This is an optimization exercise on Yosys and OpenROAD, whose aim is small area and a short achievable clock period, not a production implementation.
The RTL was checked by simulation tests, not by an equivalence proof against the original design.
The series may have gaps, and a smaller design here may also do less where the tests do not look.
Power figures rest on the tool's default switching activity, not on a simulated workload.

`flow/run.sh`:
```
#!/bin/bash
# synth_recipe.tcl (not shown) runs the flow's synth.tcl, then flattens the netlist and writes it again
# the make line also repeats each setting of config.mk as NAME=value (left out here)
make -C /OpenROAD-flow-scripts/flow DESIGN_CONFIG=/design/flow/config.mk WORK_HOME=/design/flow/orfs CLKGATE_MAP_FILE= SYNTH_SCRIPT=/design/flow/synth_recipe.tcl finish
```
`flow/config.mk`:
```
export PLATFORM = sky130hd
export DESIGN_NAME = if_id_top
export DESIGN_NICKNAME = if_id_top
export VERILOG_FILES = /design/flow/design.v
export SDC_FILE = /design/flow/constraint.sdc
export NUM_CORES = 8
export LEC_CHECK = 0
export CAP_MARGIN = 20
export CORE_MARGIN = 2
export CORE_UTILIZATION = 40
export SLEW_MARGIN = 20
```
`flow/constraint.sdc`:
```
create_clock -name core_clock -period 9.0 [get_ports {clk}]
set_input_delay 1.8000 -clock core_clock [delete_from_list [all_inputs] [get_ports {clk}]]
set_output_delay 1.8000 -clock core_clock [all_outputs]
set_load 0.01 [all_outputs]
```
`flow/design.v`:
```
module pc_prefix_adder(
    input   [31:0] curr_pc,
    output  [31:0] pc_plus_4
);
    wire carry;
    cla_16 low_16bit(
        .src1       (curr_pc[15:0]),
        .src2       (16'h4),
        .carry_in   (1'b0),
        .sub_flag   (1'b0),
        .sum        (pc_plus_4[15:0]),
        .carry_out  (carry)
    );
    cla_16 high_16bit(
        .src1       (curr_pc[31:16]),
        .src2       (16'h0),
        .carry_in   (carry),
        .sub_flag   (1'b0),
        .sum        (pc_plus_4[31:16]),
        .carry_out  ( )
    );
endmodule
module cla_16(
    input [15:0] src1,
    input [15:0] src2,
    input carry_in,
    input sub_flag,
    output [15:0] sum,
    output carry_out
);
    wire carry;
    cla_08 low_8bit(
        .src1       (src1[7:0]),
        .src2       (src2[7:0]),
        .carry_in   (carry_in),
        .sub_flag   (sub_flag),
        .sum        (sum[7:0]),
        .carry_out  (carry)
    );
    cla_08 high_8bit(
        .src1       (src1[15:8]),
        .src2       (src2[15:8]),
        .carry_in   (carry),
        .sub_flag   (sub_flag),
        .sum        (sum[15:8]),
        .carry_out  (carry_out)
    );
endmodule
module cla_08(
    input [7:0] src1,
    input [7:0] src2,
    input carry_in,
    input sub_flag,
    output [7:0] sum,
    output carry_out
);
    wire carry;
    cla_04 low_4bit(
        .src1       (src1[3:0]),
        .src2       (src2[3:0]),
        .carry_in   (carry_in),
        .sub_flag   (sub_flag),
        .sum        (sum[3:0]),
        .carry_out  (carry)
    );
    cla_04 high_4bit(
        .src1       (src1[7:4]),
        .src2       (src2[7:4]),
        .carry_in   (carry),
        .sub_flag   (sub_flag),
        .sum        (sum[7:4]),
        .carry_out  (carry_out)
    );
endmodule
module cla_04(
    input [3:0] src1,
    input [3:0] src2,
    input carry_in,
    input sub_flag,
    output [3:0] sum,
    output carry_out
);
    wire [3:0] _src2;
    wire [3:0] gen;  
    wire [3:0] pro;  
    wire [3:0] carry;
    assign _src2 = sub_flag ? ~src2 : src2;  
    assign gen = src1 & _src2;   
    assign pro = src1 ^ _src2;   
    assign carry[0] = gen[0] | pro[0] & carry_in;
    assign carry[1] = gen[1] | pro[1] & carry[0];
    assign carry[2] = gen[2] | pro[2] & carry[1];
    assign carry[3] = gen[3] | pro[3] & carry[2];
    assign carry_out = carry[3];
    fa fa_00(
        .src1       (src1[0]),
        .src2       (_src2[0]),
        .carry_in   (carry_in),
        .sum        (sum[0]),
        .carry_out  ()   
    );
    fa fa_01(
        .src1       (src1[1]),
        .src2       (_src2[1]),
        .carry_in   (carry[0]),
        .sum        (sum[1]),
        .carry_out  ()   
    );
    fa fa_02(
        .src1       (src1[2]),
        .src2       (_src2[2]),
        .carry_in   (carry[1]),
        .sum        (sum[2]),
        .carry_out  ()   
    );
    fa fa_03(
        .src1       (src1[3]),
        .src2       (_src2[3]),
        .carry_in   (carry[2]),
        .sum        (sum[3]),
        .carry_out  ()   
    );
endmodule
module fa(
    input src1,
    input src2,
    input carry_in,
    output sum,
    output carry_out
);
    assign sum = ((src1 ^ src2) ^ carry_in);
    assign carry_out = (src1 & src2) | (src2 & carry_in) | (carry_in & src1);
endmodule
module extend_logic(
    input   [31:0]    instr,       
    input   [2:0]     imm_src,     
    output  [31:0]    imm_extend   
);
    localparam OPC_LOAD = 7'b000_0011;  
    localparam OPC_STOR = 7'b010_0011;  
    localparam IMM_I    = 3'b000;    
    localparam IMM_S    = 3'b001;    
    localparam IMM_B    = 3'b010;    
    localparam IMM_J    = 3'b011;    
    localparam IMM_U    = 3'b100;    
    localparam F3_SLLI  = 3'b001;
    localparam F3_SRxI  = 3'b101;
    reg [31:0] ext_value;
    wire [6:0]  opcode;
    wire [2:0]  funct3;
    wire        uimm_ext;
    assign opcode    = instr[6:0];
    assign funct3    = instr[14:12];
    assign uimm_ext = (  
        (opcode != OPC_LOAD) &&
        (opcode != OPC_STOR) &&
        ((funct3 == F3_SLLI) || (funct3 == F3_SRxI))
    );
    always @(*)begin
        case(imm_src)
            IMM_I: begin
                if(uimm_ext)         
                    ext_value = {27'h0, instr[24:20]};
                else                 
                    ext_value = {{20{instr[31]}}, instr[31:20]};
            end
            IMM_S: begin  
                ext_value = {{20{instr[31]}}, instr[31:25], instr[11:7]};
            end
            IMM_B: begin  
                ext_value = {{20{instr[31]}}, instr[7], instr[30:25], instr[11:8], 1'b0};
            end
            IMM_J: begin  
                ext_value = {{12{instr[31]}}, instr[31], instr[19:12], instr[20],instr[30:21], 1'b0};
            end
            IMM_U: begin  
                ext_value = {instr[31:12], 12'h0};
            end
            default: begin
                ext_value = 32'h0;
            end
        endcase
    end
    assign imm_extend = ext_value;
endmodule
module reg_file(
    input               clk,
    input               we,
    input   [4  : 0]    rs1,
    input   [4  : 0]    rs2,
    input   [4  : 0]    rd_addr,
    input   [31  : 0]   rd_data,
    output  [31 : 0]    rd1,
    output  [31 : 0]    rd2
);
reg [31:0] mem [0:31];
assign rd1 = (rs1 == 5'h0) ? 32'h0 : mem[rs1];
assign rd2 = (rs2 == 5'h0) ? 32'h0 : mem[rs2];
genvar idx;
generate
    for(idx = 1; idx < 32; idx = idx + 1)begin: REG_FILE
        always @(posedge clk)begin
            if((idx == rd_addr) && (we))begin
                mem[idx] <= rd_data;
            end
        end
    end
endgenerate
endmodule
`timescale 1ns/1ns
module IF_stage#(
    parameter PC_RESET_VALUE = 32'h0
)(
    input   clk,
    input   n_rst,
    input   [1:0]   PC_src,
    input   [31:0]  next_pc,
    input   [31:0]  jump_pc,
    input   [31:0]  branch_pc,
    output  [31:0]  curr_pc,
    output  [31:0]  pc_plus_4
);
    reg [31:0]  PC;
    reg [31:0]  PC_reg;
    assign curr_pc      =   PC_reg;   
    always @(*)begin
        case(PC_src)
            2'b00:      PC = next_pc;
            2'b01:      PC = jump_pc;
            2'b10:      PC = branch_pc;
            default:    PC = PC_RESET_VALUE;
        endcase 
    end
    always @(posedge clk or negedge n_rst)begin
        if(!n_rst)
            PC_reg <= PC_RESET_VALUE;
        else
            PC_reg <= PC;
    end
    pc_prefix_adder u_pc_plus_4(
        .curr_pc    (PC_reg),
        .pc_plus_4  (pc_plus_4)
    );      
endmodule
`timescale 1ns/1ns
module ID_stage(
    input   clk,
    input   n_rst,
    input           RegWrite,
    input   [2:0]   Imm_Src,
    input   [31:0]  instr,
    input   [31:0]  curr_pc_in,
    input   [31:0]  pc_plus_4_in,
    input   [31:0]  reg_wdata,
    output  [31:0] RD1,
    output  [31:0] RD2,
    output  [31:0] imm_value,
    output  [31:0] curr_pc_out,
    output  [31:0] pc_plus_4_out
);
    wire [4:0] rs1  = instr[19:15];
    wire [4:0] rs2  = instr[24:20];
    wire [4:0] rd   = instr[11:7];
    assign curr_pc_out      = curr_pc_in;
    assign pc_plus_4_out    = pc_plus_4_in;
    reg_file u_register_file(
        .clk        (clk),
        .we         (RegWrite),
        .rs1        (rs1),
        .rs2        (rs2),
        .rd_addr    (rd),
        .rd_data    (reg_wdata),
        .rd1        (RD1),
        .rd2        (RD2)
    );
    extend_logic u_extend_logic(
        .instr      (instr),
        .imm_src    (Imm_Src),
        .imm_extend (imm_value)
    );
endmodule
`timescale 1ns/1ns
module if_id_top(
    input           clk,
    input           n_rst,
    input   [1:0]   PC_src,
    input           RegWrite,
    input   [2:0]   Imm_Src,
    input   [31:0]  next_pc,
    input   [31:0]  jump_pc,
    input   [31:0]  branch_pc,
    input   [31:0]  instr,
    input   [31:0]  reg_wdata,
    output  [31:0]  curr_pc,
    output  [31:0]  pc_plus_4,
    output  [31:0]  RD1,
    output  [31:0]  RD2,
    output  [31:0]  imm_value
);
    wire [31:0] if_curr_pc;
    wire [31:0] if_pc_plus_4;
    IF_stage #(
        .PC_RESET_VALUE (32'h0)
    ) u_IF_stage(
        .clk        (clk),
        .n_rst      (n_rst),
        .PC_src     (PC_src),
        .next_pc    (next_pc),
        .jump_pc    (jump_pc),
        .branch_pc  (branch_pc),
        .curr_pc    (if_curr_pc),
        .pc_plus_4  (if_pc_plus_4)
    );
    ID_stage u_ID_stage(
        .clk            (clk),
        .n_rst          (n_rst),
        .RegWrite       (RegWrite),
        .Imm_Src        (Imm_Src),
        .instr          (instr),
        .curr_pc_in     (if_curr_pc),
        .pc_plus_4_in   (if_pc_plus_4),
        .reg_wdata      (reg_wdata),
        .RD1            (RD1),
        .RD2            (RD2),
        .imm_value      (imm_value),
        .curr_pc_out    (curr_pc),
        .pc_plus_4_out  (pc_plus_4)
    );
endmodule
```
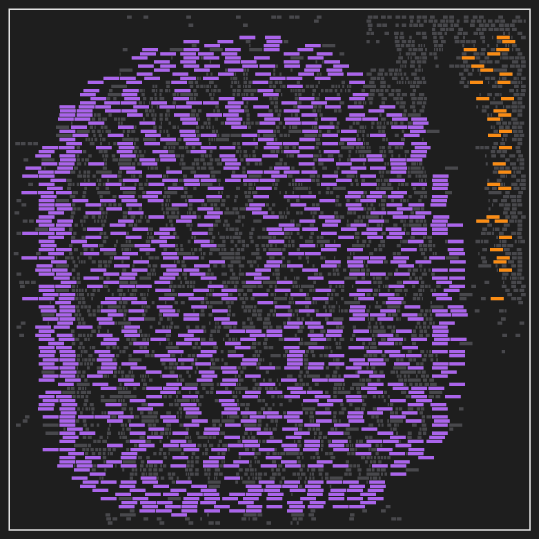
(run_1/flops_by_reg.png)
Drawn at 1.5 px/um. Other cells in gray.
Key: u_ID_stage.u_register_file.mem = purple [placed flops 992, where spread over the die]; u_IF_stage.PC_reg = orange [placed flops 32]
Reg area: 0.03059 mm2
Sequential Power: 5.35 mW

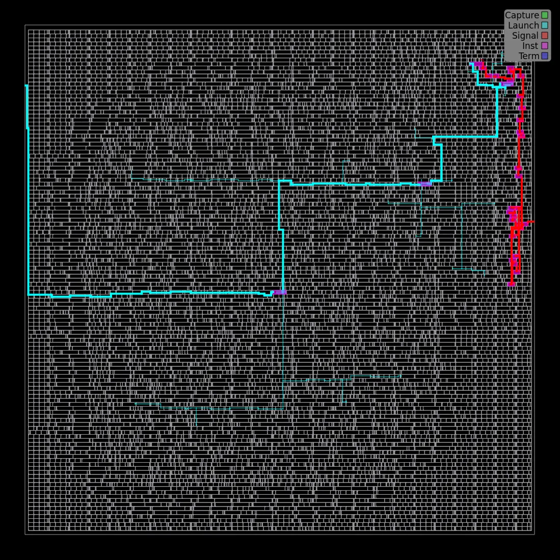
(run_1/worst_path.png)
final critical delay including setup and external delays: 8554 ps
Final Util: 48.50%
PnR worst setup slack: 445.6 ps
Total Negative Setup Slacks: 0 ps

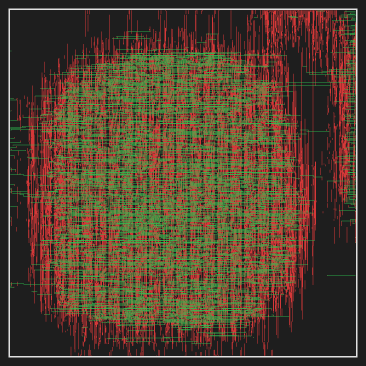
(run_1/wires.png)
Drawn at 1 px/um. Two of the layers only.
Key: metal 2 = red [wire length 102 mm]; metal 3 = green [wire length 49.5 mm]
combined global-route utilization of all metal layers: 41.89%
Post-Route WL: 260300 um

==> run notes, run 1 <==
----------------------------------------------------
[Route]
  Met3 routed wirelength ... 49460 um
  Total via count in the routed design ... 42540
  Number of design-rule violations left by the first detailed-router iteration ... 10880
  Wire length per cell after detailed routing ... 47.70 um
  Number of vias per cell ... 7.797
  Remaining DRCs ... 0
  Number of iterations in the first detailed-routing pass ... 13
  Number of nets with antenna violations after routing ... 0

[Run status]
  Outcome ... no timing/DRC/antenna violations

[Critical path]
  Destination of the critical timing path ... pc_plus_4[29]
  Crit path arrival time ... 6750 ps
  Critical Path Stages ... 28
  Maximum fanout encountered on the critical timing path ... 3
  Highest cell delay on the worst timing path ... 520 ps
  First element of the critical path ... u_IF_stage.PC_reg[2]
  Cell seen most often among critical-path stages ... sky130_fd_sc_hd__ha_1
  Slowest cell on the critical path ... sky130_fd_sc_hd__clkdlybuf4s50_1
  Category of the worst setup path capture point ... output pin
  Type of the setup path with the least slack ... flop to output pin
  Element type at the critical path start ... flop

[STA]
  Worst-margin pin slew ... 1400 ps
  Final hold slack ... 1497 ps
  Max-slew headroom at the worst pin ... 6.342%
  Endpoints failing setup ... 0
  Peak Freq ... 116.9 MHz

[Logic synthesis]
  Mean instance size in the synthesized netlist ... 13.56 um2
  Most common flop cell mapped by yosys ... sky130_fd_sc_hd__edfxtp_1
  Number of instances in the synthesized netlist ... 3452
  Cells taking the most area after synthesis ... sky130_fd_sc_hd__edfxtp_1 64%, sky130_fd_sc_hd__a22oi_1 8.8%, sky130_fd_sc_hd__mux2i_1 3.0%
  Library cell occupying the most area in the post-synthesis netlist ... sky130_fd_sc_hd__edfxtp_1
  Count of synthesis-stage warnings from yosys ... 36
  Cell area after technology mapping ... 0.04681 mm2
  Sequential cell area fraction in the yosys report ... 65.35%
  Compound-Gate Fraction of Synth Area ... 17.95%
  Post-synth ARST share ... 3.125%
  Count leader, synth ... sky130_fd_sc_hd__edfxtp_1
  Post-synthesis share of cell area spent on full adders, half adders and majority gates ... 0.7484%
  Simple-gate share of the synthesized area ... 7.909%
  Syn Nets ... 3648
  Proportion of synthesized area in mux cells ... 4.197%
  Most numerous cell types in the synthesized netlist ... 992 x sky130_fd_sc_hd__edfxtp_1, 548 x sky130_fd_sc_hd__a22oi_1, 185 x sky130_fd_sc_hd__nand2_1

[Cells and area]
  Leading cell type in the layout, fill and taps excluded ... sky130_fd_sc_hd__edfxtp_1
  Count of fill cells added during filler insertion ... 10040
  Area fraction of clock buffers and clock inverters ... 6.369%
  Largest cell class ... flip-flops and latches
  Count of multi-input gates ... 2096
  Buffering overhead ... 9.021%
  Final instance count without filler cells ... 5456
  ANT cells ... 46
  Area taken by multi-input logic gates ... 0.01504 mm2
  Clock buffers ... 143
  Share of layout cells above drive strength 1 ... 14.49%
  Area Overhead vs Synth ... 20.41%
  Multi-input gate share of the layout cell area ... 26.68%
  Final nets ... 3986

[Power and ir drop]
  Seq pwr share ... 48.1%
  Switching power as a share of total power ... 25.27%
  Overall Power ... 11.10 mW
  Total net switching power ... 2.806 mW
  Max rail drop VDD ... 163.2 uV
  Power density normalized to cell area ... 197.0 mW/mm2
  P_clk ... 4.59 mW
  Fraction of power consumed by combinational cells ... 10.6%
  Clock network fraction of design power ... 41.3%
  Power consumed by combinational cells ... 1.17 mW

[Placed design]
  Half-perimeter wire length of the detailed placement result ... 153700 um

[Floorplanning]
  Die H ... 346.1 um
  Full die area ... 0.1198 mm2
  Number of well taps ... 1524
  I/O pin count ... 328
  Initial core utilization ... 40.28%
  Placeable Area ... 0.1162 mm2
  Die W ... 346.1 um
  Count of standard-cell rows ... 125

[Global routing]
  Routing usage on met1 ... 50.08%
  Met2 track utilization from global routing ... 56.95%
  Wire length of the first global-routing pass ... 340100 um
  Via count of the first global-routing pass ... 38450
  Largest net degree at the start of global routing ... 45
  Antenna violations before repair ... 35
  Busiest metal layer after global routing ... met2

[Clock network]
  Count of instances resized after the clock tree is built ... 0
  Setup bufs post-CTS ... 0
  Number of levels in the clock H-tree ... 3
  CTS root buf ... sky130_fd_sc_hd__clkbuf_16
  Number of hold buffers added after CTS ... 0
  Clock input transition at the sequential cells of the worst setup and hold paths ... 60 ps
  CTS tree ... yes
  Longest Clk Path Bufs ... 3

[Worst hold path]
  Hold WC Path Type ... input pin to asynchronous set/reset pin

----------------------------------------------------
## Run 2: files that changed since run 1, shown whole
removed: flow/run.sh
==> flow/design.v <==
module pc_prefix_adder(
    input   [31:0] curr_pc,
    output  [31:0] pc_plus_4
);
    assign pc_plus_4 = {curr_pc[31:2] + 30'd1, curr_pc[1:0]};
endmodule
module ext_ao22(
    input   a0,
    input   b0,
    input   a1,
    input   b1,
    output  y
);
    assign y = (a0 & b0) | (a1 & b1);
endmodule
module extend_logic(
    input   [31:0]    instr,       
    input   [2:0]     imm_src,     
    output  [31:0]    imm_extend   
);
    localparam OPC_LOAD = 7'b000_0011;  
    localparam OPC_STOR = 7'b010_0011;  
    localparam IMM_I    = 3'b000;    
    localparam IMM_S    = 3'b001;    
    localparam IMM_B    = 3'b010;    
    localparam IMM_J    = 3'b011;    
    localparam IMM_U    = 3'b100;    
    localparam F3_SLLI  = 3'b001;
    localparam F3_SRxI  = 3'b101;
    wire [6:0]  opcode = instr[6:0];
    wire [2:0]  funct3 = instr[14:12];
    wire uimm_ext = (  
        (opcode != OPC_LOAD) &&
        (opcode != OPC_STOR) &&
        ((funct3 == F3_SLLI) || (funct3 == F3_SRxI))
    );
    wire is_i  = (imm_src == IMM_I);
    wire is_s  = (imm_src == IMM_S);
    wire is_b  = (imm_src == IMM_B);
    wire is_j  = (imm_src == IMM_J);
    wire is_u  = (imm_src == IMM_U);
    wire is_is = is_i & ~uimm_ext;               
    wire f_lo_i  = is_i | is_j;                  
    wire f_lo_s  = is_s | is_b;                  
    wire f_mid   = is_is | is_s | is_b | is_j;   
    wire f_sgn12 = is_is | is_s | is_b;          
    wire f_up12  = is_j | is_u;                  
    wire f_sgn20 = f_mid;                        
    wire f_31    = f_mid | is_u;                 
    wire [31:0] v;
    genvar k;
    ext_ao22 u_b0(.a0(is_i), .b0(instr[20]), .a1(is_s), .b1(instr[7]), .y(v[0]));
    generate
        for(k = 1; k < 5; k = k + 1)begin: LO
            ext_ao22 u_b(.a0(f_lo_i), .b0(instr[20+k]), .a1(f_lo_s), .b1(instr[7+k]), .y(v[k]));
        end
        for(k = 5; k < 11; k = k + 1)begin: MID
            assign v[k] = f_mid & instr[20+k];
        end
    endgenerate
    assign v[11] = ((is_is | is_s) & instr[31]) | (is_b & instr[7]) | (is_j & instr[20]);
    generate
        for(k = 12; k < 20; k = k + 1)begin: UP12
            ext_ao22 u_b(.a0(f_sgn12), .b0(instr[31]), .a1(f_up12), .b1(instr[k]), .y(v[k]));
        end
        for(k = 20; k < 31; k = k + 1)begin: UP20
            ext_ao22 u_b(.a0(f_sgn20), .b0(instr[31]), .a1(is_u), .b1(instr[k]), .y(v[k]));
        end
    endgenerate
    assign v[31] = f_31 & instr[31];
    assign imm_extend = v;
endmodule
module rf_aoi3(
    input   [2:0]   d,
    input   [2:0]   s,
    output          y_n
);
    assign y_n = ~|(d & s);
endmodule
module rf_and4(
    input   [3:0]   a,
    output          y
);
    assign y = &a;
endmodule
module rf_and3(
    input   [2:0]   a,
    output          y
);
    assign y = &a;
endmodule
module rf_nand3(
    input   [2:0]   a,
    output          y
);
    assign y = ~&a;
endmodule
module rf_rdbit(
    input   [31:1]  d,
    input   [31:1]  s,
    output          q
);
    wire [10:0] y_n;
    wire [2:0]  p;
    genvar g;
    generate
        for(g = 0; g < 10; g = g + 1)begin: A3
            rf_aoi3 u_aoi(.d(d[3*g+3:3*g+1]), .s(s[3*g+3:3*g+1]), .y_n(y_n[g]));
        end
    endgenerate
    assign y_n[10] = ~(d[31] & s[31]);
    rf_and4  u_a0(.a(y_n[3:0]),  .y(p[0]));
    rf_and4  u_a1(.a(y_n[7:4]),  .y(p[1]));
    rf_and3  u_a2(.a(y_n[10:8]), .y(p[2]));
    rf_nand3 u_n (.a(p), .y(q));
endmodule
module rf_inv(
    input   a,
    output  y
);
    assign y = ~a;
endmodule
module rf_nand2(
    input   [1:0]   a,
    output          y
);
    assign y = ~&a;
endmodule
module rf_nor2(
    input   [1:0]   a,
    output          y
);
    assign y = ~|a;
endmodule
module rf_dec(
    input   [4:0]   a,
    output  [31:1]  s_lo,
    output  [31:1]  s_hi
);
    wire [4:0] a_n;
    wire [3:0] pa_n;     
    wire [7:0] pb_n;     
    genvar g;
    generate
        for(g = 0; g < 5; g = g + 1)begin: LIT
            rf_inv u_inv(.a(a[g]), .y(a_n[g]));
        end
        for(g = 0; g < 4; g = g + 1)begin: PA
            rf_nand2 u_pa(.a({g[1] ? a[1] : a_n[1], g[0] ? a[0] : a_n[0]}), .y(pa_n[g]));
        end
        for(g = 0; g < 8; g = g + 1)begin: PB
            rf_nand3 u_pb(.a({g[2] ? a[4] : a_n[4], g[1] ? a[3] : a_n[3], g[0] ? a[2] : a_n[2]}), .y(pb_n[g]));
        end
        for(g = 1; g < 32; g = g + 1)begin: SEL
            rf_nor2 u_lo(.a({pb_n[g/4], pa_n[g%4]}), .y(s_lo[g]));
            rf_nor2 u_hi(.a({pb_n[g/4], pa_n[g%4]}), .y(s_hi[g]));
        end
    endgenerate
endmodule
module rf_wdec(
    input           we,
    input   [4:0]   a,
    output  [31:1]  w,
    output  [31:1]  w_n
);
    genvar g;
    generate
        for(g = 1; g < 32; g = g + 1)begin: D
            assign w[g]   = we & (a == g);
            assign w_n[g] = ~(we & (a == g));
        end
    endgenerate
endmodule
module reg_file(
    input               clk,
    input               we,
    input   [4  : 0]    rs1,
    input   [4  : 0]    rs2,
    input   [4  : 0]    rd_addr,
    input   [31  : 0]   rd_data,
    output  [31 : 0]    rd1,
    output  [31 : 0]    rd2
);
reg [31:0] mem [1:31];
wire [31:1] sel1_lo, sel1_hi, sel2_lo, sel2_hi;
rf_dec u_dec1(.a(rs1), .s_lo(sel1_lo), .s_hi(sel1_hi));
rf_dec u_dec2(.a(rs2), .s_lo(sel2_lo), .s_hi(sel2_hi));
genvar idx, b;
generate
    for(b = 0; b < 32; b = b + 1)begin: RD
        wire [31:1] col;
        for(idx = 1; idx < 32; idx = idx + 1)begin: C
            assign col[idx] = mem[idx][b];
        end
        rf_rdbit u_rd1(.d(col), .s(b < 16 ? sel1_lo : sel1_hi), .q(rd1[b]));
        rf_rdbit u_rd2(.d(col), .s(b < 16 ? sel2_lo : sel2_hi), .q(rd2[b]));
    end
endgenerate
wire [31:1] wr, wr_n;
rf_wdec u_wdec(.we(we), .a(rd_addr), .w(wr), .w_n(wr_n));
generate
    for(idx = 1; idx < 32; idx = idx + 1)begin: REG_FILE
        always @(posedge clk)begin
            mem[idx] <= (rd_data & {32{wr[idx]}}) | (mem[idx] & {32{wr_n[idx]}});
        end
    end
endgenerate
endmodule
`timescale 1ns/1ns
module pc_aoi222(
    input   [2:0]   s,
    input   [2:0]   d,
    output          y_n
);
    assign y_n = ~|(s & d);
endmodule
module IF_stage#(
    parameter PC_RESET_VALUE = 32'h0
)(
    input   clk,
    input   n_rst,
    input   [1:0]   PC_src,
    input   [31:0]  next_pc,
    input   [31:0]  jump_pc,
    input   [31:0]  branch_pc,
    output  [31:0]  curr_pc,
    output  [31:0]  pc_plus_4
);
    wire [31:0] PC_n;
    reg  [31:0] PC_reg;
    assign curr_pc      =   PC_reg;   
    wire [2:0] pc_sel = {PC_src == 2'b10, PC_src == 2'b01, PC_src == 2'b00};
    genvar k;
    generate
        for(k = 0; k < 32; k = k + 1)begin: MUX
            pc_aoi222 u_mux(
                .s      (pc_sel),
                .d      ({branch_pc[k], jump_pc[k], next_pc[k]}),
                .y_n    (PC_n[k])
            );
        end
    endgenerate
    always @(posedge clk or negedge n_rst)begin
        if(!n_rst)
            PC_reg <= PC_RESET_VALUE;
        else
            PC_reg <= ~PC_n;
    end
    pc_prefix_adder u_pc_plus_4(
        .curr_pc    (PC_reg),
        .pc_plus_4  (pc_plus_4)
    );      
endmodule
`timescale 1ns/1ns
module ID_stage(
    input   clk,
    input   n_rst,
    input           RegWrite,
    input   [2:0]   Imm_Src,
    input   [31:0]  instr,
    input   [31:0]  reg_wdata,
    output  [31:0] RD1,
    output  [31:0] RD2,
    output  [31:0] imm_value
);
    wire [4:0] rs1  = instr[19:15];
    wire [4:0] rs2  = instr[24:20];
    wire [4:0] rd   = instr[11:7];
    reg_file u_register_file(
        .clk        (clk),
        .we         (RegWrite),
        .rs1        (rs1),
        .rs2        (rs2),
        .rd_addr    (rd),
        .rd_data    (reg_wdata),
        .rd1        (RD1),
        .rd2        (RD2)
    );
    extend_logic u_extend_logic(
        .instr      (instr),
        .imm_src    (Imm_Src),
        .imm_extend (imm_value)
    );
endmodule
`timescale 1ns/1ns
module if_id_top(
    input           clk,
    input           n_rst,
    input   [1:0]   PC_src,
    input           RegWrite,
    input   [2:0]   Imm_Src,
    input   [31:0]  next_pc,
    input   [31:0]  jump_pc,
    input   [31:0]  branch_pc,
    input   [31:0]  instr,
    input   [31:0]  reg_wdata,
    output  [31:0]  curr_pc,
    output  [31:0]  pc_plus_4,
    output  [31:0]  RD1,
    output  [31:0]  RD2,
    output  [31:0]  imm_value
);
    IF_stage #(
        .PC_RESET_VALUE (32'h0)
    ) u_IF_stage(
        .clk        (clk),
        .n_rst      (n_rst),
        .PC_src     (PC_src),
        .next_pc    (next_pc),
        .jump_pc    (jump_pc),
        .branch_pc  (branch_pc),
        .curr_pc    (curr_pc),
        .pc_plus_4  (pc_plus_4)
    );
    ID_stage u_ID_stage(
        .clk            (clk),
        .n_rst          (n_rst),
        .RegWrite       (RegWrite),
        .Imm_Src        (Imm_Src),
        .instr          (instr),
        .reg_wdata      (reg_wdata),
        .RD1            (RD1),
        .RD2            (RD2),
        .imm_value      (imm_value)
    );
endmodule
==> flow/flow/run.sh <==
#!/bin/bash
# Layout flow: the standard ORFS flow (standard.sh, synthesis unchanged),
# with two changes to how the layout is made:
#  - the input/output port buffers are sky130_fd_sc_hd__buf_1 (the resizer
#    upsizes those on critical paths) instead of the cell buffer_ports picks;
#  - clock tree synthesis uses clkbuf_16 with larger sink clusters and no
#    dummy loads.
set -euo pipefail
export BUFFER_PORTS_ARGS="-buffer_cell sky130_fd_sc_hd__buf_1"
export CTS_ARGS="-sink_clustering_enable -repair_clock_nets -dont_use_dummy_load -buf_list sky130_fd_sc_hd__clkbuf_16 -sink_clustering_size 24 -sink_clustering_max_diameter 60"
bash standard.sh finish > flow_make.log 2>&1
==> flow/standard.sh <==
#!/bin/bash
# synth_recipe.tcl (not shown) runs the flow's synth.tcl, then flattens the netlist and writes it again
# the make line also repeats each setting of config.mk as NAME=value (left out here)
make -C /OpenROAD-flow-scripts/flow DESIGN_CONFIG=/design/flow/config.mk WORK_HOME=/design/flow/orfs CLKGATE_MAP_FILE= SYNTH_SCRIPT=/design/flow/synth_recipe.tcl "${@:-finish}"
==> flow/config.mk <==
export PLATFORM = sky130hd
export DESIGN_NAME = if_id_top
export DESIGN_NICKNAME = if_id_top
export VERILOG_FILES = /design/flow/design.v
export SDC_FILE = /design/flow/constraint.sdc
export NUM_CORES = 8
export LEC_CHECK = 0
export CAP_MARGIN = 20
export CORE_MARGIN = 2
export CORE_UTILIZATION = 60
export PLACE_DENSITY = 0.72
export SETUP_SLACK_MARGIN = 3.5
export SLEW_MARGIN = 20
export SYNTH_HIERARCHICAL = 1
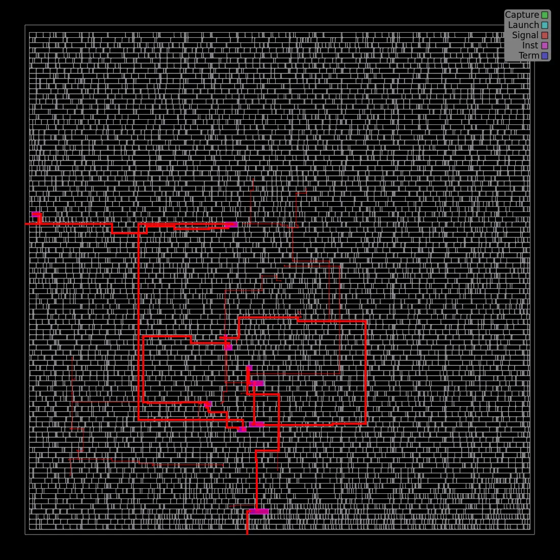
(run_2/worst_path.png)
final instance count without filler cells: 5114
Final Util: 71.67%

==> run 2 against run 1 <==
  * Critical endpoint is now RD1[12]
  * Die area is 39% lower
  * Sequential power is 16% higher
  * Flip-flop and latch count stayed put
  * Utilization is 23 points higher
==> run notes, run 2 <==
----------------------------------------------------
[Power and ir drop]
  Seq pwr share ... 56.4%
  Switching power as a share of total power ... 29.71%
  Total net switching power ... 3.268 mW
  P_clk ... 2.91 mW
  Power consumed by combinational cells ... 1.89 mW
  Power density normalized to cell area ... 218.8 mW/mm2
  Overall Power ... 11.00 mW
  Fraction of power consumed by combinational cells ... 17.1%

[STA]
  Peak Freq ... 173.5 MHz
  Max-slew headroom at the worst pin ... 14.30%
  Final critical delay including setup and external delays ... 5764 ps
  Total Negative Setup Slacks ... 0 ps
  PnR worst setup slack ... 3236 ps
  Final hold slack ... 499.5 ps
  Endpoints failing setup ... 0

[Critical path]
  Element type at the critical path start ... input pin
  Highest cell delay on the worst timing path ... 490 ps
  Cell seen most often among critical-path stages ... sky130_fd_sc_hd__buf_6
  First element of the critical path ... instr[15]
  Critical Path Stages ... 10
  Slowest cell on the critical path ... sky130_fd_sc_hd__a222oi_1
  Type of the setup path with the least slack ... input pin to output pin
  Category of the worst setup path capture point ... output pin
  Destination of the critical timing path ... RD1[12]

[Clock network]
  Clock input transition at the sequential cells of the worst setup and hold paths ... 60 ps
  CTS tree ... yes
  CTS root buf ... sky130_fd_sc_hd__clkbuf_16
  Count of instances resized after the clock tree is built ... 294
  Number of levels in the clock H-tree ... 3
  Number of hold buffers added after CTS ... 0
  Longest Clk Path Bufs ... 3
  Setup bufs post-CTS ... 111

[Logic synthesis]
  Post-synth ARST share ... 3.125%
  Simple-gate share of the synthesized area ... 8.342%
  Count of synthesis-stage warnings from yosys ... 9
  Most numerous cell types in the synthesized netlist ... 992 x sky130_fd_sc_hd__dfxtp_1, 970 x sky130_fd_sc_hd__a22o_1, 672 x sky130_fd_sc_hd__a222oi_1
  Cells taking the most area after synthesis ... sky130_fd_sc_hd__dfxtp_1 47%, sky130_fd_sc_hd__a22o_1 20%, sky130_fd_sc_hd__a222oi_1 16%
  Number of instances in the synthesized netlist ... 3718
  Compound-Gate Fraction of Synth Area ... 36.94%
  Post-synthesis share of cell area spent on full adders, half adders and majority gates ... 0.02936%
  Mean instance size in the synthesized netlist ... 11.46 um2
  Count leader, synth ... sky130_fd_sc_hd__dfxtp_1
  Sequential cell area fraction in the yosys report ... 48.48%
  Proportion of synthesized area in mux cells ... 0.02349%

[Cells and area]
  Leading cell type in the layout, fill and taps excluded ... sky130_fd_sc_hd__dfxtp_1
  Share of layout cells above drive strength 1 ... 20.10%
  Clock buffers ... 68
  Area fraction of clock buffers and clock inverters ... 3.384%
  Buffering overhead ... 10.51%
  ANT cells ... 0
  Count of fill cells added during filler insertion ... 4858
  Reg area ... 0.02066 mm2
  Area taken by multi-input logic gates ... 0.02125 mm2
  Largest cell class ... multi-input gates
  Multi-input gate share of the layout cell area ... 42.26%

[Global routing]
  Wire length of the first global-routing pass ... 276400 um
  Met2 track utilization from global routing ... 70.22%
  Largest net degree at the start of global routing ... 33
  Via count of the first global-routing pass ... 42840
  Antenna violations before repair ... 4
  Routing usage on met1 ... 60.19%

[Floorplanning]
  Initial core utilization ... 60.74%
  Count of standard-cell rows ... 97
  I/O pin count ... 328
  Die H ... 270.5 um
  Number of well taps ... 940
  Placeable Area ... 0.07015 mm2
  Die W ... 270.5 um
  Full die area ... 0.07317 mm2

[Worst hold path]
  Hold WC Path Type ... flop to flop

[Route]
  Remaining DRCs ... 0
  Number of nets with antenna violations after routing ... 0

[Run status]
  Outcome ... no timing/DRC/antenna violations

----------------------------------------------------
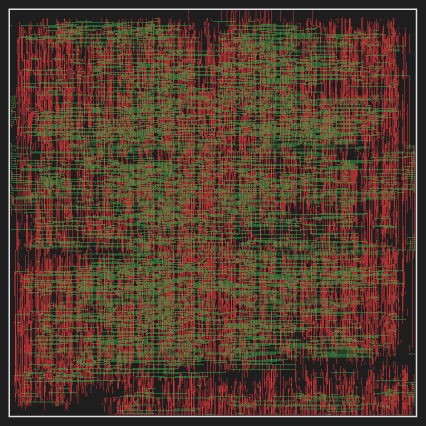
(run_2/wires.png)
Drawn at 1.5 px/um. Two of the layers only.
Key: metal 3 = green [wire length 35.8 mm]; metal 2 = red [wire length 79.9 mm]
total via count in the routed design: 45060
wire length per cell after detailed routing: 39.09 um
Post-Route WL: 199900 um
combined global-route utilization of all metal layers: 49.86%

--- run 3 (diff from run 2) ---
==> flow/flow/run.sh (replaced) <==
#!/bin/bash
# Layout flow: the standard ORFS flow (standard.sh, synthesis unchanged),
# with two changes to how the layout is made:
#  - the input/output port buffers are sky130_fd_sc_hd__buf_1 (the resizer
#    upsizes those on critical paths) instead of the cell buffer_ports picks;
#  - clock tree synthesis uses clkbuf_8 with sink clusters of up to 16 and
#    no dummy loads.
set -euo pipefail
export BUFFER_PORTS_ARGS="-buffer_cell sky130_fd_sc_hd__buf_1"
export CTS_ARGS="-sink_clustering_enable -repair_clock_nets -dont_use_dummy_load -buf_list sky130_fd_sc_hd__clkbuf_8 -sink_clustering_size 16 -sink_clustering_max_diameter 50"
bash standard.sh finish > flow_make.log 2>&1
--- a/flow/config.mk
+++ b/flow/config.mk
@@ -9,4 +9,4 @@
 export CORE_MARGIN = 2
-export CORE_UTILIZATION = 60
-export PLACE_DENSITY = 0.72
+export CORE_UTILIZATION = 65
+export PLACE_DENSITY = 0.78
 export SETUP_SLACK_MARGIN = 3.5
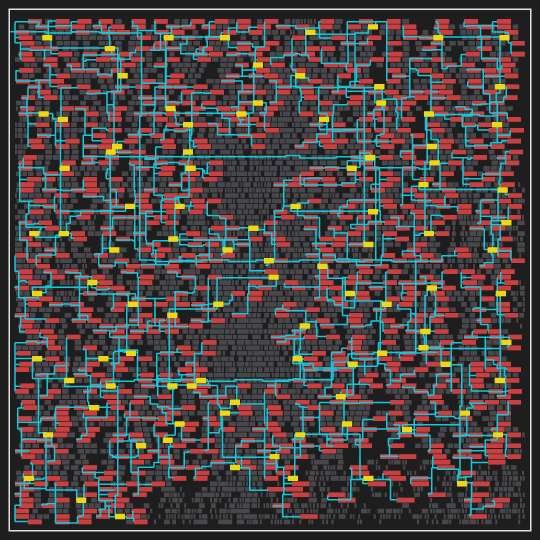
(run_3/clk_routes.png)
Drawn at 2 px/um.
Key: flip-flops = red [count 1024]; clock drivers = yellow [count 98]; clock wires = cyan [length 11000 um]
Position of the flops: spread over the die.
insertion delay to the later sink of the worst-skew pair: 790 ps
clock network fraction of design power: 23.8%
P_clk: 2.51 mW

==> run 3 against run 2 <==
  * Fmax fell by 1.0%
  * Critical path type unchanged
  * Largest power group unchanged
  * Register-to-register slack lost 20 ps
  * Critical path depth fell by 1
==> run notes, run 3 <==
----------------------------------------------------
[Run status]
  Outcome ... no timing/DRC/antenna violations

[Route]
  Number of iterations in the first detailed-routing pass ... 20
  Sum of routed wire segments on met1 ... 62520 um
  Number of design-rule violations left by the first detailed-router iteration ... 15200
  Number of vias per cell ... 8.982
  Met2 Routed Length ... 74940 um
  Highest routed metal layer ... met5
  Met3 routed wirelength ... 35310 um
  Remaining DRCs ... 0
  Number of nets with antenna violations after routing ... 0

[Critical path]
  Highest cell delay on the worst timing path ... 630 ps
  Reg2reg setup slack ... 8260 ps
  Maximum fanout encountered on the critical timing path ... 8
  R2r worst-path depth ... 1
  First element of the critical path ... instr[18]
  End of the worst register-to-register path ... u_ID_stage.u_register_file.mem[28][13]
  Reg2reg start ... u_ID_stage.u_register_file.mem[28][13]
  Worst path buffer plus inverter count ... 4
  Slowest cell on the critical path ... sky130_fd_sc_hd__a222oi_1
  Category of the worst setup path capture point ... output pin
  Destination of the critical timing path ... RD1[3]
  Cell-by-cell listing of the critical path ... buf_12, clkinvlp_4, nand3_4, nor2_4, buf_6, a222oi_1, and4_1, nand3_2, buf_2
  Type of the setup path with the least slack ... input pin to output pin
  Data required time at the worst endpoint ... 7200 ps
  Element type at the critical path start ... input pin
  Cell family contributing the most delay on the critical path ... simple AND/OR/NAND/NOR gates
  Crit path arrival time ... 4020 ps
  Critical Path Stages ... 9

[Placed design]
  GPL Wtd Cong ... 1.098
  Half-perimeter wire length of the detailed placement result ... 107200 um
  Placed Cells incl. Taps ... 4782
  Worst slack after detailed placement ... 2587 ps
  Count of input and output buffers ... 326
  Placed cell area ... 0.04423 mm2

[Global routing]
  Aggregate global routing overflow ... 0
  Largest net degree at the start of global routing ... 33
  Routing usage on met3 ... 22.82%
  Busiest metal layer after global routing ... met2
  Antenna violations before repair ... 9
  Via count of the first global-routing pass ... 42450
  Wire length of the first global-routing pass ... 268100 um
  Routing usage on met1 ... 63.53%
  Met2 track utilization from global routing ... 71.94%

[Power and ir drop]
  Seq pwr share ... 58.7%
  Switching power as a share of total power ... 30.61%
  Standby leakage power ... 19.28 nW
  Internal power component ... 7.336 mW
  Overall Power ... 10.57 mW
  Fraction of power consumed by combinational cells ... 17.5%
  Power density normalized to cell area ... 215.4 mW/mm2
  Total net switching power ... 3.237 mW
  Max rail drop VDD ... 183.5 uV
  Sequential Power ... 6.21 mW
  Biggest consumer ... sequential cells
  Power consumed by combinational cells ... 1.85 mW

[Cells and area]
  Non-clock inverter instance count of the final layout ... 45
  Fin area ... 0.04908 mm2
  Non-clock buffer count ... 662
  Reg area ... 0.02066 mm2
  Leading cell type in the layout, fill and taps excluded ... sky130_fd_sc_hd__dfxtp_1
  Clock buffers ... 98
  Largest cell class ... multi-input gates
  Commonest cells after routing, fill and taps aside ... 992 x sky130_fd_sc_hd__dfxtp_1, 970 x sky130_fd_sc_hd__a22o_1, 672 x sky130_fd_sc_hd__a222oi_1, 269 x sky130_fd_sc_hd__buf_1, 234 x sky130_fd_sc_hd__buf_4
  Area taken by multi-input logic gates ... 0.02103 mm2
  Final Util ... 76.00%
  Count of fill cells added during filler insertion ... 4202
  ANT cells ... 6
  Number of flip-flops in the largest register ... 992
  Total number of sequential cells ... 1024
  Buffering overhead ... 9.695%
  Area fraction of clock buffers and clock inverters ... 2.748%
  Share of layout cells above drive strength 1 ... 19.63%
  Area Overhead vs Synth ... 15.18%
  Final instance count without filler cells ... 5048
  Proportion of cell area occupied by registers ... 42.09%
  Final nets ... 4358
  Multi-input gate share of the layout cell area ... 42.85%
  Count of multi-input gates ... 2358

[STA]
  Setup repair after global routing missed its margin ... true
  Endpoints failing setup ... 0
  Final hold slack ... 501.7 ps
  Final slew viol count ... 0
  Final critical delay including setup and external delays ... 5823 ps
  Total count of hold-check failures in the final report ... 0
  Post-route clock period utilization ... 64.70%
  Worst-margin pin slew ... 1277 ps
  Max-slew headroom at the worst pin ... 14.77%
  Final Skew ... 0 ps
  Total Negative Setup Slacks ... 0 ps
  PnR worst setup slack ... 3177 ps
  Peak Freq ... 171.7 MHz

[Logic synthesis]
  Count of synthesis-stage warnings from yosys ... 9
  Syn Nets ... 3887
  Mean instance size in the synthesized netlist ... 11.46 um2
  FF+latch count, synth ... 1024
  Most numerous cell types in the synthesized netlist ... 992 x sky130_fd_sc_hd__dfxtp_1, 970 x sky130_fd_sc_hd__a22o_1, 672 x sky130_fd_sc_hd__a222oi_1
  Compound-Gate Fraction of Synth Area ... 36.94%
  Area share of xor/xnor cells in the synthesized design ... 0.5961%
  Sequential cell area fraction in the yosys report ... 48.48%
  Count leader, synth ... sky130_fd_sc_hd__dfxtp_1
  Number of enable-type register cells in the synthesized netlist ... 0
  Post-synthesis share of cell area spent on full adders, half adders and majority gates ... 0.02936%
  Fraction of synthesized cell area taken by the top area cell type ... 46.60%
  Number of instances in the synthesized netlist ... 3718
  Cell area after technology mapping ... 0.04261 mm2
  Number of different library cells in the post-synthesis netlist ... 44
  Proportion of synthesized area in mux cells ... 0.02349%
  Cells taking the most area after synthesis ... sky130_fd_sc_hd__dfxtp_1 47%, sky130_fd_sc_hd__a22o_1 20%, sky130_fd_sc_hd__a222oi_1 16%
  Main combinational cell family by area after synthesis ... compound AO/OA/AOI/OAI gates
  Simple-gate share of the synthesized area ... 8.342%
  Post-synth ARST share ... 3.125%
  Library cell occupying the most area in the post-synthesis netlist ... sky130_fd_sc_hd__dfxtp_1
  Most common flop cell mapped by yosys ... sky130_fd_sc_hd__dfxtp_1

[Worst hold path]
  Cells on Worst Hold Path ... 1
  Hold WC Path Type ... flop to flop
  Worst Hold End ... u_ID_stage.u_register_file.mem[31][28]
  Start point of the worst min-delay path ... u_ID_stage.u_register_file.mem[31][28]

[Clock network]
  Longest Clk Path Bufs ... 3
  Count of instances resized after the clock tree is built ... 216
  Number of hold buffers added after CTS ... 0
  Setup bufs post-CTS ... 58
  Clock input transition at the sequential cells of the worst setup and hold paths ... 70 ps
  Number of levels in the clock H-tree ... 3
  CTS tree ... yes
  CTS Buf Count ... 98
  Clock sink count ... 1024
  CTS root buf ... sky130_fd_sc_hd__clkbuf_8

[Floorplanning]
  Number of well taps ... 855
  Placeable Area ... 0.06458 mm2
  Initial core utilization ... 65.98%
  Die W ... 260.0 um
  Die H ... 260.0 um
  I/O pin count ... 328
  Count of standard-cell rows ... 93
  Full die area ... 0.06762 mm2

[Run]
  Max-capacitance violation count ... 0

----------------------------------------------------
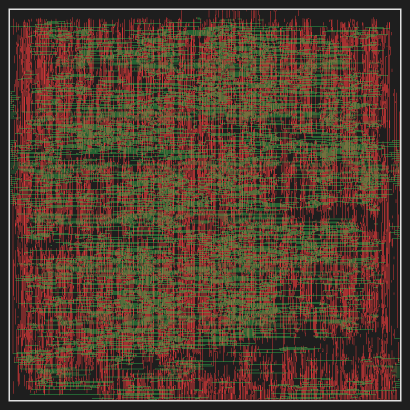
(run_3/wires.png)
Drawn at 1.5 px/um. Two of the layers only.
Key: metal 3 = green [wire length 35.3 mm]; metal 2 = red [wire length 74.9 mm]
total via count in the routed design: 45340
Post-Route WL: 193400 um
combined global-route utilization of all metal layers: 52.32%
wire length per cell after detailed routing: 38.31 um

--- run 4 (diff from run 3) ---
==> flow/flow/run.sh (replaced) <==
#!/bin/bash
# Layout flow: the standard ORFS flow (standard.sh; synthesis, floorplan,
# tap cells and power grid unchanged), with these changes to how the layout
# is made:
#  - after the floorplan, place_array2.tcl places the register-file storage
#    (each flip-flop with the and-or hold multiplexer that drives it) in one
#    column block per bit, bits 0-15 in the lower half of the core and 16-31
#    in the upper half, on legal sites between the tap cells (FIRM); the
#    standard placement then places every other cell around them;
#  - io_pins.tcl puts the RD1/RD2 pins of each bit on the die edge next to
#    that bit's block (the other pins are placed by the standard pin placer);
#  - the input/output port buffers are sky130_fd_sc_hd__buf_1 (the resizer
#    upsizes those on critical paths);
#  - clock tree synthesis uses clkbuf_16 with sink clusters of up to 24 and
#    no dummy loads.
# Each tool's output goes to the ORFS logs under orfs/logs and to the
# *.log files written here.
set -euo pipefail
HERE=$(pwd)
export PA_BANDS=2 PA_GAP=0 PA_PITCH=30 PA_X0=61
export BUFFER_PORTS_ARGS="-buffer_cell sky130_fd_sc_hd__buf_1"
export CTS_ARGS="-sink_clustering_enable -repair_clock_nets -dont_use_dummy_load -buf_list sky130_fd_sc_hd__clkbuf_16 -sink_clustering_size 24 -sink_clustering_max_diameter 60"
export PRE_IO_PLACEMENT_TCL="$HERE/flow/io_pins.tcl"

bash standard.sh floorplan > flow_make_floorplan.log 2>&1

FP="$HERE/orfs/results/$FLOW_PLATFORM/if_id_top/base/2_floorplan.odb"
cp "$FP" "$HERE/2_floorplan_standard.odb"
ODB_IN="$HERE/2_floorplan_standard.odb" ODB_OUT="$FP" \
  openroad -no_init -exit "$HERE/flow/place_array2.tcl" > place_array.log 2>&1
rm -f "$HERE/2_floorplan_standard.odb"

bash standard.sh finish > flow_make.log 2>&1
==> flow/flow/io_pins.tcl (new file) <==
# Put the two read-port output pins of each bit on the die edge next to that
# bit's register-file block (bits 0-15 along the bottom, 16-31 along the top),
# matching the block layout of place_array.tcl.
set blk [ord::get_db_block]
set site_w 0.46
set cx0 [expr {[lindex [[lindex [$blk getRows] 0] getOrigin] 0] / 1000.0}]
set bits_per_band [expr {32 / $::env(PA_BANDS)}]
for {set b 0} {$b < 32} {incr b} {
  set col [expr {$b % $bits_per_band}]
  set x1 [expr {$cx0 + ($::env(PA_X0) + $col * $::env(PA_PITCH)) * $site_w}]
  set x2 [expr {$x1 + $::env(PA_PITCH) * $site_w}]
  set edge [expr {$b < $bits_per_band ? "bottom" : "top"}]
  set_io_pin_constraint -pin_names [list "RD1\[$b\]" "RD2\[$b\]"] -region $edge:$x1-$x2
}
==> flow/flow/place_array2.tcl (new file) <==
# Pre-place the register-file storage and the first level of its read
# multiplexers in one column block per bit (bits 0-15 in the lower half of
# the core, 16-31 in the upper half).  In a block, registers 3g+1..3g+3 take
# three rows (each flip-flop beside the and-or hold multiplexer driving its D
# pin) and the row after them holds the two and-or-invert cells (one per read
# port) that read those three registers.  Cells sit on legal sites between
# the tap cells and are marked FIRM; the standard placement places all other
# cells around them.
# usage: openroad -exit place_array2.tcl  (env ODB_IN, ODB_OUT, PA_*)
read_db $::env(ODB_IN)
set blk [ord::get_db_block]
set site_w 460
set rows [$blk getRows]
set nrows [llength $rows]
set cx0 [lindex [[lindex $rows 0] getOrigin] 0]

array set taps {}
foreach inst [$blk getInsts] {
  if {[string match "*tapvpwrvgnd*" [[$inst getMaster] getName]]} {
    set loc [$inst getLocation]
    set s [expr {([lindex $loc 0] - $cx0) / $site_w}]
    set w [expr {[[$inst getMaster] getWidth] / $site_w}]
    lappend taps([lindex $loc 1]) [list $s [expr {$s + $w}]]
  }
}

proc driver_of {it} {
  set net [$it getNet]
  if {$net == "NULL"} { return "" }
  foreach t [$net getITerms] { if {[$t isOutputSignal]} { return [$t getInst] } }
  return ""
}

# flip-flop / hold-mux pairs by register and bit
array set pair {}
array set ffpos {}
foreach inst [$blk getInsts] {
  if {[regexp {u_register_file\.mem(_n)?\\?\[(\d+)\\?\]\\?\[(\d+)\\?\]} [$inst getName] -> x r b]} {
    set pair($r,$b) [list $inst [driver_of [$inst findITerm D]]]
    set ffpos([$inst getName]) [list $r $b]
  }
}
puts "pairs found: [array size pair]"

# and-or-invert read cells by (group, bit)
array set aoi {}
foreach inst [$blk getInsts] {
  if {![string match "*a222oi*" [[$inst getMaster] getName]]} continue
  set regs {}
  set bit -1
  foreach it [$inst getITerms] {
    if {![$it isInputSignal]} continue
    set d [driver_of $it]
    if {$d != "" && [info exists ffpos([$d getName])]} {
      lassign $ffpos([$d getName]) r b
      lappend regs $r
      set bit $b
    }
  }
  if {[llength $regs] != 3} continue
  set g [expr {([lindex [lsort -integer $regs] 0] - 1) / 3}]
  lappend aoi($g,$bit) $inst
}
puts "aoi groups found: [array size aoi]"

proc overlaps {y s e} {
  global taps
  if {![info exists taps($y)]} { return -1 }
  foreach t $taps($y) {
    if {$s < [lindex $t 1] && [lindex $t 0] < $e} { return [lindex $t 1] }
  }
  return -1
}

# place the instances in list insts left to right in row ri from site xs
proc place_row {ri xs xe insts} {
  global rows cx0 site_w
  set row [lindex $rows $ri]
  set y [lindex [$row getOrigin] 1]
  set cur $xs
  foreach inst $insts {
    set w [expr {[[$inst getMaster] getWidth] / $site_w}]
    while {1} {
      if {$cur + $w > $xe} { error "row $ri full" }
      set t [overlaps $y $cur [expr {$cur + $w}]]
      if {$t < 0} break
      set cur $t
    }
    $inst setOrient [$row getOrient]
    $inst setLocation [expr {$cx0 + $cur * $site_w}] $y
    $inst setPlacementStatus FIRM
    set cur [expr {$cur + $w + $::env(PA_GAP)}]
  }
}

set pitch $::env(PA_PITCH)
set x0 $::env(PA_X0)
set half [expr {$nrows / 2}]
set nused 42
set placed 0
for {set b 0} {$b < 32} {incr b} {
  set band [expr {$b / 16}]
  set col [expr {$b % 16}]
  set xs [expr {$x0 + $col * $pitch}]
  set xe [expr {$xs + $pitch}]
  set r0 [expr {$band * $half + ($half - $nused) / 2}]
  set ri $r0
  for {set g 0} {$g < 11} {incr g} {
    for {set r [expr {3 * $g + 1}]} {$r <= 3 * $g + 3 && $r <= 31} {incr r} {
      place_row $ri [expr {$xs + 1}] $xe [lindex $pair($r,$b) 1]
      # hold mux and flip-flop abut
      set mx [lindex $pair($r,$b) 1]
      set ff [lindex $pair($r,$b) 0]
      set mloc [$mx getLocation]
      set mw [[$mx getMaster] getWidth]
      set row [lindex $rows $ri]
      $ff setOrient [$row getOrient]
      $ff setLocation [expr {[lindex $mloc 0] + $mw}] [lindex $mloc 1]
      $ff setPlacementStatus FIRM
      if {[overlaps [lindex $mloc 1] [expr {([lindex $mloc 0] + $mw - $cx0) / $site_w}] [expr {([lindex $mloc 0] + $mw + [[$ff getMaster] getWidth] - $cx0) / $site_w}]] >= 0} {
        error "flip-flop of x$r bit $b overlaps a tap"
      }
      incr placed
      incr ri
    }
    if {[info exists aoi($g,$b)]} {
      place_row $ri [expr {$xs + 1}] $xe $aoi($g,$b)
    }
    incr ri
  }
}
puts "placed $placed pairs"
write_db $::env(ODB_OUT)
--- a/flow/config.mk
+++ b/flow/config.mk
@@ -9,4 +9,4 @@
 export CORE_MARGIN = 2
-export CORE_UTILIZATION = 65
-export PLACE_DENSITY = 0.78
+export CORE_UTILIZATION = 60
+export PLACE_DENSITY = 0.72
 export SETUP_SLACK_MARGIN = 3.5
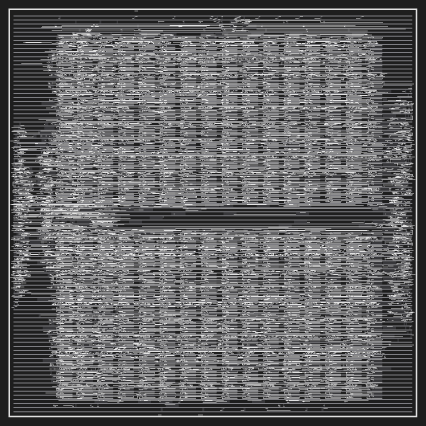
(run_4/layer_met1.png)
Drawn at 1.5 px/um. Supply wires on this layer in gray. Cells faint in the background.
3857 nets have wire on it. The layer holds 38% of the routed length.
Post-Route WL: 147100 um
total via count in the routed design: 37690
routing usage on met1: 60.10%

==> run 4 against run 3 <==
  * Worst hold slack improved by 1.6 ps
  * Clock power fell by 8%
  * Clock skew did not move
  * Synthesized cell count did not move
  * Still clean on timing, DRC and antenna
  * Utilization fell by 10 points
  * Wire length fell by 24%
  * Critical path depth did not move
  * Non-clock buffer count fell by 182
  * Worst setup slack improved by 290 ps
==> run notes, run 4 <==
----------------------------------------------------
[Run status]
  Outcome ... no timing/DRC/antenna violations

[Placed design]
  Worst slack after detailed placement ... 3101 ps
  GPL Wtd Cong ... 0.9448
  Count of input and output buffers ... 326
  Placed cell area ... 0.04408 mm2
  Placed Cells incl. Taps ... 4815

[Critical path]
  Critical Path Stages ... 9
  Element type at the critical path start ... input pin
  Cell family contributing the most delay on the critical path ... simple AND/OR/NAND/NOR gates
  Reg2reg start ... u_ID_stage.u_register_file.mem[10][0]
  First element of the critical path ... instr[23]
  Highest cell delay on the worst timing path ... 400 ps
  Data required time at the worst endpoint ... 7200 ps
  R2r worst-path depth ... 1
  Worst path buffer plus inverter count ... 4
  Type of the setup path with the least slack ... input pin to output pin
  Crit path arrival time ... 3730 ps
  Slowest cell on the critical path ... sky130_fd_sc_hd__a222oi_1
  End of the worst register-to-register path ... u_ID_stage.u_register_file.mem[10][0]
  Destination of the critical timing path ... RD2[16]

[Logic synthesis]
  Number of instances in the synthesized netlist ... 3718
  Number of different library cells in the post-synthesis netlist ... 44
  Most common flop cell mapped by yosys ... sky130_fd_sc_hd__dfxtp_1
  Simple-gate share of the synthesized area ... 8.342%
  Mean instance size in the synthesized netlist ... 11.46 um2
  Post-synth ARST share ... 3.125%
  Fraction of synthesized cell area taken by the top area cell type ... 46.60%
  Sequential cell area fraction in the yosys report ... 48.48%
  Post-synthesis share of cell area spent on full adders, half adders and majority gates ... 0.02936%
  Library cell occupying the most area in the post-synthesis netlist ... sky130_fd_sc_hd__dfxtp_1
  Cell area after technology mapping ... 0.04261 mm2
  Proportion of synthesized area in mux cells ... 0.02349%
  Cells taking the most area after synthesis ... sky130_fd_sc_hd__dfxtp_1 47%, sky130_fd_sc_hd__a22o_1 20%, sky130_fd_sc_hd__a222oi_1 16%

[Global routing]
  Met2 track utilization from global routing ... 48.52%
  Antenna violations before repair ... 6
  Wire length of the first global-routing pass ... 214800 um
  Busiest metal layer after global routing ... met1
  Routing usage on met3 ... 9.772%
  Aggregate global routing overflow ... 0

[Power and ir drop]
  Power density normalized to cell area ... 214.8 mW/mm2
  Max rail drop VDD ... 182.6 uV
  Overall Power ... 9.951 mW
  Internal power component ... 7.274 mW
  Fraction of power consumed by combinational cells ... 14.6%
  Sequential Power ... 6.18 mW
  Switching power as a share of total power ... 26.90%
  P_clk ... 2.32 mW
  Power consumed by combinational cells ... 1.45 mW
  Standby leakage power ... 17.59 nW
  Biggest consumer ... sequential cells

[Clock network]
  Number of hold buffers added after CTS ... 0
  Count of instances resized after the clock tree is built ... 41
  CTS root buf ... sky130_fd_sc_hd__clkbuf_16
  CTS tree ... yes
  Setup bufs post-CTS ... 5
  Longest Clk Path Bufs ... 3

[Worst hold path]
  Start point of the worst min-delay path ... u_ID_stage.u_register_file.mem[3][31]
  Cells on Worst Hold Path ... 1

[Cells and area]
  Final nets ... 4126
  Final instance count without filler cells ... 4900
  Non-clock buffer count ... 480
  Commonest cells after routing, fill and taps aside ... 992 x sky130_fd_sc_hd__dfxtp_1, 970 x sky130_fd_sc_hd__a22o_1, 672 x sky130_fd_sc_hd__a222oi_1, 280 x sky130_fd_sc_hd__buf_1, 133 x sky130_fd_sc_hd__nor2_1
  Buffering overhead ... 5.979%
  Multi-input gate share of the layout cell area ... 43.59%
  Non-clock inverter instance count of the final layout ... 45
  Count of multi-input gates ... 2353
  Final Util ... 66.04%
  Area taken by multi-input logic gates ... 0.02019 mm2
  Reg area ... 0.02066 mm2
  Area Overhead vs Synth ... 8.721%
  Largest cell class ... flip-flops and latches
  Clock buffers ... 53

[STA]
  Peak Freq ... 180.8 MHz
  Final Skew ... 0 ps
  Final slew viol count ... 0
  Setup repair after global routing missed its margin ... true
  Max-slew headroom at the worst pin ... 19.50%
  Endpoints failing setup ... 0
  Final hold slack ... 503.3 ps
  Worst-margin pin slew ... 1205 ps
  Total count of hold-check failures in the final report ... 0
  Total Negative Setup Slacks ... 0 ps

[Route]
  Number of vias per cell ... 7.692
  Number of iterations in the first detailed-routing pass ... 20
  Sum of routed wire segments on met1 ... 55480 um
  Remaining DRCs ... 0

[Floorplanning]
  Die H ... 270.5 um
  Die W ... 270.5 um
  Full die area ... 0.07317 mm2
  Number of well taps ... 940
  Count of standard-cell rows ... 97

----------------------------------------------------
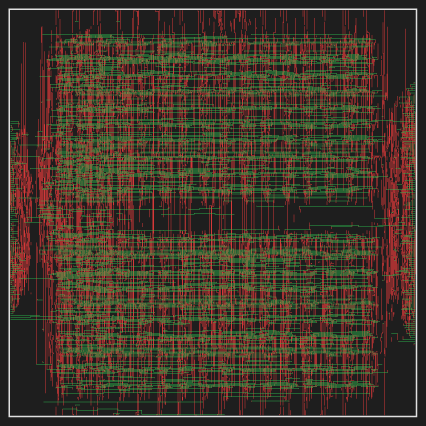
(run_4/wires.png)
Drawn at 1.5 px/um. Two of the layers only.
Key: metal 2 = red [wire length 53.1 mm]; metal 3 = green [wire length 32.1 mm]
wire length per cell after detailed routing: 30.03 um
combined global-route utilization of all metal layers: 37.93%

--- run 5 (diff from run 4) ---
--- a/flow/flow/run.sh
+++ b/flow/flow/run.sh
@@ -13,3 +13,3 @@
 #    upsizes those on critical paths);
-#  - clock tree synthesis uses clkbuf_16 with sink clusters of up to 24 and
+#  - clock tree synthesis uses clkbuf_8 with sink clusters of up to 16 and
 #    no dummy loads.
@@ -21,3 +21,3 @@
 export BUFFER_PORTS_ARGS="-buffer_cell sky130_fd_sc_hd__buf_1"
-export CTS_ARGS="-sink_clustering_enable -repair_clock_nets -dont_use_dummy_load -buf_list sky130_fd_sc_hd__clkbuf_16 -sink_clustering_size 24 -sink_clustering_max_diameter 60"
+export CTS_ARGS="-sink_clustering_enable -repair_clock_nets -dont_use_dummy_load -buf_list sky130_fd_sc_hd__clkbuf_8 -sink_clustering_size 16 -sink_clustering_max_diameter 50"
 export PRE_IO_PLACEMENT_TCL="$HERE/flow/io_pins.tcl"
--- a/flow/flow/place_array2.tcl
+++ b/flow/flow/place_array2.tcl
@@ -132,2 +132,3 @@
 puts "placed $placed pairs"
+if {[info exists ::env(SD_SEL)]} { source [file join [file dirname [info script]] size_dec.tcl] }
 write_db $::env(ODB_OUT)
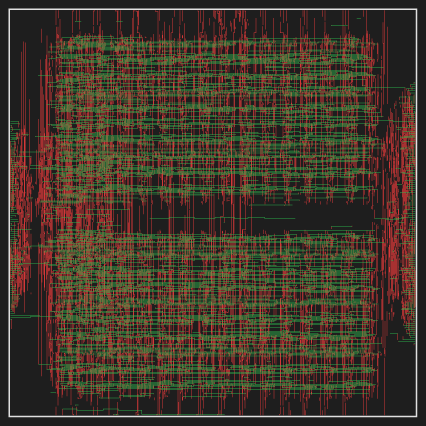
(run_5/wires.png)
Drawn at 1.5 px/um. Two of the layers only.
Key: metal 2 = red [wire length 52.4 mm]; metal 3 = green [wire length 32.6 mm]
wire length per cell after detailed routing: 29.93 um
Post-Route WL: 147400 um
total via count in the routed design: 38050
combined global-route utilization of all metal layers: 38.11%

==> run 5 against run 4 <==
  * Final cell count rose by 0.49%
  * Largest cell class unchanged
  * Non-clock buffer count fell by 5
  * Global-route usage rose by 0.18 points
  * Clock skew did not move
==> run notes, run 5 <==
----------------------------------------------------
[Logic synthesis]
  Library cell occupying the most area in the post-synthesis netlist ... sky130_fd_sc_hd__dfxtp_1
  Syn Nets ... 3887
  Most common flop cell mapped by yosys ... sky130_fd_sc_hd__dfxtp_1
  Cell area after technology mapping ... 0.04261 mm2
  Main combinational cell family by area after synthesis ... compound AO/OA/AOI/OAI gates
  Simple-gate share of the synthesized area ... 8.342%
  Count of synthesis-stage warnings from yosys ... 9
  Proportion of synthesized area in mux cells ... 0.02349%
  Mean instance size in the synthesized netlist ... 11.46 um2
  Count leader, synth ... sky130_fd_sc_hd__dfxtp_1
  Fraction of synthesized cell area taken by the top area cell type ... 46.60%
  Most numerous cell types in the synthesized netlist ... 992 x sky130_fd_sc_hd__dfxtp_1, 970 x sky130_fd_sc_hd__a22o_1, 672 x sky130_fd_sc_hd__a222oi_1
  Compound-Gate Fraction of Synth Area ... 36.94%
  FF+latch count, synth ... 1024
  Number of different library cells in the post-synthesis netlist ... 44
  Cells taking the most area after synthesis ... sky130_fd_sc_hd__dfxtp_1 47%, sky130_fd_sc_hd__a22o_1 20%, sky130_fd_sc_hd__a222oi_1 16%
  Post-synth ARST share ... 3.125%

[Floorplanning]
  Initial core utilization ... 60.74%
  Die W ... 270.5 um
  I/O pin count ... 328
  Placeable Area ... 0.07015 mm2
  Number of well taps ... 940
  Die H ... 270.5 um

[Route]
  Sum of routed wire segments on met1 ... 55240 um
  Number of iterations in the first detailed-routing pass ... 17
  Number of design-rule violations left by the first detailed-router iteration ... 18030
  Met2 Routed Length ... 52370 um
  Remaining DRCs ... 0
  Number of vias per cell ... 7.728
  Number of nets with antenna violations after routing ... 0
  Highest routed metal layer ... met5

[Power and ir drop]
  Switching power as a share of total power ... 27.83%
  Overall Power ... 9.756 mW
  Total net switching power ... 2.715 mW
  Standby leakage power ... 17.49 nW
  Biggest consumer ... sequential cells
  Internal power component ... 7.041 mW
  Clock network fraction of design power ... 21.8%
  Power consumed by combinational cells ... 1.45 mW
  Fraction of power consumed by combinational cells ... 14.9%
  Max rail drop VDD ... 126.7 uV
  Sequential Power ... 6.18 mW

[Critical path]
  Slowest cell on the critical path ... sky130_fd_sc_hd__a222oi_1
  First element of the critical path ... instr[24]
  End of the worst register-to-register path ... u_ID_stage.u_register_file.mem[28][0]
  Cell-by-cell listing of the critical path ... buf_6, clkinvlp_4, nand3_4, nor2_1, buf_4, a222oi_1, and4_1, nand3_1, clkbuf_2
  Data required time at the worst endpoint ... 7200 ps
  Worst path buffer plus inverter count ... 4
  Reg2reg setup slack ... 8330 ps
  Critical Path Stages ... 9
  Maximum fanout encountered on the critical timing path ... 16
  Cell family contributing the most delay on the critical path ... simple AND/OR/NAND/NOR gates
  Destination of the critical timing path ... RD2[0]
  Element type at the critical path start ... input pin
  Reg2reg start ... u_ID_stage.u_register_file.mem[28][0]

[Cells and area]
  Buffering overhead ... 5.890%
  Count of multi-input gates ... 2353
  Area fraction of clock buffers and clock inverters ... 2.450%
  Total number of sequential cells ... 1024
  Number of flip-flops in the largest register ... 992
  Leading cell type in the layout, fill and taps excluded ... sky130_fd_sc_hd__dfxtp_1
  Share of layout cells above drive strength 1 ... 10.98%
  Commonest cells after routing, fill and taps aside ... 992 x sky130_fd_sc_hd__dfxtp_1, 970 x sky130_fd_sc_hd__a22o_1, 672 x sky130_fd_sc_hd__a222oi_1, 279 x sky130_fd_sc_hd__buf_1, 134 x sky130_fd_sc_hd__nor2_1
  Clock buffers ... 82
  Area taken by multi-input logic gates ... 0.02019 mm2
  Area Overhead vs Synth ... 8.122%
  Final nets ... 4150
  Multi-input gate share of the layout cell area ... 43.82%
  Non-clock inverter instance count of the final layout ... 45
  ANT cells ... 5
  Fin area ... 0.04607 mm2
  Largest cell class ... flip-flops and latches

[Placed design]
  Placed Cells incl. Taps ... 4815
  Half-perimeter wire length of the detailed placement result ... 105400 um
  Worst slack after detailed placement ... 3101 ps
  Placed cell area ... 0.04408 mm2

[Clock network]
  Longest Clk Path Bufs ... 3
  CTS Buf Count ... 82
  Clock sink count ... 1024
  Clock input transition at the sequential cells of the worst setup and hold paths ... 40 ps
  Number of hold buffers added after CTS ... 0
  Count of instances resized after the clock tree is built ... 42
  CTS root buf ... sky130_fd_sc_hd__clkbuf_8

[STA]
  Peak Freq ... 179.0 MHz
  Worst-margin pin slew ... 1200 ps
  Post-route clock period utilization ... 62.08%
  Max-slew headroom at the worst pin ... 19.83%
  Final slew viol count ... 0
  Final hold slack ... 497.6 ps
  Final Skew ... 0 ps
  Total Negative Setup Slacks ... 0 ps

[Global routing]
  Routing usage on met3 ... 10.21%
  Via count of the first global-routing pass ... 32810
  Met2 track utilization from global routing ... 47.67%
  Antenna violations before repair ... 7
  Routing usage on met1 ... 60.13%
  Busiest metal layer after global routing ... met1
  Wire length of the first global-routing pass ... 215300 um
  Largest net degree at the start of global routing ... 33

[Run status]
  Outcome ... no timing/DRC/antenna violations

[Worst hold path]
  Start point of the worst min-delay path ... u_ID_stage.u_register_file.mem[30][31]
  Hold WC Path Type ... flop to flop
  Cells on Worst Hold Path ... 1
  Worst Hold End ... u_ID_stage.u_register_file.mem[30][31]

[Run]
  Max-capacitance violation count ... 0

----------------------------------------------------
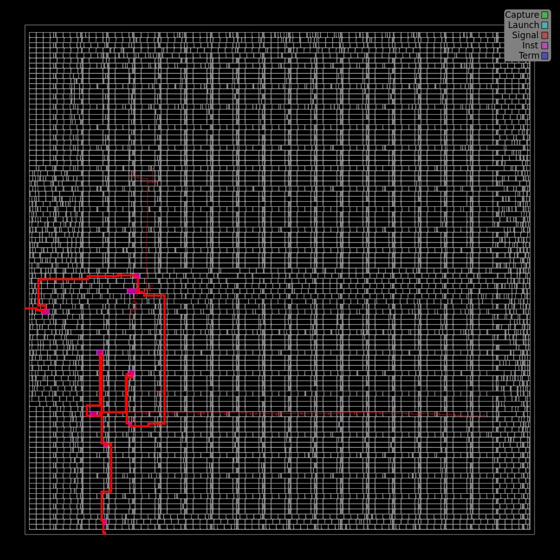
(run_5/worst_path.png)
final critical delay including setup and external delays: 5587 ps
PnR worst setup slack: 3413 ps
final instance count without filler cells: 4924
Final Util: 65.68%

--- run 6 (diff from run 5) ---
--- a/flow/design.v
+++ b/flow/design.v
@@ -15,2 +15,10 @@
 endmodule
+module ext_ao21(
+    input   a0,
+    input   b0,
+    input   c,
+    output  y
+);
+    assign y = (a0 & b0) | c;
+endmodule
 module extend_logic(
@@ -49,2 +57,4 @@
     wire f_31    = f_mid | is_u;                 
+    wire sgn12 = f_sgn12 & instr[31];            
+    wire sgn20 = f_sgn20 & instr[31];            
     wire [31:0] v;
@@ -63,6 +73,6 @@
         for(k = 12; k < 20; k = k + 1)begin: UP12
-            ext_ao22 u_b(.a0(f_sgn12), .b0(instr[31]), .a1(f_up12), .b1(instr[k]), .y(v[k]));
+            ext_ao21 u_b(.a0(f_up12), .b0(instr[k]), .c(sgn12), .y(v[k]));
         end
         for(k = 20; k < 31; k = k + 1)begin: UP20
-            ext_ao22 u_b(.a0(f_sgn20), .b0(instr[31]), .a1(is_u), .b1(instr[k]), .y(v[k]));
+            ext_ao21 u_b(.a0(is_u), .b0(instr[k]), .c(sgn20), .y(v[k]));
         end
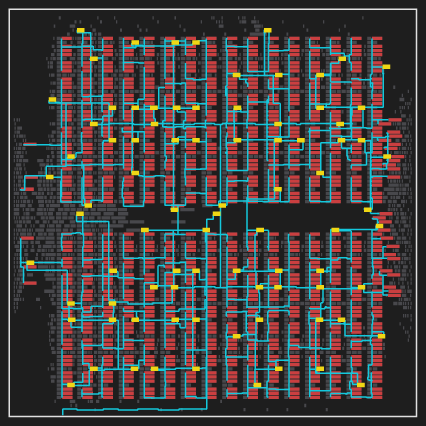
(run_6/clk_routes.png)
Drawn at 1.5 px/um.
Key: clock wires = cyan [length 8220 um]; flip-flops = red [count 1024]; clock drivers = yellow [count 84]
There are 85 routed clock nets.
P_clk: 2.16 mW
clock network fraction of design power: 22.1%
insertion delay to the later sink of the worst-skew pair: 710 ps
Final Skew: 0 ps

==> run 6 against run 5 <==
  * Total power up 0.31%
  * Non-clock buffer count up 8
  * Clock-buffer cell count up 2
  * Utilization up 0.30 points
  * Critical path depth unchanged
  * Sequential share of layout area down 0.21 points
  * Critical path type unchanged
  * Largest power group unchanged
  * Via count about the same
  * Flip-flop and latch count unchanged
==> run notes, run 6 <==
----------------------------------------------------
[Run status]
  Outcome ... no timing/DRC/antenna violations

[Route]
  Number of design-rule violations left by the first detailed-router iteration ... 17670
  Highest routed metal layer ... met5
  Number of iterations in the first detailed-routing pass ... 17
  Post-Route WL ... 147900 um
  Wire length per cell after detailed routing ... 29.96 um
  Sum of routed wire segments on met1 ... 54690 um
  Remaining DRCs ... 0
  Number of vias per cell ... 7.703
  Met3 routed wirelength ... 32500 um
  Total via count in the routed design ... 38020
  Met2 Routed Length ... 53560 um
  Number of nets with antenna violations after routing ... 0

[STA]
  Max-slew headroom at the worst pin ... 19.72%
  Final slew viol count ... 0
  PnR worst setup slack ... 3416 ps
  Final hold slack ... 503.5 ps
  Setup repair after global routing missed its margin ... true
  Post-route clock period utilization ... 62.04%
  Peak Freq ... 179.1 MHz
  Worst-margin pin slew ... 1201 ps
  Endpoints failing setup ... 0
  Total count of hold-check failures in the final report ... 0
  Total Negative Setup Slacks ... 0 ps

[Power and ir drop]
  Fraction of power consumed by combinational cells ... 14.8%
  Total net switching power ... 2.722 mW
  Internal power component ... 7.065 mW
  Power density normalized to cell area ... 211.4 mW/mm2
  Sequential Power ... 6.18 mW
  Biggest consumer ... sequential cells
  Power consumed by combinational cells ... 1.45 mW
  Standby leakage power ... 17.68 nW
  Max rail drop VDD ... 103.0 uV
  Switching power as a share of total power ... 27.81%
  Seq pwr share ... 63.1%
  Overall Power ... 9.787 mW

[Logic synthesis]
  Proportion of synthesized area in mux cells ... 0.02350%
  Compound-Gate Fraction of Synth Area ... 36.87%
  Number of enable-type register cells in the synthesized netlist ... 0
  Post-synthesis share of cell area spent on full adders, half adders and majority gates ... 0.02937%
  Most common flop cell mapped by yosys ... sky130_fd_sc_hd__dfxtp_1
  Mean instance size in the synthesized netlist ... 11.45 um2
  Fraction of synthesized cell area taken by the top area cell type ... 46.62%
  Simple-gate share of the synthesized area ... 8.403%
  Library cell occupying the most area in the post-synthesis netlist ... sky130_fd_sc_hd__dfxtp_1
  Area share of xor/xnor cells in the synthesized design ... 0.5962%
  Most numerous cell types in the synthesized netlist ... 992 x sky130_fd_sc_hd__dfxtp_1, 951 x sky130_fd_sc_hd__a22o_1, 672 x sky130_fd_sc_hd__a222oi_1
  Main combinational cell family by area after synthesis ... compound AO/OA/AOI/OAI gates
  FF+latch count, synth ... 1024
  Post-synth ARST share ... 3.125%
  Number of different library cells in the post-synthesis netlist ... 45
  Cells taking the most area after synthesis ... sky130_fd_sc_hd__dfxtp_1 47%, sky130_fd_sc_hd__a22o_1 20%, sky130_fd_sc_hd__a222oi_1 16%
  Count of synthesis-stage warnings from yosys ... 9
  Syn Nets ... 3889
  Sequential cell area fraction in the yosys report ... 48.49%
  Count leader, synth ... sky130_fd_sc_hd__dfxtp_1
  Number of instances in the synthesized netlist ... 3720
  Cell area after technology mapping ... 0.04260 mm2

[Critical path]
  Data required time at the worst endpoint ... 7200 ps
  Reg2reg setup slack ... 8330 ps
  Worst path buffer plus inverter count ... 4
  First element of the critical path ... instr[19]
  Destination of the critical timing path ... RD1[1]
  Reg2reg start ... u_ID_stage.u_register_file.mem[16][1]
  End of the worst register-to-register path ... u_ID_stage.u_register_file.mem[16][1]
  Type of the setup path with the least slack ... input pin to output pin
  Critical Path Stages ... 9
  Maximum fanout encountered on the critical timing path ... 16
  Element type at the critical path start ... input pin
  Highest cell delay on the worst timing path ... 470 ps
  Cell-by-cell listing of the critical path ... buf_6, clkinvlp_4, nand3_4, nor2_1, buf_4, a222oi_1, and4_1, nand3_1, clkbuf_2
  Cell family contributing the most delay on the critical path ... simple AND/OR/NAND/NOR gates
  Category of the worst setup path capture point ... output pin
  R2r worst-path depth ... 1
  Crit path arrival time ... 3780 ps
  Slowest cell on the critical path ... sky130_fd_sc_hd__a222oi_1

[Global routing]
  Largest net degree at the start of global routing ... 33
  Wire length of the first global-routing pass ... 214800 um
  Met2 track utilization from global routing ... 48.12%
  Combined global-route utilization of all metal layers ... 37.96%
  Aggregate global routing overflow ... 0
  Via count of the first global-routing pass ... 32830
  Routing usage on met3 ... 10.61%
  Busiest metal layer after global routing ... met1
  Routing usage on met1 ... 59.24%
  Antenna violations before repair ... 2

[Placed design]
  Worst slack after detailed placement ... 3076 ps
  GPL Wtd Cong ... 0.9574
  Placed cell area ... 0.04405 mm2
  Half-perimeter wire length of the detailed placement result ... 104600 um
  Count of input and output buffers ... 326
  Placed Cells incl. Taps ... 4814

[Floorplanning]
  Full die area ... 0.07315 mm2
  Count of standard-cell rows ... 97
  Placeable Area ... 0.07015 mm2
  Die H ... 270.5 um
  Die W ... 270.5 um
  Number of well taps ... 940
  I/O pin count ... 328
  Initial core utilization ... 60.73%

[Worst hold path]
  Hold WC Path Type ... flop to flop
  Start point of the worst min-delay path ... u_ID_stage.u_register_file.mem[12][31]
  Cells on Worst Hold Path ... 1
  Worst Hold End ... u_ID_stage.u_register_file.mem[12][31]

[Cells and area]
  Multi-input gate share of the layout cell area ... 43.64%
  Area Overhead vs Synth ... 8.649%
  Number of flip-flops in the largest register ... 992
  Commonest cells after routing, fill and taps aside ... 992 x sky130_fd_sc_hd__dfxtp_1, 951 x sky130_fd_sc_hd__a22o_1, 672 x sky130_fd_sc_hd__a222oi_1, 281 x sky130_fd_sc_hd__buf_1, 134 x sky130_fd_sc_hd__nor2_1
  Count of multi-input gates ... 2358
  Proportion of cell area occupied by registers ... 44.63%
  ANT cells ... 2
  Share of layout cells above drive strength 1 ... 11.42%
  Buffering overhead ... 6.239%
  Non-clock inverter instance count of the final layout ... 45
  Non-clock buffer count ... 483
  Reg area ... 0.02066 mm2
  Largest cell class ... flip-flops and latches
  Leading cell type in the layout, fill and taps excluded ... sky130_fd_sc_hd__dfxtp_1
  Total number of sequential cells ... 1024
  Area fraction of clock buffers and clock inverters ... 2.498%
  Count of fill cells added during filler insertion ... 5495
  Clock buffers ... 84
  Final nets ... 4165
  Fin area ... 0.04629 mm2
  Final instance count without filler cells ... 4936
  Area taken by multi-input logic gates ... 0.02020 mm2

[Clock network]
  CTS tree ... yes
  Number of levels in the clock H-tree ... 3
  Clock sink count ... 1024
  CTS root buf ... sky130_fd_sc_hd__clkbuf_8
  Count of instances resized after the clock tree is built ... 40
  Clock input transition at the sequential cells of the worst setup and hold paths ... 60 ps
  Setup bufs post-CTS ... 0
  CTS Buf Count ... 84
  Longest Clk Path Bufs ... 3
  Number of hold buffers added after CTS ... 0

[Run]
  Max-capacitance violation count ... 0

----------------------------------------------------
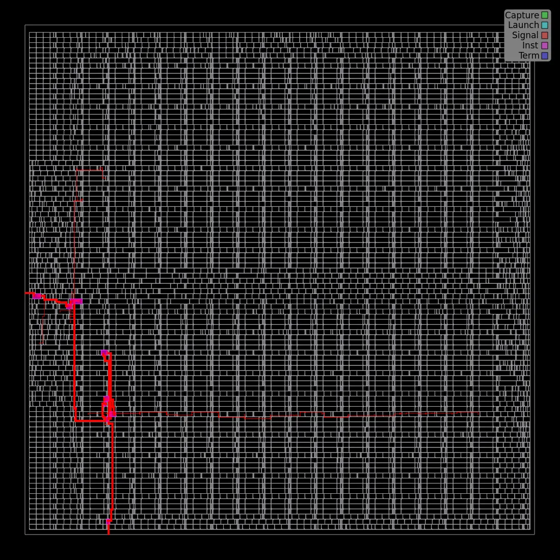
(run_6/worst_path.png)
Final Util: 65.98%
final critical delay including setup and external delays: 5584 ps

-- static timing again, ports no longer ideal --
Ports are ideal in the flow. The routed layouts listed here were re-timed in OpenROAD. Step 1 assumes that a clkbuf_16 drives the clock port and a buf_2 every other input. Step 2, shift: input delay + t, output delay - t, t = (earliest + latest rising clock arrival at the registers) / 2. This alone moves slack from input paths to output paths. Slacks: ideal ports / drivers / drivers and shift; pairs: ideal ports / drivers.
run	t (ns)	setup WS [ns]	latest minus earliest clock arrival (ns)	worst register clock-pin slew, ns	worst slew at a driven data input, ns
run 1	0.797	0.446 / 0.369 / 1.014	0.043 / 0.044	0.07 / 0.07	0.15
run 2	0.701	3.236 / 3.145 / 3.145	0.058 / 0.058	0.10 / 0.10	0.15
run 3	0.829	3.177 / 3.114 / 3.114	0.089 / 0.088	0.11 / 0.11	0.15
run 4	0.645	3.471 / 3.430 / 3.430	0.057 / 0.058	0.09 / 0.09	0.22
run 5	0.732	3.413 / 3.355 / 3.355	0.096 / 0.097	0.10 / 0.10	0.22
run 6	0.744	3.416 / 3.377 / 3.377	0.079 / 0.080	0.09 / 0.09	0.11
After both steps setup and hold are still met in every run listed. The setup slack of run 2, which loses most, moves by -0.091 ns with the drivers and by -0.091 ns with both steps.
